This is an optimization exercise on Yosys and OpenROAD, whose aim is small area, not a production implementation. Where RTL was checked, it was by simulation tests only, not by an equivalence proof against the original. Some runs may be left out. An edit can pass the tests and still lose a function that they never use. For run 2, only the layout was checked, not whether the RTL still works. Power figures rest on the tool's default switching activity, not on a simulated workload.

==> design/flow/design.v <==
module segments_lut(input [4:0] score, output [13:0] segments);
    reg[13:0] seg;
    assign segments = seg;
    always @(score) begin
        case(score)
            5'd0  : seg = 14'b00000000111111;
            5'd1  : seg = 14'b00000000000011;
            5'd2  : seg = 14'b00000001101101;
            5'd3  : seg = 14'b00000001100111;
            5'd4  : seg = 14'b00000001010011;
            5'd5  : seg = 14'b00000001110110;
            5'd6  : seg = 14'b00000001111110;
            5'd7  : seg = 14'b00000000100011;
            5'd8  : seg = 14'b00000001111111;
            5'd9  : seg = 14'b00000001110111;
            5'd10 : seg = 14'b00000110111111;
            5'd11 : seg = 14'b00000110000011;
            5'd12 : seg = 14'b00000111101101;
            5'd13 : seg = 14'b00000111100111;
            5'd14 : seg = 14'b00000111010011;
            5'd15 : seg = 14'b00000111110110;
            5'd16 : seg = 14'b00000111111110;
            5'd17 : seg = 14'b00000110100011;
            5'd18 : seg = 14'b00000111111111;
            5'd19 : seg = 14'b00000111110111;
            5'd20 : seg = 14'b11011010111111;
            5'd21 : seg = 14'b11011010000011;
            5'd22 : seg = 14'b11011011101101;
            5'd23 : seg = 14'b11011011100111;
            5'd24 : seg = 14'b11011011010011;
            5'd25 : seg = 14'b11011011110110;
            5'd26 : seg = 14'b11011011111110;
            5'd27 : seg = 14'b11011010100011;
            5'd28 : seg = 14'b11011011111111;
            5'd29 : seg = 14'b11011011110111;
            5'd30 : seg = 14'b11001110111111;
            5'd31 : seg = 14'b11001110000011;
            default: seg = 7'b00000001111000;
        endcase
    end
endmodule
module video_encoder(input        clk, rst,
                                  bat_size,
                                  p1_win,
                                  p2_win,
                                  turn,
                                  start_state,
                     input [1:0]  mode,
                     input [4:0]  p1_score,
                                  p2_score,
                     input [9:0] p1_y,
                                  p2_y,
                                  ball_x,
                                  ball_y,
                                  x,
                                  y,
                     output       px_data);
    localparam LB = 20,     
               RB = 620,    
               TB = 20,     
               BB = 460,    
               thick = 6;  
    reg ML_ff , ML_nxt ,   
        FBL_ff, FBL_nxt,   
        FBR_ff, FBR_nxt,   
        SQ_ff , SQ_nxt ,   
        P1_ff , P1_nxt ,   
        P1F_ff, P1F_nxt,   
        P2_ff , P2_nxt ,   
        P2F_ff, P2F_nxt,   
        P2S_ff, P2S_nxt;   
    reg [5:0] size_ff, size_nxt;  
    wire [13:0] scl, scr;
    reg px_data_ff, px_data_nxt;
    assign px_data = px_data_ff;
    segments_lut segl(p1_score, scl);
    segments_lut segr(p2_score, scr);
    function automatic [2:0] column;
        input [9:0] tlx;
        input [6:0] size, size2, size3, size4, size5;
        begin
            if(x >= tlx && x < tlx + size) begin
                column = 0;
            end else
            if(x >= tlx + size && x < tlx + size2) begin
                column = 1;
            end else
            if(x >= tlx + size2 && x < tlx + size3) begin
                column = 2;
            end else
            if(x >= tlx + size3 && x < tlx + size4) begin
                column = 3;
            end else
            if(x >= tlx + size4 && x < tlx + size5) begin
                column = 4;
            end else column = 5;
        end
    endfunction
    function automatic letter_data;
        input [9:0] tlx, tly, x, y;
        input [4:0] letter;
        input [3:0] size;
        reg [0:29] seg;
        reg [6:0] size2, size3, size4, size5, size6;
        reg[2:0] col;
        letter_data = 1'b0;
        begin
            case(letter)
                5'd0  : seg = 30'b01110_10001_11111_10001_10001_10001;  
                5'd1  : seg = 30'b11110_10001_11110_10001_10001_11110;  
                5'd2  : seg = 30'b01110_10001_10000_10000_10001_01110;  
                5'd3  : seg = 30'b11110_10001_10001_10001_10001_11110;  
                5'd4  : seg = 30'b11111_10000_11100_10000_10000_11111;  
                5'd5  : seg = 30'b11111_10000_11100_10000_10000_10000;  
                5'd6  : seg = 30'b01110_10001_10000_10011_10001_01110;  
                5'd7  : seg = 30'b10001_10001_10001_11111_10001_10001;  
                5'd8  : seg = 30'b01110_00100_00100_00100_00100_01110;  
                5'd9  : seg = 30'b00010_00010_00010_00010_01010_00100;  
                5'd10 : seg = 30'b10001_10010_11100_10010_10001_10001;  
                5'd11 : seg = 30'b10000_10000_10000_10000_10000_11111;  
                5'd12 : seg = 30'b10001_11011_10101_10001_10001_10001;  
                5'd13 : seg = 30'b10001_11001_10101_10011_10001_10001;  
                5'd14 : seg = 30'b01110_10001_10001_10001_10001_01110;  
                5'd15 : seg = 30'b11110_10001_11110_10000_10000_10000;  
                5'd16 : seg = 30'b01100_10010_10010_10010_10010_01101;  
                5'd17 : seg = 30'b11110_10001_11110_10100_10010_10001;  
                5'd18 : seg = 30'b01111_10000_01110_00001_00001_11110;  
                5'd19 : seg = 30'b11111_00100_00100_00100_00100_00100;  
                5'd20 : seg = 30'b10001_10001_10001_10001_10001_01110;  
                5'd21 : seg = 30'b10001_10001_10001_01010_01010_00100;  
                5'd22 : seg = 30'b10001_10001_10001_10101_10101_01010;  
                5'd23 : seg = 30'b10001_01010_00100_01010_10001_10001;  
                5'd24 : seg = 30'b10001_01010_00100_00100_00100_00100;  
                5'd25 : seg = 30'b11111_00010_00100_01000_10000_11111;  
                5'd26 : seg = 30'b10000_10000_10000_10000_00000_10000;  
                5'd27 : seg = 30'b00100_01010_00010_00100_00000_00100;  
                5'd28 : seg = 30'b00000_00000_00000_00000_00000_00100;  
                5'd29 : seg = 30'b00000_00000_01110_00000_00000_00000;  
                5'd30 : seg = 30'b00100_01100_10100_00100_00100_00100;  
                5'd31 : seg = 30'b01110_10001_00010_00100_01000_11111;  
                default: seg = 30'b00000_00000_00000_00000_00000_00000;
            endcase
            size2 = size  + size;
            size3 = size2 + size;
            size4 = size3 + size;
            size5 = size4 + size;
            size6 = size5 + size;
            col = column(tlx, size, size2, size3, size4, size5);
            if(col != 5) begin
                if(y >= tly && y < tly + size ) begin
                    if(seg[col]) letter_data = 1'b1;
                end
                if(y >= tly + size  && y < tly + size2) begin
                    if(seg[5 + col]) letter_data = 1'b1;
                end
                if(y >= tly + size2 && y < tly + size3) begin
                    if(seg[10 + col]) letter_data = 1'b1;
                end
                if(y >= tly + size3 && y < tly + size4) begin
                    if(seg[15 + col]) letter_data = 1'b1;
                end
                if(y >= tly + size4 && y < tly + size5) begin
                    if(seg[20 + col]) letter_data = 1'b1;
                end
                if(y >= tly + size5 && y < tly + size6) begin
                    if(seg[25 + col]) letter_data = 1'b1;
                end
            end
        end
    endfunction
    always @* begin
        ML_nxt  = ML_ff ;
        FBL_nxt = FBL_ff;
        FBR_nxt = FBR_ff;
        SQ_nxt  = SQ_ff ;
        P1_nxt  = P1_ff ;
        P1F_nxt = P1F_ff;
        P2_nxt  = P2_ff ;
        P2F_nxt = P2F_ff;
        P2S_nxt = P2S_ff;
        size_nxt = size_ff;
        px_data_nxt = 1'b0;
        case(mode)
            2'b00 : begin  
                ML_nxt  = 1'b1;
                FBL_nxt = 1'b0;
                FBR_nxt = 1'b0;
                SQ_nxt  = 1'b0;
                P1_nxt  = 1'b1;
                P1F_nxt = 1'b0;
                P2_nxt  = 1'b1;
                P2F_nxt = 1'b0;
                P2S_nxt = 1'b0;
            end
            2'b01 : begin  
                ML_nxt  = 1'b1;
                FBL_nxt = 1'b1;
                FBR_nxt = 1'b1;
                SQ_nxt  = 1'b0;
                P1_nxt  = 1'b1;
                P1F_nxt = 1'b1;
                P2_nxt  = 1'b1;
                P2F_nxt = 1'b1;
                P2S_nxt = 1'b0;
            end
            2'b10 : begin  
                ML_nxt  = 1'b0;
                FBL_nxt = 1'b1;
                FBR_nxt = 1'b0;
                SQ_nxt  = 1'b1;
                P1_nxt  = 1'b0;
                P1F_nxt = 1'b1;
                P2_nxt  = 1'b0;
                P2F_nxt = 1'b0;
                P2S_nxt = 1'b1;
            end
            2'b11 : begin  
                ML_nxt  = 1'b0;
                FBL_nxt = 1'b1;
                FBR_nxt = 1'b0;
                SQ_nxt  = 1'b1;
                P1_nxt  = 1'b0;
                P1F_nxt = 1'b1;
                P2_nxt  = 1'b0;
                P2F_nxt = 1'b0;
                P2S_nxt = 1'b0;
            end
        endcase
        if(x >= LB && x < RB) begin
            if((y >= TB && y < TB + thick) || (y < BB && y >= BB - thick)) begin
                px_data_nxt = 1'b1;
            end
        end
        if(ML_ff) begin
            if(x >= 317 && x <= 323) begin
                if(   (y >= 36 && y < 46) ||
                      (y >= 56 && y < 66) ||
                      (y >= 76 && y < 86) ||
                    (y >=  96 && y < 106) ||
                    (y >= 116 && y < 126) ||
                    (y >= 136 && y < 146) ||
                    (y >= 156 && y < 166) ||
                    (y >= 176 && y < 186) ||
                    (y >= 196 && y < 206) ||
                    (y >= 216 && y < 226) ||
                    (y >= 235 && y < 245) ||
                    (y >= 254 && y < 264) ||
                    (y >= 274 && y < 284) ||
                    (y >= 294 && y < 304) ||
                    (y >= 314 && y < 324) ||
                    (y >= 334 && y < 344) ||
                    (y >= 354 && y < 364) ||
                    (y >= 374 && y < 384) ||
                    (y >= 394 && y < 404) ||
                    (y >= 414 && y < 424) ||
                    (y >= 434 && y < 444)
                ) begin
                    px_data_nxt = 1'b1;
                end
            end
        end
        if(FBL_ff) begin
            if(x >= LB && x < LB + thick) begin
                if((y >= TB && y < 130) || (y >= 350 && y < BB)) begin
                    px_data_nxt = 1'b1;
                end
            end
        end
        if(FBR_ff) begin
            if(x >= RB - thick && x < RB) begin
                if((y >= TB && y < 130) || (y >= 350 && y < BB)) begin
                    px_data_nxt = 1'b1;
                end
            end
        end
        if(SQ_ff) begin
            if(x >= LB && x < LB + thick) begin
                if(y >= 130 && y < 350) begin
                    px_data_nxt = 1'b1;
                end
            end
        end
        if(bat_size) begin
            size_nxt = 6'd15;
        end else begin
            size_nxt = 6'd25;
        end
        if(y >= p1_y - size_ff && y < p1_y + size_ff) begin
            if(P1_ff && x >= 40 && x < 46) begin
                px_data_nxt = 1'b1;
            end
            if(P1F_ff && x >= 484 && x < 490) begin
                px_data_nxt = 1'b1;
            end
        end
        if(y >= p2_y - size_ff && y < p2_y + size_ff) begin
            if(P2_ff && x >= 594 && x < 600) begin
                px_data_nxt = 1'b1;
            end
            if(P2F_ff && x >= 150 && x < 156) begin
                px_data_nxt = 1'b1;
            end
            if(P2S_ff && (x == 500 || x == 501 || x == 504 || x == 505)) begin
                px_data_nxt = 1'b1;
            end
        end
        if(x >= ball_x - 4 && x < ball_x + 4) begin
            if(y >= ball_y - 4 && y < ball_y + 4) begin
                px_data_nxt = 1'b1;
            end
        end
        if(x >= 282 && x < 300) begin
            if(y >= 50 && y <= 56) begin
                if(scl[5]) begin
                    px_data_nxt = 1'b1;
                end
            end
            if(y >= 62 && y <= 68) begin
                if(scl[6]) begin
                    px_data_nxt = 1'b1;
                end
            end
            if(y >= 74 && y <= 80) begin
                if(scl[2]) begin
                    px_data_nxt = 1'b1;
                end
            end
        end
        if(x >= 282 && x < 288) begin
            if(y >= 50 && y < 68) begin
                if(scl[4]) begin
                    px_data_nxt = 1'b1;
                end
            end
            if(y >= 62 && y < 80) begin
                if(scl[3]) begin
                    px_data_nxt = 1'b1;
                end
            end
        end
        if(x >= 294 && x < 300) begin
            if(y >= 50 && y < 68) begin
                if(scl[0]) begin
                    px_data_nxt = 1'b1;
                end
            end
            if(y >= 62 && y < 80) begin
                if(scl[1]) begin
                    px_data_nxt = 1'b1;
                end
            end
        end
        if(x >= 258 && x < 276) begin
            if(y >= 50 && y <= 56) begin
                if(scl[12]) begin
                    px_data_nxt = 1'b1;
                end
            end
            if(y >= 62 && y <= 68) begin
                if(scl[13]) begin
                    px_data_nxt = 1'b1;
                end
            end
            if(y >= 74 && y <= 80) begin
                if(scl[9]) begin
                    px_data_nxt = 1'b1;
                end
            end
        end
        if(x >= 258 && x < 264) begin
            if(y >= 50 && y < 68) begin
                if(scl[11]) begin
                    px_data_nxt = 1'b1;
                end
            end
            if(y >= 62 && y < 80) begin
                if(scl[10]) begin
                    px_data_nxt = 1'b1;
                end
            end
        end
        if(x >= 270 && x < 276) begin
            if(y >= 50 && y < 68) begin
                if(scl[7]) begin
                    px_data_nxt = 1'b1;
                end
            end
            if(y >= 62 && y < 80) begin
                if(scl[8]) begin
                    px_data_nxt = 1'b1;
                end
            end
        end
        if(x >= 340 && x < 358) begin
            if(y >= 50 && y <= 56) begin
                if(scr[12]) begin
                    px_data_nxt = 1'b1;
                end
            end
            if(y >= 62 && y <= 68) begin
                if(scr[13]) begin
                    px_data_nxt = 1'b1;
                end
            end
            if(y >= 74 && y <= 80) begin
                if(scr[9]) begin
                    px_data_nxt = 1'b1;
                end
            end
        end
        if(x >= 340 && x < 346) begin
            if(y >= 50 && y < 68) begin
                if(scr[11]) begin
                    px_data_nxt = 1'b1;
                end
            end
            if(y >= 62 && y < 80) begin
                if(scr[10]) begin
                    px_data_nxt = 1'b1;
                end
            end
        end
        if(x >= 352 && x < 358) begin
            if(y >= 50 && y < 68) begin
                if(scr[7]) begin
                    px_data_nxt = 1'b1;
                end
            end
            if(y >= 62 && y < 80) begin
                if(scr[8]) begin
                    px_data_nxt = 1'b1;
                end
            end
        end
        if(x >= 364 && x < 382) begin
            if(y >= 50 && y <= 56) begin
                if(scr[5]) begin
                    px_data_nxt = 1'b1;
                end
            end
            if(y >= 62 && y <= 68) begin
                if(scr[6]) begin
                    px_data_nxt = 1'b1;
                end
            end
            if(y >= 74 && y <= 80) begin
                if(scr[2]) begin
                    px_data_nxt = 1'b1;
                end
            end
        end
        if(x >= 364 && x < 370) begin
            if(y >= 50 && y < 68) begin
                if(scr[4]) begin
                    px_data_nxt = 1'b1;
                end
            end
            if(y >= 62 && y < 80) begin
                if(scr[3]) begin
                    px_data_nxt = 1'b1;
                end
            end
        end
        if(x >= 376 && x < 382) begin
            if(y >= 50 && y < 68) begin
                if(scr[0]) begin
                    px_data_nxt = 1'b1;
                end
            end
            if(y >= 62 && y < 80) begin
                if(scr[1]) begin
                    px_data_nxt = 1'b1;
                end
            end
        end
        if(mode == 2'b10) begin
            if(x >= 550  && x < 570 && y >= 50 && y < 70) px_data_nxt = letter_data(10'd550 , 10'd50, x, y, 5'd15, 4'd3);
            if(x >= 570  && x < 590 && y >= 50 && y < 70) begin
                if(!turn) begin
                    px_data_nxt = letter_data(10'd570 , 10'd50, x, y, 5'd30, 4'd3);
                end else begin
                    px_data_nxt = letter_data(10'd570 , 10'd50, x, y, 5'd31, 4'd3);
                end
            end                 
        end
        if(p1_win || p2_win) begin
            if(x >= 120 && x < 160 && y >= 190 && y < 240) px_data_nxt = letter_data(10'd120, 10'd190, x, y, 5'd24, 4'd6);
            if(x >= 160 && x < 200 && y >= 190 && y < 240) px_data_nxt = letter_data(10'd160, 10'd190, x, y, 5'd14, 4'd6);
            if(x >= 200 && x < 240 && y >= 190 && y < 240) px_data_nxt = letter_data(10'd200, 10'd190, x, y, 5'd20, 4'd6);
            if(p1_win) begin
                if(x >= 114 && x < 154 && y >= 240 && y < 290) px_data_nxt = letter_data(10'd114, 10'd240, x, y, 5'd22, 4'd6);
                if(x >= 154 && x < 194 && y >= 240 && y < 290) px_data_nxt = letter_data(10'd154, 10'd240, x, y, 5'd8,  4'd6);
                if(x >= 194 && x < 234 && y >= 240 && y < 290) px_data_nxt = letter_data(10'd194, 10'd240, x, y, 5'd13, 4'd6);
                if(x >= 234 && x < 274 && y >= 240 && y < 290) px_data_nxt = letter_data(10'd234, 10'd240, x, y, 5'd26, 4'd6);
            end else begin
                if(x >=  92 && x < 132 && y >= 240 && y < 290) px_data_nxt = letter_data(10'd92 , 10'd240, x, y, 5'd11, 4'd6);
                if(x >= 132 && x < 172 && y >= 240 && y < 290) px_data_nxt = letter_data(10'd132, 10'd240, x, y, 5'd14, 4'd6);
                if(x >= 172 && x < 212 && y >= 240 && y < 290) px_data_nxt = letter_data(10'd172, 10'd240, x, y, 5'd18, 4'd6);
                if(x >= 212 && x < 252 && y >= 240 && y < 290) px_data_nxt = letter_data(10'd212, 10'd240, x, y, 5'd4,  4'd6);
                if(x >= 252 && x < 292 && y >= 240 && y < 290) px_data_nxt = letter_data(10'd252, 10'd240, x, y, 5'd26, 4'd6);
            end
            if(mode != 2'b11) begin
                if(x >= 410 && x < 450 && y >= 190 && y < 240) px_data_nxt = letter_data(10'd410, 10'd190, x, y, 5'd24, 4'd6);
                if(x >= 450 && x < 490 && y >= 190 && y < 240) px_data_nxt = letter_data(10'd450, 10'd190, x, y, 5'd14, 4'd6);
                if(x >= 490 && x < 530 && y >= 190 && y < 240) px_data_nxt = letter_data(10'd490, 10'd190, x, y, 5'd20, 4'd6);
                if(p2_win) begin
                    if(x >= 404 && x < 444 && y >= 240 && y < 290) px_data_nxt = letter_data(10'd404, 10'd240, x, y, 5'd22, 4'd6);
                    if(x >= 444 && x < 484 && y >= 240 && y < 290) px_data_nxt = letter_data(10'd444, 10'd240, x, y, 5'd8,  4'd6);
                    if(x >= 484 && x < 524 && y >= 240 && y < 290) px_data_nxt = letter_data(10'd484, 10'd240, x, y, 5'd13, 4'd6);
                    if(x >= 524 && x < 564 && y >= 240 && y < 290) px_data_nxt = letter_data(10'd524, 10'd240, x, y, 5'd26, 4'd6);
                end else begin
                    if(x >= 382 && x < 422 && y >= 240 && y < 290) px_data_nxt = letter_data(10'd382, 10'd240, x, y, 5'd11, 4'd6);
                    if(x >= 422 && x < 462 && y >= 240 && y < 290) px_data_nxt = letter_data(10'd422, 10'd240, x, y, 5'd14, 4'd6);
                    if(x >= 462 && x < 502 && y >= 240 && y < 290) px_data_nxt = letter_data(10'd462, 10'd240, x, y, 5'd18, 4'd6);
                    if(x >= 502 && x < 542 && y >= 240 && y < 290) px_data_nxt = letter_data(10'd502, 10'd240, x, y, 5'd4,  4'd6);
                    if(x >= 542 && x < 582 && y >= 240 && y < 290) px_data_nxt = letter_data(10'd542, 10'd240, x, y, 5'd26, 4'd6);
                end
            end
        end
        if(start_state) begin
            if(x >= 70  && x < 85  && y >= 380 && y < 400) px_data_nxt = letter_data(10'd70 , 10'd380, x, y, 5'd15, 4'd2);
            if(x >= 85  && x < 100 && y >= 380 && y < 400) px_data_nxt = letter_data(10'd85 , 10'd380, x, y, 5'd17, 4'd2);
            if(x >= 100 && x < 115 && y >= 380 && y < 400) px_data_nxt = letter_data(10'd100, 10'd380, x, y, 5'd4 , 4'd2);
            if(x >= 115 && x < 130 && y >= 380 && y < 400) px_data_nxt = letter_data(10'd115, 10'd380, x, y, 5'd18, 4'd2);
            if(x >= 130 && x < 145 && y >= 380 && y < 400) px_data_nxt = letter_data(10'd130, 10'd380, x, y, 5'd18, 4'd2);
            if(x >= 160 && x < 175 && y >= 380 && y < 400) px_data_nxt = letter_data(10'd160, 10'd380, x, y, 5'd18, 4'd2);
            if(x >= 175 && x < 190 && y >= 380 && y < 400) px_data_nxt = letter_data(10'd175, 10'd380, x, y, 5'd19, 4'd2);
            if(x >= 190 && x < 205 && y >= 380 && y < 400) px_data_nxt = letter_data(10'd190, 10'd380, x, y, 5'd0 , 4'd2);
            if(x >= 205 && x < 220 && y >= 380 && y < 400) px_data_nxt = letter_data(10'd205, 10'd380, x, y, 5'd17, 4'd2);
            if(x >= 220 && x < 235 && y >= 380 && y < 400) px_data_nxt = letter_data(10'd220, 10'd380, x, y, 5'd19, 4'd2);
        end         
    end     
    always @(posedge clk or posedge rst) begin
        if(rst) begin
            ML_ff      <= 1'b0;
            FBL_ff     <= 1'b0;
            FBR_ff     <= 1'b0;
            SQ_ff      <= 1'b0;
            P1_ff      <= 1'b0;
            P1F_ff     <= 1'b0;
            P2_ff      <= 1'b0;
            P2F_ff     <= 1'b0;
            P2S_ff     <= 1'b0;
            size_ff    <= 6'd0;
            px_data_ff <= 1'b0;
        end else begin
            ML_ff      <= ML_nxt;
            FBL_ff     <= FBL_nxt;
            FBR_ff     <= FBR_nxt;
            SQ_ff      <= SQ_nxt;
            P1_ff      <= P1_nxt;
            P1F_ff     <= P1F_nxt;
            P2_ff      <= P2_nxt;
            P2F_ff     <= P2F_nxt;
            P2S_ff     <= P2S_nxt;
            size_ff    <= size_nxt;
            px_data_ff <= px_data_nxt;
        end
    end
endmodule
module color_module(
    input         clk, rst,
                  px_data,
                  enable,
    input   [1:0] mode,
    input  [9:0] x, y,
    output [29:0] color_data);
    reg [29:0] color_data_ff, color_data_nxt;
    assign color_data = color_data_ff;
    always @* begin
        color_data_nxt = color_data_ff;
        if(mode == 1'b00) begin  
            if(!px_data) begin
                color_data_nxt = 30'b1101000000_0101000000_0011000000;
            end else color_data_nxt = 30'b1111111111_1111111111_1111111111;
        end else if(mode == 1'b01) begin  
            if(!px_data) begin
                if(x > 0   && x <  80 ||
                   x > 160 && x < 240 ||
                   x > 320 && x < 400 ||
                   x > 480 && x < 560) begin
                    color_data_nxt = 30'b0010000000_1000000000_0010000000;
                   end else color_data_nxt = 30'b0000000000_0110000000_0000000000;
            end else color_data_nxt = 30'b1111111111_1111111111_1111111111;
        end else begin  
            if(!px_data) begin
                if(x % 10 == 0) begin  
                    color_data_nxt = 30'b1010000000_0110000000_0010000000;
                end else color_data_nxt = 30'b1100000000_1000000000_0100000000;  
                if((x/10)%2) begin  
                    if(y == 120 || y == 240 || y == 360) begin
                        color_data_nxt = 30'b1010000000_0110000000_0010000000;
                    end
                end else begin
                    if(y == 60 || y == 180 || y == 300 || y == 420) begin
                        color_data_nxt = 30'b1010000000_0110000000_0010000000;
                    end
                end
            end else color_data_nxt = 30'b1111111111_1111111111_1111111111;
        end
    end
    always @(posedge clk or posedge rst) begin
        if(rst) begin
            color_data_ff <= 30'b0000000000_0000000000_0000000000;
        end else if(enable) begin
            color_data_ff <= color_data_nxt;
        end else if(px_data) begin
            color_data_ff <= 30'b1111111111_1111111111_1111111111;
        end else begin
            color_data_ff <= 1'b0000000000_0000000000_0000000000;
        end
    end
endmodule
`timescale 1ns/1ns
module vga_controller(input clk, px_en, rst, input[29:0] px_data, output[9:0] px_h, px_v, 
                        output[9:0] RED, GRN, BLU, output HSYNC, VSYNC);
    reg hs_ff, hs_nxt, vs_ff, vs_nxt;
    reg[9:0] hcount_ff, hcount_nxt;
    reg[9:0] vcount_ff, vcount_nxt;
    wire[11:0] h_total = 12'd800, v_total = 12'd525;
    wire[9:0] h_data = 10'd640, v_data = 10'd480;
    wire[7:0] h_fp = 8'd16, h_bp = 8'd48, h_pw = 8'd96, v_fp = 8'd10, v_bp = 8'd33, v_pw = 8'd2;
    wire polarity = 1'b1;
    assign RED = (hcount_ff < h_data && vcount_ff < v_data) ? px_data[29:20] : 10'd0;
    assign GRN = (hcount_ff < h_data && vcount_ff < v_data) ? px_data[19:10] : 10'd0;
    assign BLU = (hcount_ff < h_data && vcount_ff < v_data) ? px_data[9:0]   : 10'd0;
    assign HSYNC = hs_ff;
    assign VSYNC = vs_ff;
    assign px_h = hcount_ff < h_data ? hcount_ff : 1'b0;
    assign px_v = vcount_ff < v_data ? vcount_ff : 1'b0;
    always @* begin
        hs_nxt = hs_ff;
        vs_nxt = vs_ff;
        hcount_nxt = hcount_ff + 10'd1;
        vcount_nxt = vcount_ff;
        if(hcount_ff == h_total - 1) begin
            hcount_nxt = 10'd0;
            vcount_nxt = vcount_ff + 10'd1;
        end
        if(hcount_ff == h_data + h_fp - 1) begin
            hs_nxt = !polarity;
        end
        if(hcount_ff == h_data + h_fp + h_pw - 1) begin
            hs_nxt = polarity;
        end
        if(vcount_ff == v_total - 1) begin
            vcount_nxt = 10'd0;
        end
        if(vcount_ff == v_data + v_fp - 1) begin
            vs_nxt = !polarity;
        end
        if(vcount_ff == v_data + v_fp + v_pw - 1) begin
            vs_nxt = polarity;
        end
    end
    always @(posedge clk or posedge rst) begin
        if(rst) begin
            hs_ff <= 1'b1;
            vs_ff <= 1'b1;
            hcount_ff <= 10'd0;
            vcount_ff <= 10'd0;
        end else if(px_en) begin
            hs_ff <= hs_nxt;
            vs_ff <= vs_nxt;
            hcount_ff <= hcount_nxt;
            vcount_ff <= vcount_nxt;
        end
    end
endmodule
module clk_divider(input clk, rst, output px_clk);
    reg px_clk_ff, px_clk_nxt;
    assign px_clk = px_clk_ff;
    always @* begin
        px_clk_nxt = ~px_clk_ff;
    end
    always @(posedge clk or posedge rst) begin
        if(rst) begin
            px_clk_ff <= 1'b0;
        end else begin
            px_clk_ff <= px_clk_nxt;
        end
    end
endmodule
module adc_reader(input clk, rst, input[8:0] adc, output sel, output[9:0] p1_y, p2_y);
    reg[9:0] p1_ff, p1_nxt, p2_ff, p2_nxt;
    reg sel_ff, sel_nxt;
    reg[4:0] counter_ff, counter_nxt;  
    assign p1_y = p1_ff;
    assign p2_y = p2_ff;
    assign sel = sel_ff;
    always @* begin
        sel_nxt = sel_ff;
        p1_nxt = p1_ff;
        p2_nxt = p2_ff;
        counter_nxt = counter_ff + 5'd1;
        if(!counter_ff) begin
            sel_nxt = sel_ff + 1'b1;  
            if(sel_ff) begin
                p2_nxt[8:0] = adc;
                p2_nxt[9] = 1'b0;
            end else begin
                p1_nxt[8:0] = adc;
                p1_nxt[9] = 1'b0;
            end
        end
    end
    always @(posedge clk or posedge rst) begin
        if(rst) begin
            p1_ff <= 9'd240;
            p2_ff <= 9'd240;
            sel_ff <= 1'b0;
            counter_ff <= 5'd1;
        end else begin
            p1_ff <= p1_nxt;
            p2_ff <= p2_nxt;
            sel_ff <= sel_nxt;
            counter_ff <= counter_nxt;
        end
    end
endmodule
module paddle_controller(input clk, rst, p, m, bat_size, output[9:0] p2_y);
    reg [3:0] counter_ff, counter_nxt;  
    reg [9:0] p2_ff, p2_nxt;
    assign p2_y = p2_ff;
    always @* begin
        p2_nxt = p2_ff;
        counter_nxt = counter_ff + 4'd1;
        if(!counter_ff) begin
            if(!p) begin
                p2_nxt = p2_ff + 10'd1;
            end
            if(!m) begin
                p2_nxt = p2_ff - 10'd1;
            end
        end
        if(bat_size) begin
            if(p2_ff < 10'd40)  p2_nxt = 10'd40;
            if(p2_ff > 10'd440) p2_nxt = 10'd440;
        end else begin
            if(p2_ff < 10'd50)  p2_nxt = 10'd50;
            if(p2_ff > 10'd430) p2_nxt = 10'd430;
        end
    end
    always @(posedge clk or posedge rst) begin
        if(rst) begin
            p2_ff <= 10'd240;
            counter_ff <= 4'd1;
        end else begin
            p2_ff <= p2_nxt;
            counter_ff <= counter_nxt;
        end
    end
endmodule
module heading_detect(input clk, rst, input [9:0] x, y, output xh, yh);
    reg xh_ff, xh_nxt, yh_ff, yh_nxt;
    reg [9:0] x_ff, x_nxt, y_ff, y_nxt;
    assign xh = xh_ff;
    assign yh = yh_ff;
    always @* begin
        x_nxt = x;
        y_nxt = y;
        if(x < x_ff)
            xh_nxt = 1'b0;
        else if(x > x_ff)
            xh_nxt = 1'b1;
        else  xh_nxt = xh_ff;
        if(y < y_ff)
            yh_nxt = 1'b0;
        else if(y > y_ff)
            yh_nxt = 1'b1;
        else  yh_nxt = yh_ff;
    end
    always @(posedge clk or posedge rst) begin
        if(rst) begin
            xh_ff <= 1'b1;
            yh_ff <= 1'b1;
            x_ff <= 10'd60;
            y_ff <= 10'd60;
        end else begin
            xh_ff <= xh_nxt;
            yh_ff <= yh_nxt;
            x_ff <= x_nxt;
            y_ff <= y_nxt;
        end
    end
endmodule
module auto_player(
    input clk, rst, en,
          turn, hit, wall,   
          start_state, 
          hard_mode,         
          xh, yh,            
    input [1:0] mode,        
    input [9:0] bx, by, py,  
    output p, m              
);
reg p_ff, p_nxt,  
    m_ff, m_nxt;  
reg [4:0] err_count_ff, err_count_nxt;
reg [5:0] error_ff, error_nxt;
reg wall_ff, wall_nxt;
assign p = p_ff;
assign m = m_ff;
always @* begin
    p_nxt = p_ff;
    m_nxt = m_ff;
    err_count_nxt = err_count_ff;
    error_nxt = error_ff;
    wall_nxt = wall_ff;
    if(!hard_mode) begin
        if(hit || (mode == 2'b10 && wall)) err_count_nxt = err_count_ff + 5'd1;
    end else err_count_nxt = 1'b0;
    if(start_state) begin
        wall_nxt = 1'b0;
    end
    if(wall) begin
        wall_nxt = 1'b1;
    end
    case(err_count_ff)
        5'd0  : error_nxt = 6'd0;
        5'd1  : error_nxt = 6'd5;
        5'd2  : error_nxt = 6'd26;
        5'd3  : error_nxt = 6'd29;
        5'd4  : error_nxt = 6'd0;
        5'd5  : error_nxt = 6'd30;
        5'd6  : error_nxt = 6'd26;
        5'd7  : error_nxt = 6'd28;
        5'd8  : error_nxt = 6'd5;
        5'd9  : error_nxt = 6'd7;
        5'd10 : error_nxt = 6'd40;
        5'd11 : error_nxt = 6'd26;
        5'd12 : error_nxt = 6'd24;
        5'd13 : error_nxt = 6'd19;
        5'd14 : error_nxt = 6'd29;
        5'd15 : error_nxt = 6'd26;
        5'd16 : error_nxt = 6'd31;
        5'd17 : error_nxt = 6'd5;
        5'd18 : error_nxt = 6'd28;
        5'd19 : error_nxt = 6'd31;
        5'd20 : error_nxt = 6'd27;
        5'd21 : error_nxt = 6'd0;
        5'd22 : error_nxt = 6'd17;
        5'd23 : error_nxt = 6'd31;
        5'd24 : error_nxt = 6'd26;
        5'd25 : error_nxt = 6'd27;
        5'd26 : error_nxt = 6'd26;
        5'd27 : error_nxt = 6'd28;
        5'd28 : error_nxt = 6'd31;
        5'd29 : error_nxt = 6'd34;
        5'd30 : error_nxt = 6'd8;
        5'd31 : error_nxt = 6'd26;
        default: error_nxt = 6'd0;
    endcase
    if((mode == 2'b00 && xh) || (mode == 2'b01 && wall_ff) || (mode == 2'b10 && turn)) begin  
            if(py < by - error_ff) begin
                p_nxt = 1'b0;
                m_nxt = 1'b1;
            end else if(py > by + error_ff) begin
                p_nxt = 1'b1;
                m_nxt = 1'b0;
            end else begin
                p_nxt = 1'b1;
                m_nxt = 1'b1;
            end
    end else begin  
        p_nxt = 1'b1;
        m_nxt = 1'b1; 
    end
end
always @(posedge clk or posedge rst) begin
    if(rst) begin
        p_ff <= 1'b0;
        m_ff <= 1'b0;
        err_count_ff <= 5'd0;
        error_ff <= 6'd0;
        wall_ff <= 1'b0;
    end else if(en) begin
        p_ff <= p_nxt;
        m_ff <= m_nxt;
        err_count_ff <= err_count_nxt;
        error_ff <= error_nxt;
        wall_ff <= wall_nxt;
    end else begin
        p_ff <= 1'b1;
        m_ff <= 1'b1;
    end
end
endmodule
module sound_output(input clk, rst, hit, wall, goal, output sound);
    reg hit_ff , wall_ff , goal_ff,
        hit_nxt, wall_nxt, goal_nxt,
        sound_ff, sound_nxt;
    reg [12:0] counter_ff, counter_nxt;  
    reg [5:0] pulse_ff, pulse_nxt;  
    assign sound = sound_ff;
    always @* begin
        counter_nxt = counter_ff + 13'd1;
        hit_nxt = hit_ff;
        wall_nxt = wall_ff;
        goal_nxt = goal_ff;
        sound_nxt = sound_ff;
        pulse_nxt = 6'd1;
        if(hit) hit_nxt = 1'b1;
        if(wall) wall_nxt = 1'b1;
        if(goal) goal_nxt = 1'b1;
        if(hit || wall || goal) counter_nxt = 13'b1;
        if(!counter_ff) begin
            hit_nxt = 1'b0;
            wall_nxt = 1'b0;
            goal_nxt = 1'b0;
        end
        if(hit_ff || wall_ff || goal_ff) begin
            pulse_nxt = pulse_ff + 6'd1;
            if(hit_ff) begin
                if(pulse_ff == 6'd25)
                    pulse_nxt = 6'd0;
            end
            if(wall_ff) begin
                if(pulse_ff == 6'd50)
                    pulse_nxt = 6'd0;
            end
            if(goal_ff) begin
                if(pulse_ff == 6'd13)
                    pulse_nxt = 6'd0;
            end
            if(!pulse_ff) begin
                sound_nxt = ~sound_ff;
            end
        end else sound_nxt = 1'b0;
    end
    always @(posedge clk or posedge rst) begin
        if(rst) begin
            counter_ff <= 13'd0;
            hit_ff <= 1'b0;
            wall_ff <= 1'b0;
            goal_ff <= 1'b0;
            sound_ff <= 1'b0;
            pulse_ff <= 6'd1;
        end else begin
            counter_ff <= counter_nxt;
            hit_ff <= hit_nxt;
            wall_ff <= wall_nxt;
            goal_ff <= goal_nxt;
            sound_ff <= sound_nxt;
            pulse_ff <= pulse_nxt;
        end
    end
endmodule
module game_controller( input clk, rst,     
                        input  [9:0] p1_in,        
                                      p2_in,       
                        input  [1:0]  mode,        
                                      max_score,   
                        input         ball_speed,  
                                      serve_type,  
                                      angle,       
                                      bat_size,    
                                      restart,     
                                      start,       
                        output        p1_win,      
                                      p2_win,      
                                      turn,        
                                      start_state, 
                                      hit,         
                                      wall,        
                                      goal,        
                        output [1:0]  mode_out,    
                        output [4:0]  p1_score,    
                                      p2_score,    
                        output [9:0]  ball_x,      
                                      ball_y);     
    localparam[1:0] START = 2'b00,
                    GAME  = 2'b01,
                    SERVE = 2'b10,
                    ENDG  = 2'b11;
    reg [1:0] state_ff, state_nxt;
    reg [1:0] mode_ff, mode_nxt;
    reg start_state_ff;
    reg hit_ff, hit_nxt, wall_ff, wall_nxt, goal_ff, goal_nxt;
    reg [9:0] x_ff, x_nxt, y_ff, y_nxt;  
    reg xh_ff, xh_nxt, yh_ff, yh_nxt;     
    reg [3:0] counter_ff, counter_nxt;   
    reg mini_counter_ff, mini_counter_nxt;
    reg ball_en_ff, ball_en_nxt;
    reg [4:0] rand_pos_ff, rand_pos_nxt;
    reg [1:0] move_counter_ff, move_counter_nxt;
    reg [4:0] p1_score_ff, p1_score_nxt, p2_score_ff, p2_score_nxt;  
    reg turn_ff, turn_nxt;  
    reg [4:0] win_score;
    reg win1_ff, win1_nxt, win2_ff, win2_nxt;
    reg [4:0] bat;
    assign mode_out = mode_ff;
    assign start_state = start_state_ff;
    assign hit = hit_ff;
    assign wall = wall_ff;
    assign goal = goal_ff;
    assign p1_win = win1_ff;
    assign p2_win = win2_ff;
    assign turn = turn_ff;
    assign p1_score = p1_score_ff;
    assign p2_score = p2_score_ff;
    assign ball_x = x_ff;
    assign ball_y = y_ff;
    function [1:0] angles;
        input [4:0] pos;
        case(pos)
            5'd0  : angles = 2'd0;
            5'd1  : angles = 2'd1;
            5'd2  : angles = 2'd2;
            5'd3  : angles = 2'd1;
            5'd4  : angles = 2'd2;
            5'd5  : angles = 2'd0;
            5'd6  : angles = 2'd0;
            5'd7  : angles = 2'd2;
            5'd8  : angles = 2'd1;
            5'd9  : angles = 2'd0;
            5'd10 : angles = 2'd1;
            5'd11 : angles = 2'd0;
            5'd12 : angles = 2'd1;
            5'd13 : angles = 2'd2;
            5'd14 : angles = 2'd2;
            5'd15 : angles = 2'd0;
            5'd16 : angles = 2'd2;
            5'd17 : angles = 2'd1;
            5'd18 : angles = 2'd2;
            5'd19 : angles = 2'd0;
            5'd20 : angles = 2'd0;
            5'd21 : angles = 2'd2;
            5'd22 : angles = 2'd1;
            5'd23 : angles = 2'd0;
            5'd24 : angles = 2'd1;
            5'd25 : angles = 2'd0;
            5'd26 : angles = 2'd2;
            5'd27 : angles = 2'd1;
            5'd28 : angles = 2'd1;
            5'd29 : angles = 2'd0;
            5'd30 : angles = 2'd0;
            5'd31 : angles = 2'd2;
            default : angles = 2'd0;
        endcase
    endfunction
    always @* begin
        state_nxt = state_ff;
        mode_nxt = mode_ff;
        hit_nxt = 1'b0;
        wall_nxt = 1'b0;
        goal_nxt = 1'b0;
        p1_score_nxt = p1_score_ff;
        p2_score_nxt = p2_score_ff;
        turn_nxt = turn_ff;
        win1_nxt = win1_ff;
        win2_nxt = win2_ff;
        counter_nxt = counter_ff + 4'd1;
        mini_counter_nxt = mini_counter_ff;
        move_counter_nxt = move_counter_ff;
        rand_pos_nxt = rand_pos_ff;
        x_nxt = x_ff;
        y_nxt = y_ff;
        xh_nxt = xh_ff;
        yh_nxt = yh_ff;
        ball_en_nxt = ball_en_ff;
        case(state_ff)
            START : begin
                mode_nxt = mode;
                p1_score_nxt = 5'b0;
                p2_score_nxt = 5'b0;
                win1_nxt = 1'b0;
                win2_nxt = 1'b0;
                x_nxt = 10'd60;
                y_nxt = 10'd60;
                xh_nxt = 1'b1;
                yh_nxt = 1'b1;
                ball_en_nxt = 1'b0;
                turn_nxt = 1'b0;
                if(start) state_nxt = GAME;
            end
            GAME  : begin
                ball_en_nxt = 1'b1;
            end
            SERVE : begin
                ball_en_nxt = 1'b0;
                if(p1_score_ff >= win_score || p2_score_ff >= win_score) begin
                    state_nxt = ENDG;
                    if(p1_score_ff > p2_score_ff)
                        win1_nxt = 1'b1;
                    else win2_nxt = 1'b1;
                end else if(serve_type) state_nxt = GAME;
            end
            ENDG  : begin
                ball_en_nxt = 1'b1;
                if(restart) state_nxt = START;
            end
        endcase
        if(!counter_ff) begin
            mini_counter_nxt = mini_counter_ff + 1'b1;
        end
        if((!mini_counter_ff || ball_speed) && !counter_ff && ball_en_ff) begin
            move_counter_nxt = move_counter_ff + 1'b1;
            if(xh_ff) begin  
                x_nxt = x_ff + 10'd1;
            end else begin
                x_nxt = x_ff - 10'd1;
            end
            if(!angle || move_counter_ff == angles(rand_pos_ff)) begin
                move_counter_nxt = 2'b00;
                if(yh_ff) begin
                    y_nxt = y_ff + 10'd1;
                end else begin
                    y_nxt = y_ff - 10'd1;
                end
            end
        end
        case(mode_ff)
            2'b00 : begin  
                if(x_ff <= 10'd15) begin
                    xh_nxt = 1'b1;
                    x_nxt = 10'd160;
                    p2_score_nxt = p2_score_ff + 5'd1;
                    if(state_ff == GAME) state_nxt = SERVE;
                    goal_nxt = 1'b1;
                end
                if(x_ff >= 10'd625) begin
                    xh_nxt = 1'b0;
                    x_nxt = 10'd480;
                    p1_score_nxt = p1_score_ff + 5'd1;
                    if(state_ff == GAME) state_nxt = SERVE;
                    goal_nxt = 1'b1;
                end
            end
            2'b01 : begin  
                if(x_ff <= 10'd30) begin
                    if(!(y_ff >= 10'd134 && y_ff <= 10'd344)) begin
                        xh_nxt = 1'b1;
                        x_nxt = 10'd31;
                        wall_nxt = 1'b1;
                    end else if(x_ff <= 10'd15) begin
                        xh_nxt = 1'b1;
                        x_nxt = 10'd160;
                        p2_score_nxt = p2_score_ff + 5'd1;
                        if(state_ff == GAME) state_nxt = SERVE;
                        goal_nxt = 1'b1;
                    end
                end
                if(x_ff >= 10'd610) begin
                    if(!(y_ff >= 10'd134 && y_ff <= 10'd344)) begin
                        xh_nxt = 1'b0;
                        x_nxt = 10'd609;
                        wall_nxt = 1'b1;
                    end else if(x_ff >= 10'd625) begin
                        xh_nxt = 1'b0;
                        x_nxt = 10'd480;
                        p1_score_nxt = p1_score_ff + 5'd1;
                        if(state_ff == GAME) state_nxt = SERVE;
                        goal_nxt = 1'b1;
                    end
                end
            end
            2'b10 : begin  
                if(x_ff <= 10'd30) begin
                    xh_nxt = 1'b1;
                    x_nxt = 10'd31;
                    rand_pos_nxt = rand_pos_ff + 2'd1;
                    wall_nxt = 1'b1;
                end
                if(x_ff >= 625) begin
                    x_nxt = 10'd100;
                    goal_nxt = 1'b1;
                    if(turn_ff) begin
                        p1_score_nxt = p1_score_ff + 5'd1;
                        if(state_ff == GAME) state_nxt = SERVE;
                    end else begin
                        p2_score_nxt = p2_score_ff + 5'd1;
                        if(state_ff == GAME) state_nxt = SERVE;
                    end
                end
            end
            2'b11 : begin  
                if(x_ff <= 10'd30) begin
                    xh_nxt = 1'b1;
                    x_nxt = 10'd31;
                    rand_pos_nxt = rand_pos_ff + 2'd1;
                    wall_nxt = 1'b1;
                end
                if(x_ff >= 10'd625) begin
                    x_nxt = 10'd100;
                    p2_score_nxt = p2_score_ff + 5'd1;
                    if(state_ff == GAME) state_nxt = SERVE;
                    goal_nxt = 1'b1;
                end
            end
        endcase
        if(mode_ff== 2'b00 || mode_ff== 2'b01) begin  
            if(x_ff >= 10'd40 && x_ff < 10'd49 && y_ff >= p1_in - 4 - bat && y_ff <= p1_in + 4 + bat) begin
                xh_nxt = 1'b1;
                x_nxt = 10'd50;
                rand_pos_nxt = rand_pos_ff + 2'd1;
                hit_nxt = 1'b1;
            end
            if(x_ff >= 10'd591 && x_ff < 10'd600 && y_ff >= p2_in - 4 - bat && y_ff <= p2_in + 4 + bat) begin
                xh_nxt = 1'b0;
                x_nxt = 10'd590;
                rand_pos_nxt = rand_pos_ff + 2'd1;
                hit_nxt = 1'b1;
            end
        end
        if(mode_ff== 2'b01) begin  
            if(x_ff >= 10'd484 && x_ff < 10'd494 && y_ff >= p1_in - 4 - bat && y_ff <= p1_in + 4 + bat) begin
                xh_nxt = 1'b1;
                x_nxt = 10'd495;
                rand_pos_nxt = rand_pos_ff + 2'd1;
                hit_nxt = 1'b1;
                if(y_ff < 10'd240) begin
                    yh_nxt = 1'b1;
                end else begin
                    yh_nxt = 1'b0;
                end
            end
            if(x_ff >= 10'd146 && x_ff < 10'd156 && y_ff >= p2_in - 4 - bat && y_ff <= p2_in + 4 + bat) begin
                xh_nxt = 1'b0;
                x_nxt = 10'd145;
                rand_pos_nxt = rand_pos_ff + 2'd1;
                hit_nxt = 1'b1;
                if(y_ff < 10'd240) begin
                    yh_nxt = 1'b1;
                end else begin
                    yh_nxt = 1'b0;
                end
            end
        end
        if(mode_ff== 2'b10) begin  
            if(x_ff >= 10'd496 && x_ff < 10'd506 && y_ff >= p2_in - 4 - bat && y_ff <= p2_in + 4 + bat && turn_ff) begin
                xh_nxt = 1'b0;
                x_nxt = 10'd479;
                rand_pos_nxt = rand_pos_ff + 2'd1;
                turn_nxt = turn_ff + 1'b1;
                hit_nxt = 1'b1;
            end
        end
        if(mode_ff== 2'b10 || mode_ff== 2'b11) begin  
            if(x_ff >= 10'd480 && x_ff < 10'd490 && y_ff >= p1_in - 4 - bat && y_ff <= p1_in + 4 + bat && !turn_ff) begin
                xh_nxt = 1'b0;
                x_nxt = 10'd479;
                rand_pos_nxt = rand_pos_ff + 2'd1;
                if(mode == 2'b10) turn_nxt = turn_ff + 1'b1;
                if(mode_ff== 2'b11) begin
                    p1_score_nxt = p1_score_ff + 5'd1;
                    if(p1_score_ff >= max_score) state_nxt = SERVE;
                end
                hit_nxt = 1'b1;
            end
        end
        if(y_ff <= 10'd30) begin
            yh_nxt = 1'b1;
            y_nxt = 10'd31;
            wall_nxt = 1'b1;
        end
        if(y_ff >= 10'd450) begin
            yh_nxt = 1'b0;
            y_nxt = 10'd445;
            wall_nxt = 1'b1;
        end
    end
    always @(posedge clk or posedge rst) begin
        if(rst) begin 
            state_ff <= START;
            mode_ff <= 2'b00;
            start_state_ff <= 1'b0;
            hit_ff <= 1'b0;
            wall_ff <= 1'b0;
            goal_ff <= 1'b0;
            p1_score_ff <= 5'd0;
            p2_score_ff <= 5'd0;
            turn_ff <= 1'b0;
            win_score <= 5'd10;
            win1_ff <= 1'b0;
            win2_ff <= 1'b0;
            counter_ff <= 4'd1;
            mini_counter_ff <= 1'b1;
            move_counter_ff <= 1'b1;
            rand_pos_ff <= 5'd0;
            x_ff <= 10'd60;
            y_ff <= 10'd60;
            xh_ff <= 1'b1;
            yh_ff <= 1'b1;
            ball_en_ff <= 1'b0;
            bat <= 5'd25;
        end else begin
            state_ff <= state_nxt;
            mode_ff <= mode_nxt;
            if(state_ff != ENDG) begin
                p1_score_ff <= p1_score_nxt;
                p2_score_ff <= p2_score_nxt;
            end
            if(state_ff == START)
                start_state_ff <= 1'b1;
            else start_state_ff <= 1'b0;
            if(state_ff != ENDG) begin
                hit_ff <= hit_nxt;
                wall_ff <= wall_nxt;
                goal_ff <= goal_nxt;
            end else begin
                hit_ff <= 1'b0;
                wall_ff <= 1'b0;
                goal_ff <= 1'b0;
            end
            win1_ff <= win1_nxt;
            win2_ff <= win2_nxt;
            turn_ff <= turn_nxt;
            counter_ff <= counter_nxt;
            mini_counter_ff <= mini_counter_nxt;
            move_counter_ff <= move_counter_nxt;
            rand_pos_ff <= rand_pos_nxt;
            x_ff <= x_nxt;
            y_ff <= y_nxt;
            xh_ff <= xh_nxt;
            yh_ff <= yh_nxt;
            ball_en_ff <= ball_en_nxt;
            if(bat_size) begin
                bat <= 5'd15;
            end else begin
                bat <= 5'd25;
            end
            case(max_score)
            2'b00 : win_score <= 5'd10;
            2'b01 : win_score <= 5'd15;
            2'b10 : win_score <= 5'd20;
            2'b11 : win_score <= 5'd30;
        endcase
        end
    end
endmodule
module top(input clk, rst, ball_speed, serve_type, angle, bat_size, restart, start, en_color, auto, hard_mode, input[3:0] mode, max_score, input[8:0] adc, output sel, size, output sound, output [9:0] RED, GRN, BLU, output HSYNC, VSYNC, px_clk, blank);
    wire [9:0] x, y, p1_y, p2_y, bx, by;
    reg [9:0] p2_y_ff;
    wire px_data_out;
    wire [29:0] px_data_in;
    wire [4:0] score1, score2;
    wire p1_win, p2_win, turn, start_state, hit, wall, goal;
    wire p2p, p2m, xh, yh;
    wire [1:0] game_mode;
    reg[1:0] mode_in, score_in;
    wire [9:0] ap2_y, pp2_y;
    assign blank = 1'b1;
    assign size = bat_size;
    assign p2_y = p2_y_ff;
    always @(posedge clk) begin
        if(auto) p2_y_ff <= ap2_y;
        else p2_y_ff <= pp2_y;
    end
    always @(posedge clk or posedge rst) begin
        if(rst) begin
            mode_in <= 2'b00;
            score_in <= 2'b00;
        end else begin
        if(mode[0]) mode_in <= 2'b00;
        if(mode[1]) mode_in <= 2'b01;
        if(mode[2]) mode_in <= 2'b10;
        if(mode[3]) mode_in <= 2'b11;
        if(max_score[0]) score_in <= 2'b00;
        if(max_score[1]) score_in <= 2'b01;
        if(max_score[2]) score_in <= 2'b10;
        if(max_score[3]) score_in <= 2'b11;
        end
    end
    paddle_controller pctrl(clk, rst, p2p, p2m, bat_size, ap2_y);
    heading_detect heading_detect(clk, rst, bx, by, xh, yh);
    auto_player auto_player(clk, rst, auto, turn, hit, wall, start_state, hard_mode, xh, yh, game_mode, bx, by, ap2_y, p2p, p2m);
    adc_reader adc_reader(clk, rst, adc, sel, p1_y, pp2_y);
    clk_divider clk_divider(clk, rst, px_clk);
    sound_output sound_output(clk, rst, hit, wall, goal, sound);
    game_controller game_controller(clk, rst, p1_y, p2_y, mode_in, score_in, ball_speed, serve_type, angle, bat_size, restart, start, p1_win, p2_win, turn, start_state, hit, wall, goal, game_mode, score1, score2, bx, by);
    video_encoder video_encoder(clk, rst, bat_size, p1_win, p2_win, turn, start_state, game_mode, score1, score2, p1_y, p2_y, bx, by, x, y, px_data_out);
    color_module color_module(clk, rst, px_data_out, en_color, game_mode, x, y, px_data_in);
    vga_controller vga_controller(clk, ~px_clk, rst, px_data_in, x, y, RED, GRN, BLU, HSYNC, VSYNC);
endmodule
==> design/flow/run.sh <==
#!/bin/bash
# synth_recipe.tcl (not shown) runs the flow's synth.tcl, then flattens the netlist and writes it again
# the make line also repeats each setting of config.mk as NAME=value (left out here)
make -C /OpenROAD-flow-scripts/flow DESIGN_CONFIG=/design/flow/config.mk WORK_HOME=/design/flow/orfs CLKGATE_MAP_FILE= SYNTH_SCRIPT=/design/flow/synth_recipe.tcl finish
==> design/flow/config.mk <==
export PLATFORM = sky130hd
export DESIGN_NAME = top
export DESIGN_NICKNAME = top
export VERILOG_FILES = /design/flow/design.v
export SDC_FILE = /design/flow/constraint.sdc
export NUM_CORES = 4
export LEC_CHECK = 0
export ABC_AREA = 1
export CAP_MARGIN = 20
export CORE_MARGIN = 2
export CORE_UTILIZATION = 40
export PLACE_DENSITY = 0.6
export SLEW_MARGIN = 20
==> design/flow/constraint.sdc <==
create_clock -name core_clock -period 10.0 [get_ports {clk}]
set_input_delay 2.0000 -clock core_clock [delete_from_list [all_inputs] [get_ports {clk}]]
set_output_delay 2.0000 -clock core_clock [all_outputs]
set_load 0.01 [all_outputs]
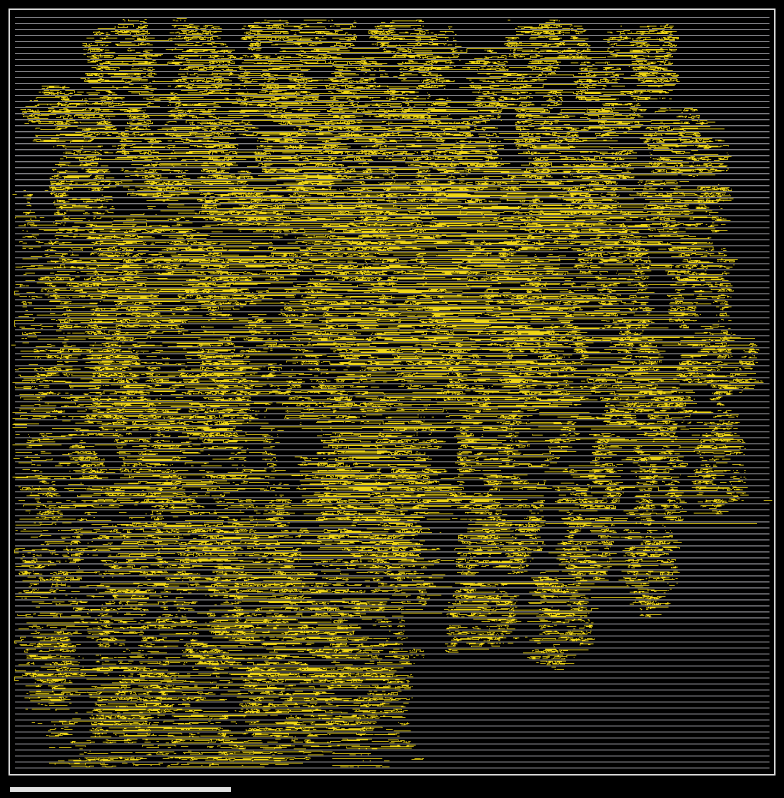
(run_1/met1.png)
Bar = 100 um. Supply wires on this layer in grey.
wire length on this layer: 75.8 mm
share of all routed wire: 46%
main direction: horizontal
detailed-route via count: 49650
aggregate routed wire length: 163.9 mm
global-route track usage on met1: 36.50%

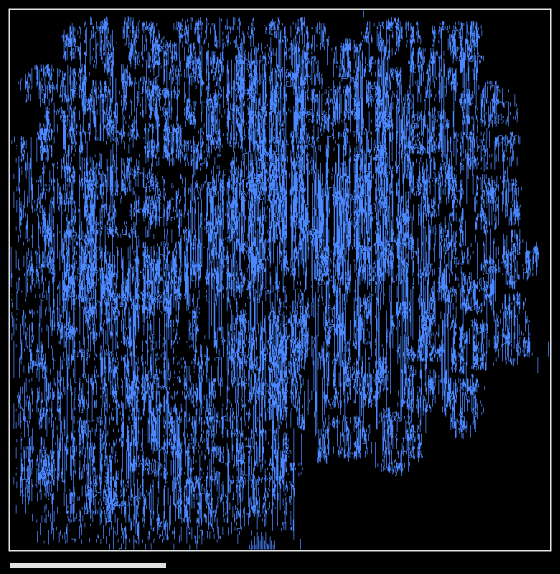
(run_1/met2.png)
Bar = 100 um.
main direction: vertical
nets with wire on the layer: 6344
wire length on this layer: 71.5 mm
M2 GR Usage: 42.45%

==> flow_metrics.env, run 1 <==
export IMPL_rsz0062_at_grt="false"
export IMPL_cts_path_max_buffers=3
export IMPL_cts_hold_buffers_added=0
export IMPL_ant_nets=0
export IMPL_totalPowerFinal_uw=5327
export IMPL_layout_area_overhead_vs_synth_pct=6.908
export IMPL_clock_tree_htree_level_count=1
export IMPL_detail_route_drc_violations=0
export IMPL_seq_cell_power_uw=1390
export IMPL_number_of_flops_mapped_to_enable_cells_by_yosys=0
export IMPL_reg2reg_slack_ns=1.46
export IMPL_max_vdd_ir_drop_mv=0.1537
export IMPL_first_global_vias=46300
export IMPL_sequentialPowerShare_pct=26.0
export IMPL_cp_end_kind="register"
export IMPL_cts_setup_buffers=0
export IMPL_final_cell_mix="nand2_1 (1406), inv_1 (1157), ha_1 (865)"
export IMPL_dr_first_iter_drc_count=4222
export IMPL_core_region_area_sq_um=116200
export IMPL_design_final_nets=8225
export IMPL_worst_hold_path_endpoint="game_controller.win_score[4]"
export IMPL_post_cts_resized=0
export IMPL_run_status="finished clean"
export IMPL_die_height_um=346.1
export IMPL_share_clk_of_total_power_pct=19.6
export IMPL_boundaryPins=65
export IMPL_post_synth_and_or_nand_nor_area_fraction_pct=26.93
export IMPL_viasPerCell=5.600
export IMPL_ys_types=93
export IMPL_setup_worst_path_start="vga_controller.hcount_ff[8]"
export IMPL_worst_slew_margin_rel_pct=26.41
export IMPL_synth_main_ff_cell="dfrtp_1"
export IMPL_critical_path_startpoint_type="register"
export IMPL_met2RoutedLength_mm=71.49
export IMPL_cts_sinks=203
export IMPL_clkSlewWorstSetupHoldPaths_ns=0.06
export IMPL_flip_flop_count_of_the_largest_register_after_layout=13
export IMPL_synthMuxAreaShare_pct=0.1844
export IMPL_ys_seq_elements=203
export IMPL_total_switching_power_uw=2584
export IMPL_clk_root_buffer_cell="clkbuf_16"
export IMPL_route_layer_met1_wl_mm=75.83
export IMPL_drv_cap=0
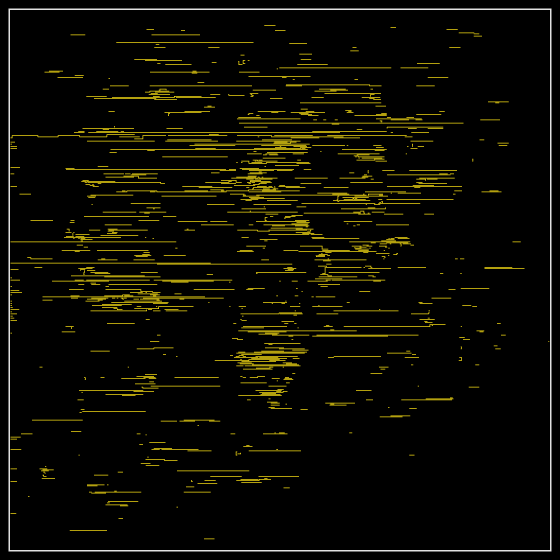
(run_1/met3.png)
wire length on this layer: 10800 um
main direction: horizontal
longest straight run: 161 um
share of all routed wire: 6.6%
global-route track usage on met3: 2.906%

==> run 1: worst reg2reg max path, delay by kind of cell (launching register included) <==
kind | cells | cell delay (ns)
AOI/OAI and AO/OA | 8 | 1.20
adders and majority gates | 3 | 0.93
buffers and inverters | 4 | 0.61
DFF | 1 | 0.57
and+or+nand+nor | 54 | 5.15
==> run 1: cell usage after synthesis, types with 25 or more instances <==
| cell | instances | area share (%) |
|---|---|---|
| nand2_1 | 1406 | 11 |
| inv_1 | 1158 | 9.3 |
| ha_1 | 865 | 23 |
| nor2_1 | 649 | 5.2 |
| o21ai_0 | 578 | 6.2 |
| nand3_1 | 438 | 4.7 |
| a21oi_1 | 432 | 4.6 |
| xor2_1 | 215 | 4.0 |
| dfrtp_1 | 156 | 8.3 |
| nor3_1 | 140 | 1.5 |
| o211ai_1 | 133 | 2.1 |
| xnor2_1 | 105 | 2.0 |
| nand4_1 | 87 | 1.2 |
| clkbuf_1 | 70 | 0.56 |
| a31oi_1 | 61 | 0.82 |
| o31ai_1 | 48 | 0.77 |
| o2111ai_1 | 44 | 0.82 |
| o21ai_1 | 41 | 0.44 |
| inv_2 | 40 | 0.32 |
| or2_2 | 39 | 0.52 |
| a211oi_1 | 37 | 0.59 |
| dfstp_2 | 37 | 2.1 |
| o22ai_1 | 32 | 0.43 |
| nor4_1 | 30 | 0.40 |
| o311ai_0 | 28 | 0.52 |
| buf_4 | 27 | 0.43 |
| o221ai_1 | 25 | 0.47 |
==> run 1: cell type report <==
cell class / instances / area (sq um)
Fill cell: 12450 / 66150
Clock buffer: 31 / 710.7
Tap cell: 1524 / 1907
Timing Repair Buffer: 99 / 900.9
Multi-Input combinational cell: 5781 / 36690
Antenna cell: 1 / 2.502
Clock inverter: 19 / 225.2
Sequential cell: 203 / 5076
Inverter: 1208 / 4547
==> run 1: metrics by stage <==
step	hold WS (ns)	setup WS, ns	instances	util [%]	cell area [sq um]
floorplan	0.3758	2.806	7309	-	46850
global placement	0.4446	1.768	8815	42.26	49110
detailed placement	0.4460	1.731	8815	42.27	49120
CTS	0.4588	1.704	8865	43.07	50050
global route	0.4687	0.8087	8865	43.07	50050
finish	0.4528	1.465	8866	43.08	50060
==> run_1/met4.png <==
Supply wires on this layer in grey.
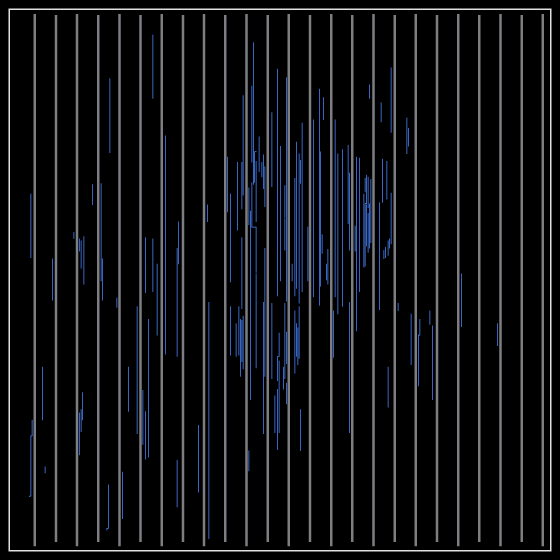

==> run 2: too many edits to list; what changed since run 1 <==
design/flow/design.v: 1375 -> 1470 lines; modules unchanged: 1
  segments_lut: edited, 41 -> 40 lines
  video_encoder: edited, 519 -> 731 lines
  color_module: edited, 53 -> 26 lines
  color_out: new, 14 lines
  vga_controller: edited, 55 -> 31 lines
  adc_reader: edited, 37 -> 16 lines
  paddle_controller: edited, 33 -> 22 lines
  auto_player: edited, 102 -> 96 lines
  game_controller: edited, 383 -> 391 lines
  top: edited, 44 -> 43 lines
  removed: clk_divider, heading_detect
==> module color_module as of run 2 <==
module color_module(
    input         clk, rst,
                  px_data,
                  enable,
    input   [1:0] mode,
    input  [9:0] x, y,
    output [2:0] color);
    reg [2:0] c_ff, c_nxt;
    assign color = c_ff;
    wire stripe = (x > 0   && x <  80 || x > 160 && x < 240 || x > 320 && x < 400 || x > 480 && x < 560);
    wire [4:0] m20 = x % 20;
    wire vline = (m20 == 5'd0) || (m20 == 5'd10);
    wire odd = m20 >= 5'd10;
    wire hline = odd ? (y == 120 || y == 240 || y == 360) : (y == 60 || y == 180 || y == 300 || y == 420);
    always @* begin
        if(px_data) c_nxt = 3'd1;
        else if(!enable) c_nxt = 3'd0;
        else if(mode == 2'b00) c_nxt = 3'd2;
        else if(mode == 2'b01) c_nxt = stripe ? 3'd3 : 3'd4;
        else c_nxt = (vline || hline) ? 3'd5 : 3'd6;
    end
    always @(posedge clk or posedge rst) begin
        if(rst) c_ff <= 3'd0;
        else c_ff <= c_nxt;
    end
endmodule
==> module vga_controller as of run 2 <==
module vga_controller(input clk, rst, output [10:0] tb, output [9:0] px_h, px_v, output vis, HSYNC, VSYNC, px_clk);
    reg [10:0] t_ff;
    reg [9:0] vcount_ff;
    reg vs_ff;
    wire [9:0] hcount = t_ff[10:1];
    wire hwrap = (t_ff == 11'd1599);
    assign tb = t_ff;
    assign px_clk = ~t_ff[0];
    wire hv = hcount < 10'd640;
    wire vv = vcount_ff < 10'd480;
    assign vis = hv & vv;
    assign px_h = hv ? hcount : 10'd0;
    assign px_v = vv ? vcount_ff : 10'd0;
    assign HSYNC = !(hcount >= 10'd656 && hcount < 10'd752);
    assign VSYNC = vs_ff;
    always @(posedge clk or posedge rst) begin
        if(rst) begin
            t_ff <= 11'd1;
            vcount_ff <= 10'd0;
            vs_ff <= 1'b1;
        end else begin
            t_ff <= hwrap ? 11'd0 : t_ff + 11'd1;
            if(t_ff[0]) begin
                if(vcount_ff == 10'd524) vcount_ff <= 10'd0;
                else if(hwrap) vcount_ff <= vcount_ff + 10'd1;
                if(vcount_ff == 10'd489) vs_ff <= 1'b0;
                if(vcount_ff == 10'd491) vs_ff <= 1'b1;
            end
        end
    end
endmodule
==> module paddle_controller as of run 2 <==
module paddle_controller(input clk, rst, p, m, bat_size, input [3:0] tb, output[9:0] p2_y);
    reg [9:0] p2_ff, p2_nxt;
    assign p2_y = p2_ff;
    always @* begin
        p2_nxt = p2_ff;
        if(tb == 4'd0) begin
            if(!p) p2_nxt = p2_ff + 10'd1;
            if(!m) p2_nxt = p2_ff - 10'd1;
        end
        if(bat_size) begin
            if(p2_ff < 10'd40)  p2_nxt = 10'd40;
            if(p2_ff > 10'd440) p2_nxt = 10'd440;
        end else begin
            if(p2_ff < 10'd50)  p2_nxt = 10'd50;
            if(p2_ff > 10'd430) p2_nxt = 10'd430;
        end
    end
    always @(posedge clk or posedge rst) begin
        if(rst) p2_ff <= 10'd240;
        else p2_ff <= p2_nxt;
    end
endmodule
==> module auto_player as of run 2 <==
module auto_player(
    input clk, rst, en,
          turn, hit, wall,
          start_state,
          hard_mode,
          xh,
    input [1:0] mode,
    input [9:0] by, py,
    output p, m
);
reg p_ff, p_nxt, m_ff, m_nxt;
reg [4:0] err_count_ff, err_count_nxt;
reg [4:0] err_idx_ff;    
reg [5:0] error;
reg wall_ff, wall_nxt;
assign p = p_ff;
assign m = m_ff;
always @* begin
    case(err_idx_ff)
        5'd0  : error = 6'd0;
        5'd1  : error = 6'd5;
        5'd2  : error = 6'd26;
        5'd3  : error = 6'd29;
        5'd4  : error = 6'd0;
        5'd5  : error = 6'd30;
        5'd6  : error = 6'd26;
        5'd7  : error = 6'd28;
        5'd8  : error = 6'd5;
        5'd9  : error = 6'd7;
        5'd10 : error = 6'd40;
        5'd11 : error = 6'd26;
        5'd12 : error = 6'd24;
        5'd13 : error = 6'd19;
        5'd14 : error = 6'd29;
        5'd15 : error = 6'd26;
        5'd16 : error = 6'd31;
        5'd17 : error = 6'd5;
        5'd18 : error = 6'd28;
        5'd19 : error = 6'd31;
        5'd20 : error = 6'd27;
        5'd21 : error = 6'd0;
        5'd22 : error = 6'd17;
        5'd23 : error = 6'd31;
        5'd24 : error = 6'd26;
        5'd25 : error = 6'd27;
        5'd26 : error = 6'd26;
        5'd27 : error = 6'd28;
        5'd28 : error = 6'd31;
        5'd29 : error = 6'd34;
        5'd30 : error = 6'd8;
        default: error = 6'd26;
    endcase
end
always @* begin
    err_count_nxt = err_count_ff;
    wall_nxt = wall_ff;
    if(!hard_mode) begin
        if(hit || (mode == 2'b10 && wall)) err_count_nxt = err_count_ff + 5'd1;
    end else err_count_nxt = 5'd0;
    if(start_state) wall_nxt = 1'b0;
    if(wall) wall_nxt = 1'b1;
    if((mode == 2'b00 && xh) || (mode == 2'b01 && wall_ff) || (mode == 2'b10 && turn)) begin
        if(py < by - error) begin
            p_nxt = 1'b0;
            m_nxt = 1'b1;
        end else if(py > by + error) begin
            p_nxt = 1'b1;
            m_nxt = 1'b0;
        end else begin
            p_nxt = 1'b1;
            m_nxt = 1'b1;
        end
    end else begin
        p_nxt = 1'b1;
        m_nxt = 1'b1;
    end
end
always @(posedge clk or posedge rst) begin
    if(rst) begin
        p_ff <= 1'b0;
        m_ff <= 1'b0;
        err_count_ff <= 5'd0;
        err_idx_ff <= 5'd0;
        wall_ff <= 1'b0;
    end else if(en) begin
        p_ff <= p_nxt;
        m_ff <= m_nxt;
        err_count_ff <= err_count_nxt;
        err_idx_ff <= err_count_ff;
        wall_ff <= wall_nxt;
    end else begin
        p_ff <= 1'b1;
        m_ff <= 1'b1;
    end
end
endmodule
==> module top as of run 2 <==
module top(input clk, rst, ball_speed, serve_type, angle, bat_size, restart, start, en_color, auto, hard_mode, input[3:0] mode, max_score, input[8:0] adc, output sel, size, output sound, output [9:0] RED, GRN, BLU, output HSYNC, VSYNC, px_clk, blank);
    wire [9:0] x, y, p1_y, bx, by, ap2_y, pp2_y;
    reg [9:0] p2_y_ff;
    wire [10:0] tb;
    wire px_data_out, vis;
    wire [2:0] color;
    wire [4:0] score1, score2;
    wire p1_win, p2_win, turn, start_state, hit, wall, goal, bs;
    wire p2p, p2m, xh;
    wire [1:0] game_mode;
    reg [1:0] mode_in, score_in;
    assign blank = 1'b1;
    assign size = bat_size;
    always @(posedge clk) begin
        if(auto) p2_y_ff <= ap2_y;
        else p2_y_ff <= pp2_y;
    end
    always @(posedge clk or posedge rst) begin
        if(rst) begin
            mode_in <= 2'b00;
            score_in <= 2'b00;
        end else begin
            if(mode[3]) mode_in <= 2'b11;
            else if(mode[2]) mode_in <= 2'b10;
            else if(mode[1]) mode_in <= 2'b01;
            else if(mode[0]) mode_in <= 2'b00;
            if(max_score[3]) score_in <= 2'b11;
            else if(max_score[2]) score_in <= 2'b10;
            else if(max_score[1]) score_in <= 2'b01;
            else if(max_score[0]) score_in <= 2'b00;
        end
    end
    vga_controller vga_controller(clk, rst, tb, x, y, vis, HSYNC, VSYNC, px_clk);
    paddle_controller pctrl(clk, rst, p2p, p2m, bat_size, tb[3:0], ap2_y);
    auto_player auto_player(clk, rst, auto, turn, hit, wall, start_state, hard_mode, xh, game_mode, by, ap2_y, p2p, p2m);
    adc_reader adc_reader(clk, rst, adc, tb[5:0], sel, p1_y, pp2_y);
    sound_output sound_output(clk, rst, hit, wall, goal, sound);
    game_controller game_controller(clk, rst, p1_y, p2_y_ff, mode_in, score_in, ball_speed, serve_type, angle, bat_size, restart, start, tb[4:0],
        p1_win, p2_win, turn, start_state, hit, wall, goal, bs, xh, game_mode, score1, score2, bx, by);
    video_encoder video_encoder(clk, rst, bs, p1_win, p2_win, turn, start_state, game_mode, score1, score2, p1_y, p2_y_ff, bx, by, x, y, px_data_out);
    color_module color_module(clk, rst, px_data_out, en_color, game_mode, x, y, color);
    color_out color_out(color, vis, RED, GRN, BLU);
endmodule
==> module color_out as of run 2 <==
module color_out(input [2:0] c, input vis, output reg [9:0] RED, GRN, BLU);
    always @* begin
        case(c)
            3'd1: {RED, GRN, BLU} = 30'b1111111111_1111111111_1111111111;
            3'd2: {RED, GRN, BLU} = 30'b1101000000_0101000000_0011000000;
            3'd3: {RED, GRN, BLU} = 30'b0010000000_1000000000_0010000000;
            3'd4: {RED, GRN, BLU} = 30'b0000000000_0110000000_0000000000;
            3'd5: {RED, GRN, BLU} = 30'b1010000000_0110000000_0010000000;
            3'd6: {RED, GRN, BLU} = 30'b1100000000_1000000000_0100000000;
            default: {RED, GRN, BLU} = 30'd0;
        endcase
        if(!vis) {RED, GRN, BLU} = 30'd0;
    end
endmodule
==> module adc_reader as of run 2 <==
module adc_reader(input clk, rst, input[8:0] adc, input [5:0] tb, output sel, output[9:0] p1_y, p2_y);
    reg [8:0] p1_ff, p2_ff;
    wire z = (tb[4:0] == 5'd0);
    assign sel = tb[5] ^ z;
    assign p1_y = {1'b0, p1_ff};
    assign p2_y = {1'b0, p2_ff};
    always @(posedge clk or posedge rst) begin
        if(rst) begin
            p1_ff <= 9'd240;
            p2_ff <= 9'd240;
        end else if(z) begin
            if(tb[5]) p1_ff <= adc;
            else p2_ff <= adc;
        end
    end
endmodule
==> module segments_lut as of run 2 <==
module segments_lut(input [4:0] score, output [13:0] segments);
    reg[13:0] seg;
    assign segments = seg;
    always @(score) begin
        case(score)
            5'd0  : seg = 14'b00000000111111;
            5'd1  : seg = 14'b00000000000011;
            5'd2  : seg = 14'b00000001101101;
            5'd3  : seg = 14'b00000001100111;
            5'd4  : seg = 14'b00000001010011;
            5'd5  : seg = 14'b00000001110110;
            5'd6  : seg = 14'b00000001111110;
            5'd7  : seg = 14'b00000000100011;
            5'd8  : seg = 14'b00000001111111;
            5'd9  : seg = 14'b00000001110111;
            5'd10 : seg = 14'b00000110111111;
            5'd11 : seg = 14'b00000110000011;
            5'd12 : seg = 14'b00000111101101;
            5'd13 : seg = 14'b00000111100111;
            5'd14 : seg = 14'b00000111010011;
            5'd15 : seg = 14'b00000111110110;
            5'd16 : seg = 14'b00000111111110;
            5'd17 : seg = 14'b00000110100011;
            5'd18 : seg = 14'b00000111111111;
            5'd19 : seg = 14'b00000111110111;
            5'd20 : seg = 14'b11011010111111;
            5'd21 : seg = 14'b11011010000011;
            5'd22 : seg = 14'b11011011101101;
            5'd23 : seg = 14'b11011011100111;
            5'd24 : seg = 14'b11011011010011;
            5'd25 : seg = 14'b11011011110110;
            5'd26 : seg = 14'b11011011111110;
            5'd27 : seg = 14'b11011010100011;
            5'd28 : seg = 14'b11011011111111;
            5'd29 : seg = 14'b11011011110111;
            5'd30 : seg = 14'b11001110111111;
            default : seg = 14'b11001110000011;
        endcase
    end
endmodule
==> design/flow/flow/run.sh (new file) <==
#!/bin/bash
# Layout flow: the standard flow, except that synthesis skips the adder extraction
# (ADDER_MAP_FILE empty) and maps the logic with a stronger ABC script (abc_area.script here).
set -euo pipefail
W=$PWD
rm -rf "$W/scripts_mine"
cp -r "$FLOW_HOME/scripts" "$W/scripts_mine"
cp "$W/flow/abc_area.script" "$W/scripts_mine/abc_area.script"
make -C "$FLOW_HOME" DESIGN_CONFIG="$W/config.mk" WORK_HOME="$W/orfs" CLKGATE_MAP_FILE= \
  SYNTH_SCRIPT="$W/synth_recipe.tcl" SCRIPTS_DIR="$W/scripts_mine" ADDER_MAP_FILE= synth > "$W/synth.log" 2>&1
bash "$W/standard.sh" > "$W/layout.log" 2>&1
==> design/flow/flow/abc_area.script (new file) <==
strash
&get -n
&fraig -x
&put
scorr
dc2
strash
&get -n
&deepsyn -T 60
&put
strash
&get -n
&dch -f
&nf
&put
==> design/flow/standard.sh (new file) <==
#!/bin/bash
# synth_recipe.tcl (not shown) runs the flow's synth.tcl, then flattens the netlist and writes it again
# the make line also repeats each setting of config.mk as NAME=value (left out here)
make -C /OpenROAD-flow-scripts/flow DESIGN_CONFIG=/design/flow/config.mk WORK_HOME=/design/flow/orfs CLKGATE_MAP_FILE= SYNTH_SCRIPT=/design/flow/synth_recipe.tcl "${@:-finish}"
removed: design/flow/run.sh
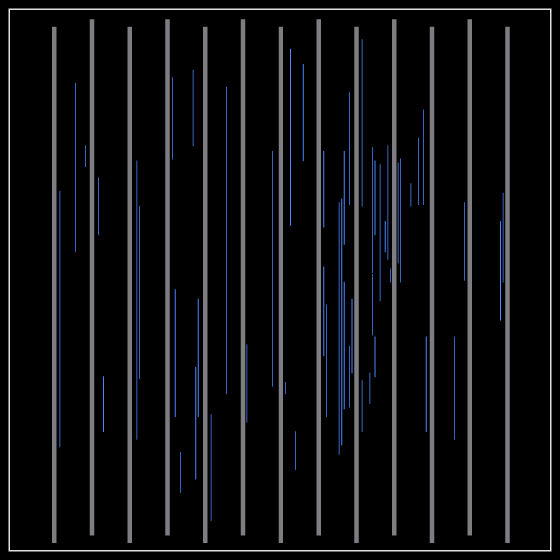
(run_2/met4.png)
Supply wires on this layer in grey.
main direction: vertical
nets with wire on the layer: 47
wire length on this layer: 2000 um
share of all routed wire: 4.0%
longest straight run: 110 um

==> run 2 against run 1 <==
Critical path depth is 51 lower. Combinational power is 62% lower. Still clean on timing, DRC and antenna. Sequential cell count is 40 lower. Cell area is 68% lower.
==> flow_metrics.env, run 2 <==
export IMPL_ys_top_cells_by_count="nand2_1 (255), nor2_1 (254), a21oi_1 (169), o21ai_0 (158), dfrtp_1 (126)"
export IMPL_synth_largest_area_cell="dfrtp_1"
export IMPL_cts_hold_buffers_added=0
export IMPL_first_global_vias=14680
export IMPL_multiInputGateArea_sq_um=9996
export IMPL_boundaryPins=65
export IMPL_share_clk_of_total_power_pct=23.9
export IMPL_total_switching_power_uw=1197
export IMPL_yosys_top_cells_area="dfrtp_1 (22%), nand2_1 (6.6%), nor2_1 (6.6%), a21oi_1 (5.9%), o21ai_0 (5.5%)"
export IMPL_drv_cap=0
export IMPL_clkSlewWorstSetupHoldPaths_ns=0.08
export IMPL_most_frequent_cell_after_synthesis="nand2_1"
export IMPL_cts_path_max_buffers=2
export IMPL_totalPowerFinal_uw=2833
export IMPL_post_route_util_pct=45.56
export IMPL_design_final_nets=2060
export IMPL_sequential_cell_area_sq_um=4063
export IMPL_dpl_cell_area_sq_um=15610
export IMPL_post_route_cell_area_sq_um=16210
export IMPL_ant_nets=0
export IMPL_run_status="finished clean"
export IMPL_cts_setup_buffers=0
export IMPL_totalWireLength_mm=50.29
export IMPL_clock_tree_htree_level_count=4
export IMPL_rsz0062_at_grt="false"
export IMPL_layout_area_overhead_vs_synth_pct=12.28
export IMPL_number_of_flops_mapped_to_enable_cells_by_yosys=0
export IMPL_worst_slew_margin_rel_pct=33.62
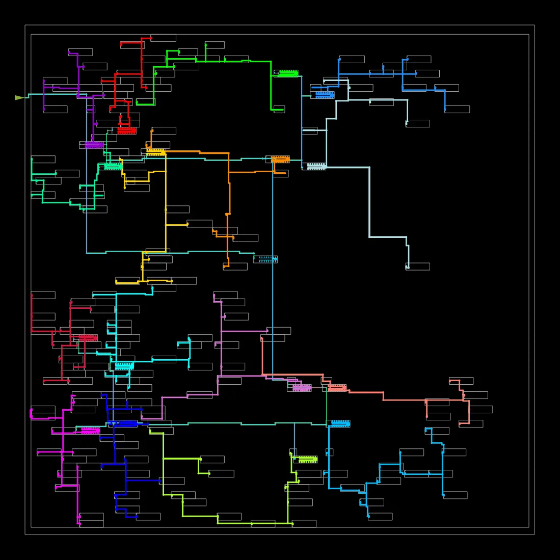
(run_2/cts_layout.png)
clock tree sinks: 163
Clock Tree Root: clkbuf_16
CTS Buf Count: 17

run 2: changes by cell type in the layout (fill, tap and decap cells not counted), sizes merged, moves of 168 or more:
cell,before,now
o21ai,632,158
nand3,452,59
xor2,217,49
nor2,680,254
inv,1203,7
ha,865,0
a21oi,440,169
nand2,1436,255
run 2: power by group through the flow:
stage | sequential, uW | clock, uW | combinational, uW
finish | 1060 | 678 | 1100
global placement | 1060 | 0 | 1070
floorplan | 976 | 0 | 837
global route | 1080 | 723 | 1230
CTS | 1050 | 699 | 1090
detailed placement | 1060 | 0 | 1090
run 2: final cells by class:
type / count / share of cell area, %
multi-input combinational: 1713 / 61.68
sequential: 163 / 25.07
timing repair buffer: 80 / 4.679
tap: 461 / 3.559
clock buffer: 17 / 2.625
inverter: 57 / 1.351
clock inverter: 15 / 1.035
run 2: logic make-up after synthesis:
logic type               after synthesis  synth area share (%)
AO/OA/AOI/OAI                        628                 27.63
XOR/XNOR                             137                 8.314
adder cells (fa/ha/maj)               21                 1.456
buffers and inverters                 80                 2.653
flip-flops                           163                 28.15
multiplexers                          39                 2.930
other                                  2               0.05204
AND/OR/NAND/NOR                      885                 28.82
run 2: worst paths after layout:
check	startpoint	end	slack [ns]	depth (start not counted)
worst max-delay path	vga_controller.t_ff[6]	video_encoder.px_data_ff	3.08	18
worst min-delay path	game_controller.dir_ff[1]	game_controller.hd_ff	0.39	1
worst max register to register	vga_controller.t_ff[6]	video_encoder.px_data_ff	3.08	18
worst min register to register	game_controller.dir_ff[1]	game_controller.hd_ff	0.39	1
max in group asynchronous	rst	vga_controller.t_ff[8]	6.61	3
min in group asynchronous	rst	sound_output.counter_ff[2]	2.14	2
run 2: metrics by stage:
stage / cells / worst slack, ns
2_1_floorplan: 1956 / 4.184
3_5_place_dp: 2473 / 3.269
3_3_place_gp: 2473 / 3.361
4_1_cts: 2505 / 3.245
6_report: 2506 / 3.083
5_1_grt: 2506 / 2.582
run 2: routing by layer:
metal	routed length, um	part of all wire (%)
met1	21910	44
met2	23260	46
met3	3110	6.2
met4	1995	4.0
met5	13	0.026

==> what the ideal ports hide <==
The flow's constraints put no driver on any port. The routed layouts listed below were extracted and timed again, unchanged, in two steps.
Step 1: set_driving_cell puts a clkbuf_16 on clk and a buf_2 on each other input, an assumption about the parent block.
Step 2 adds t to the input delays and takes it off the output delays; t is the mean of the earliest and latest rising clock arrival at the registers after step 1. Input paths then give back, and output paths get back, about the clock's delay inside the block.
Slacks: ideal ports / drivers / drivers and shift; pairs: ideal ports / drivers.
run | t, ns | setup WS [ns] | hold slack, ns | slew at the worst register clock pin (ns)
run 1 | 0.643 | 1.465 / 1.465 / 1.465 | 0.453 / 0.453 / 0.453 | 0.07 / 0.07
run 2 | 0.495 | 3.082 / 3.082 / 3.082 | 0.391 / 0.391 / 0.391 | 0.08 / 0.08
After both steps setup and hold are still met in every run listed.
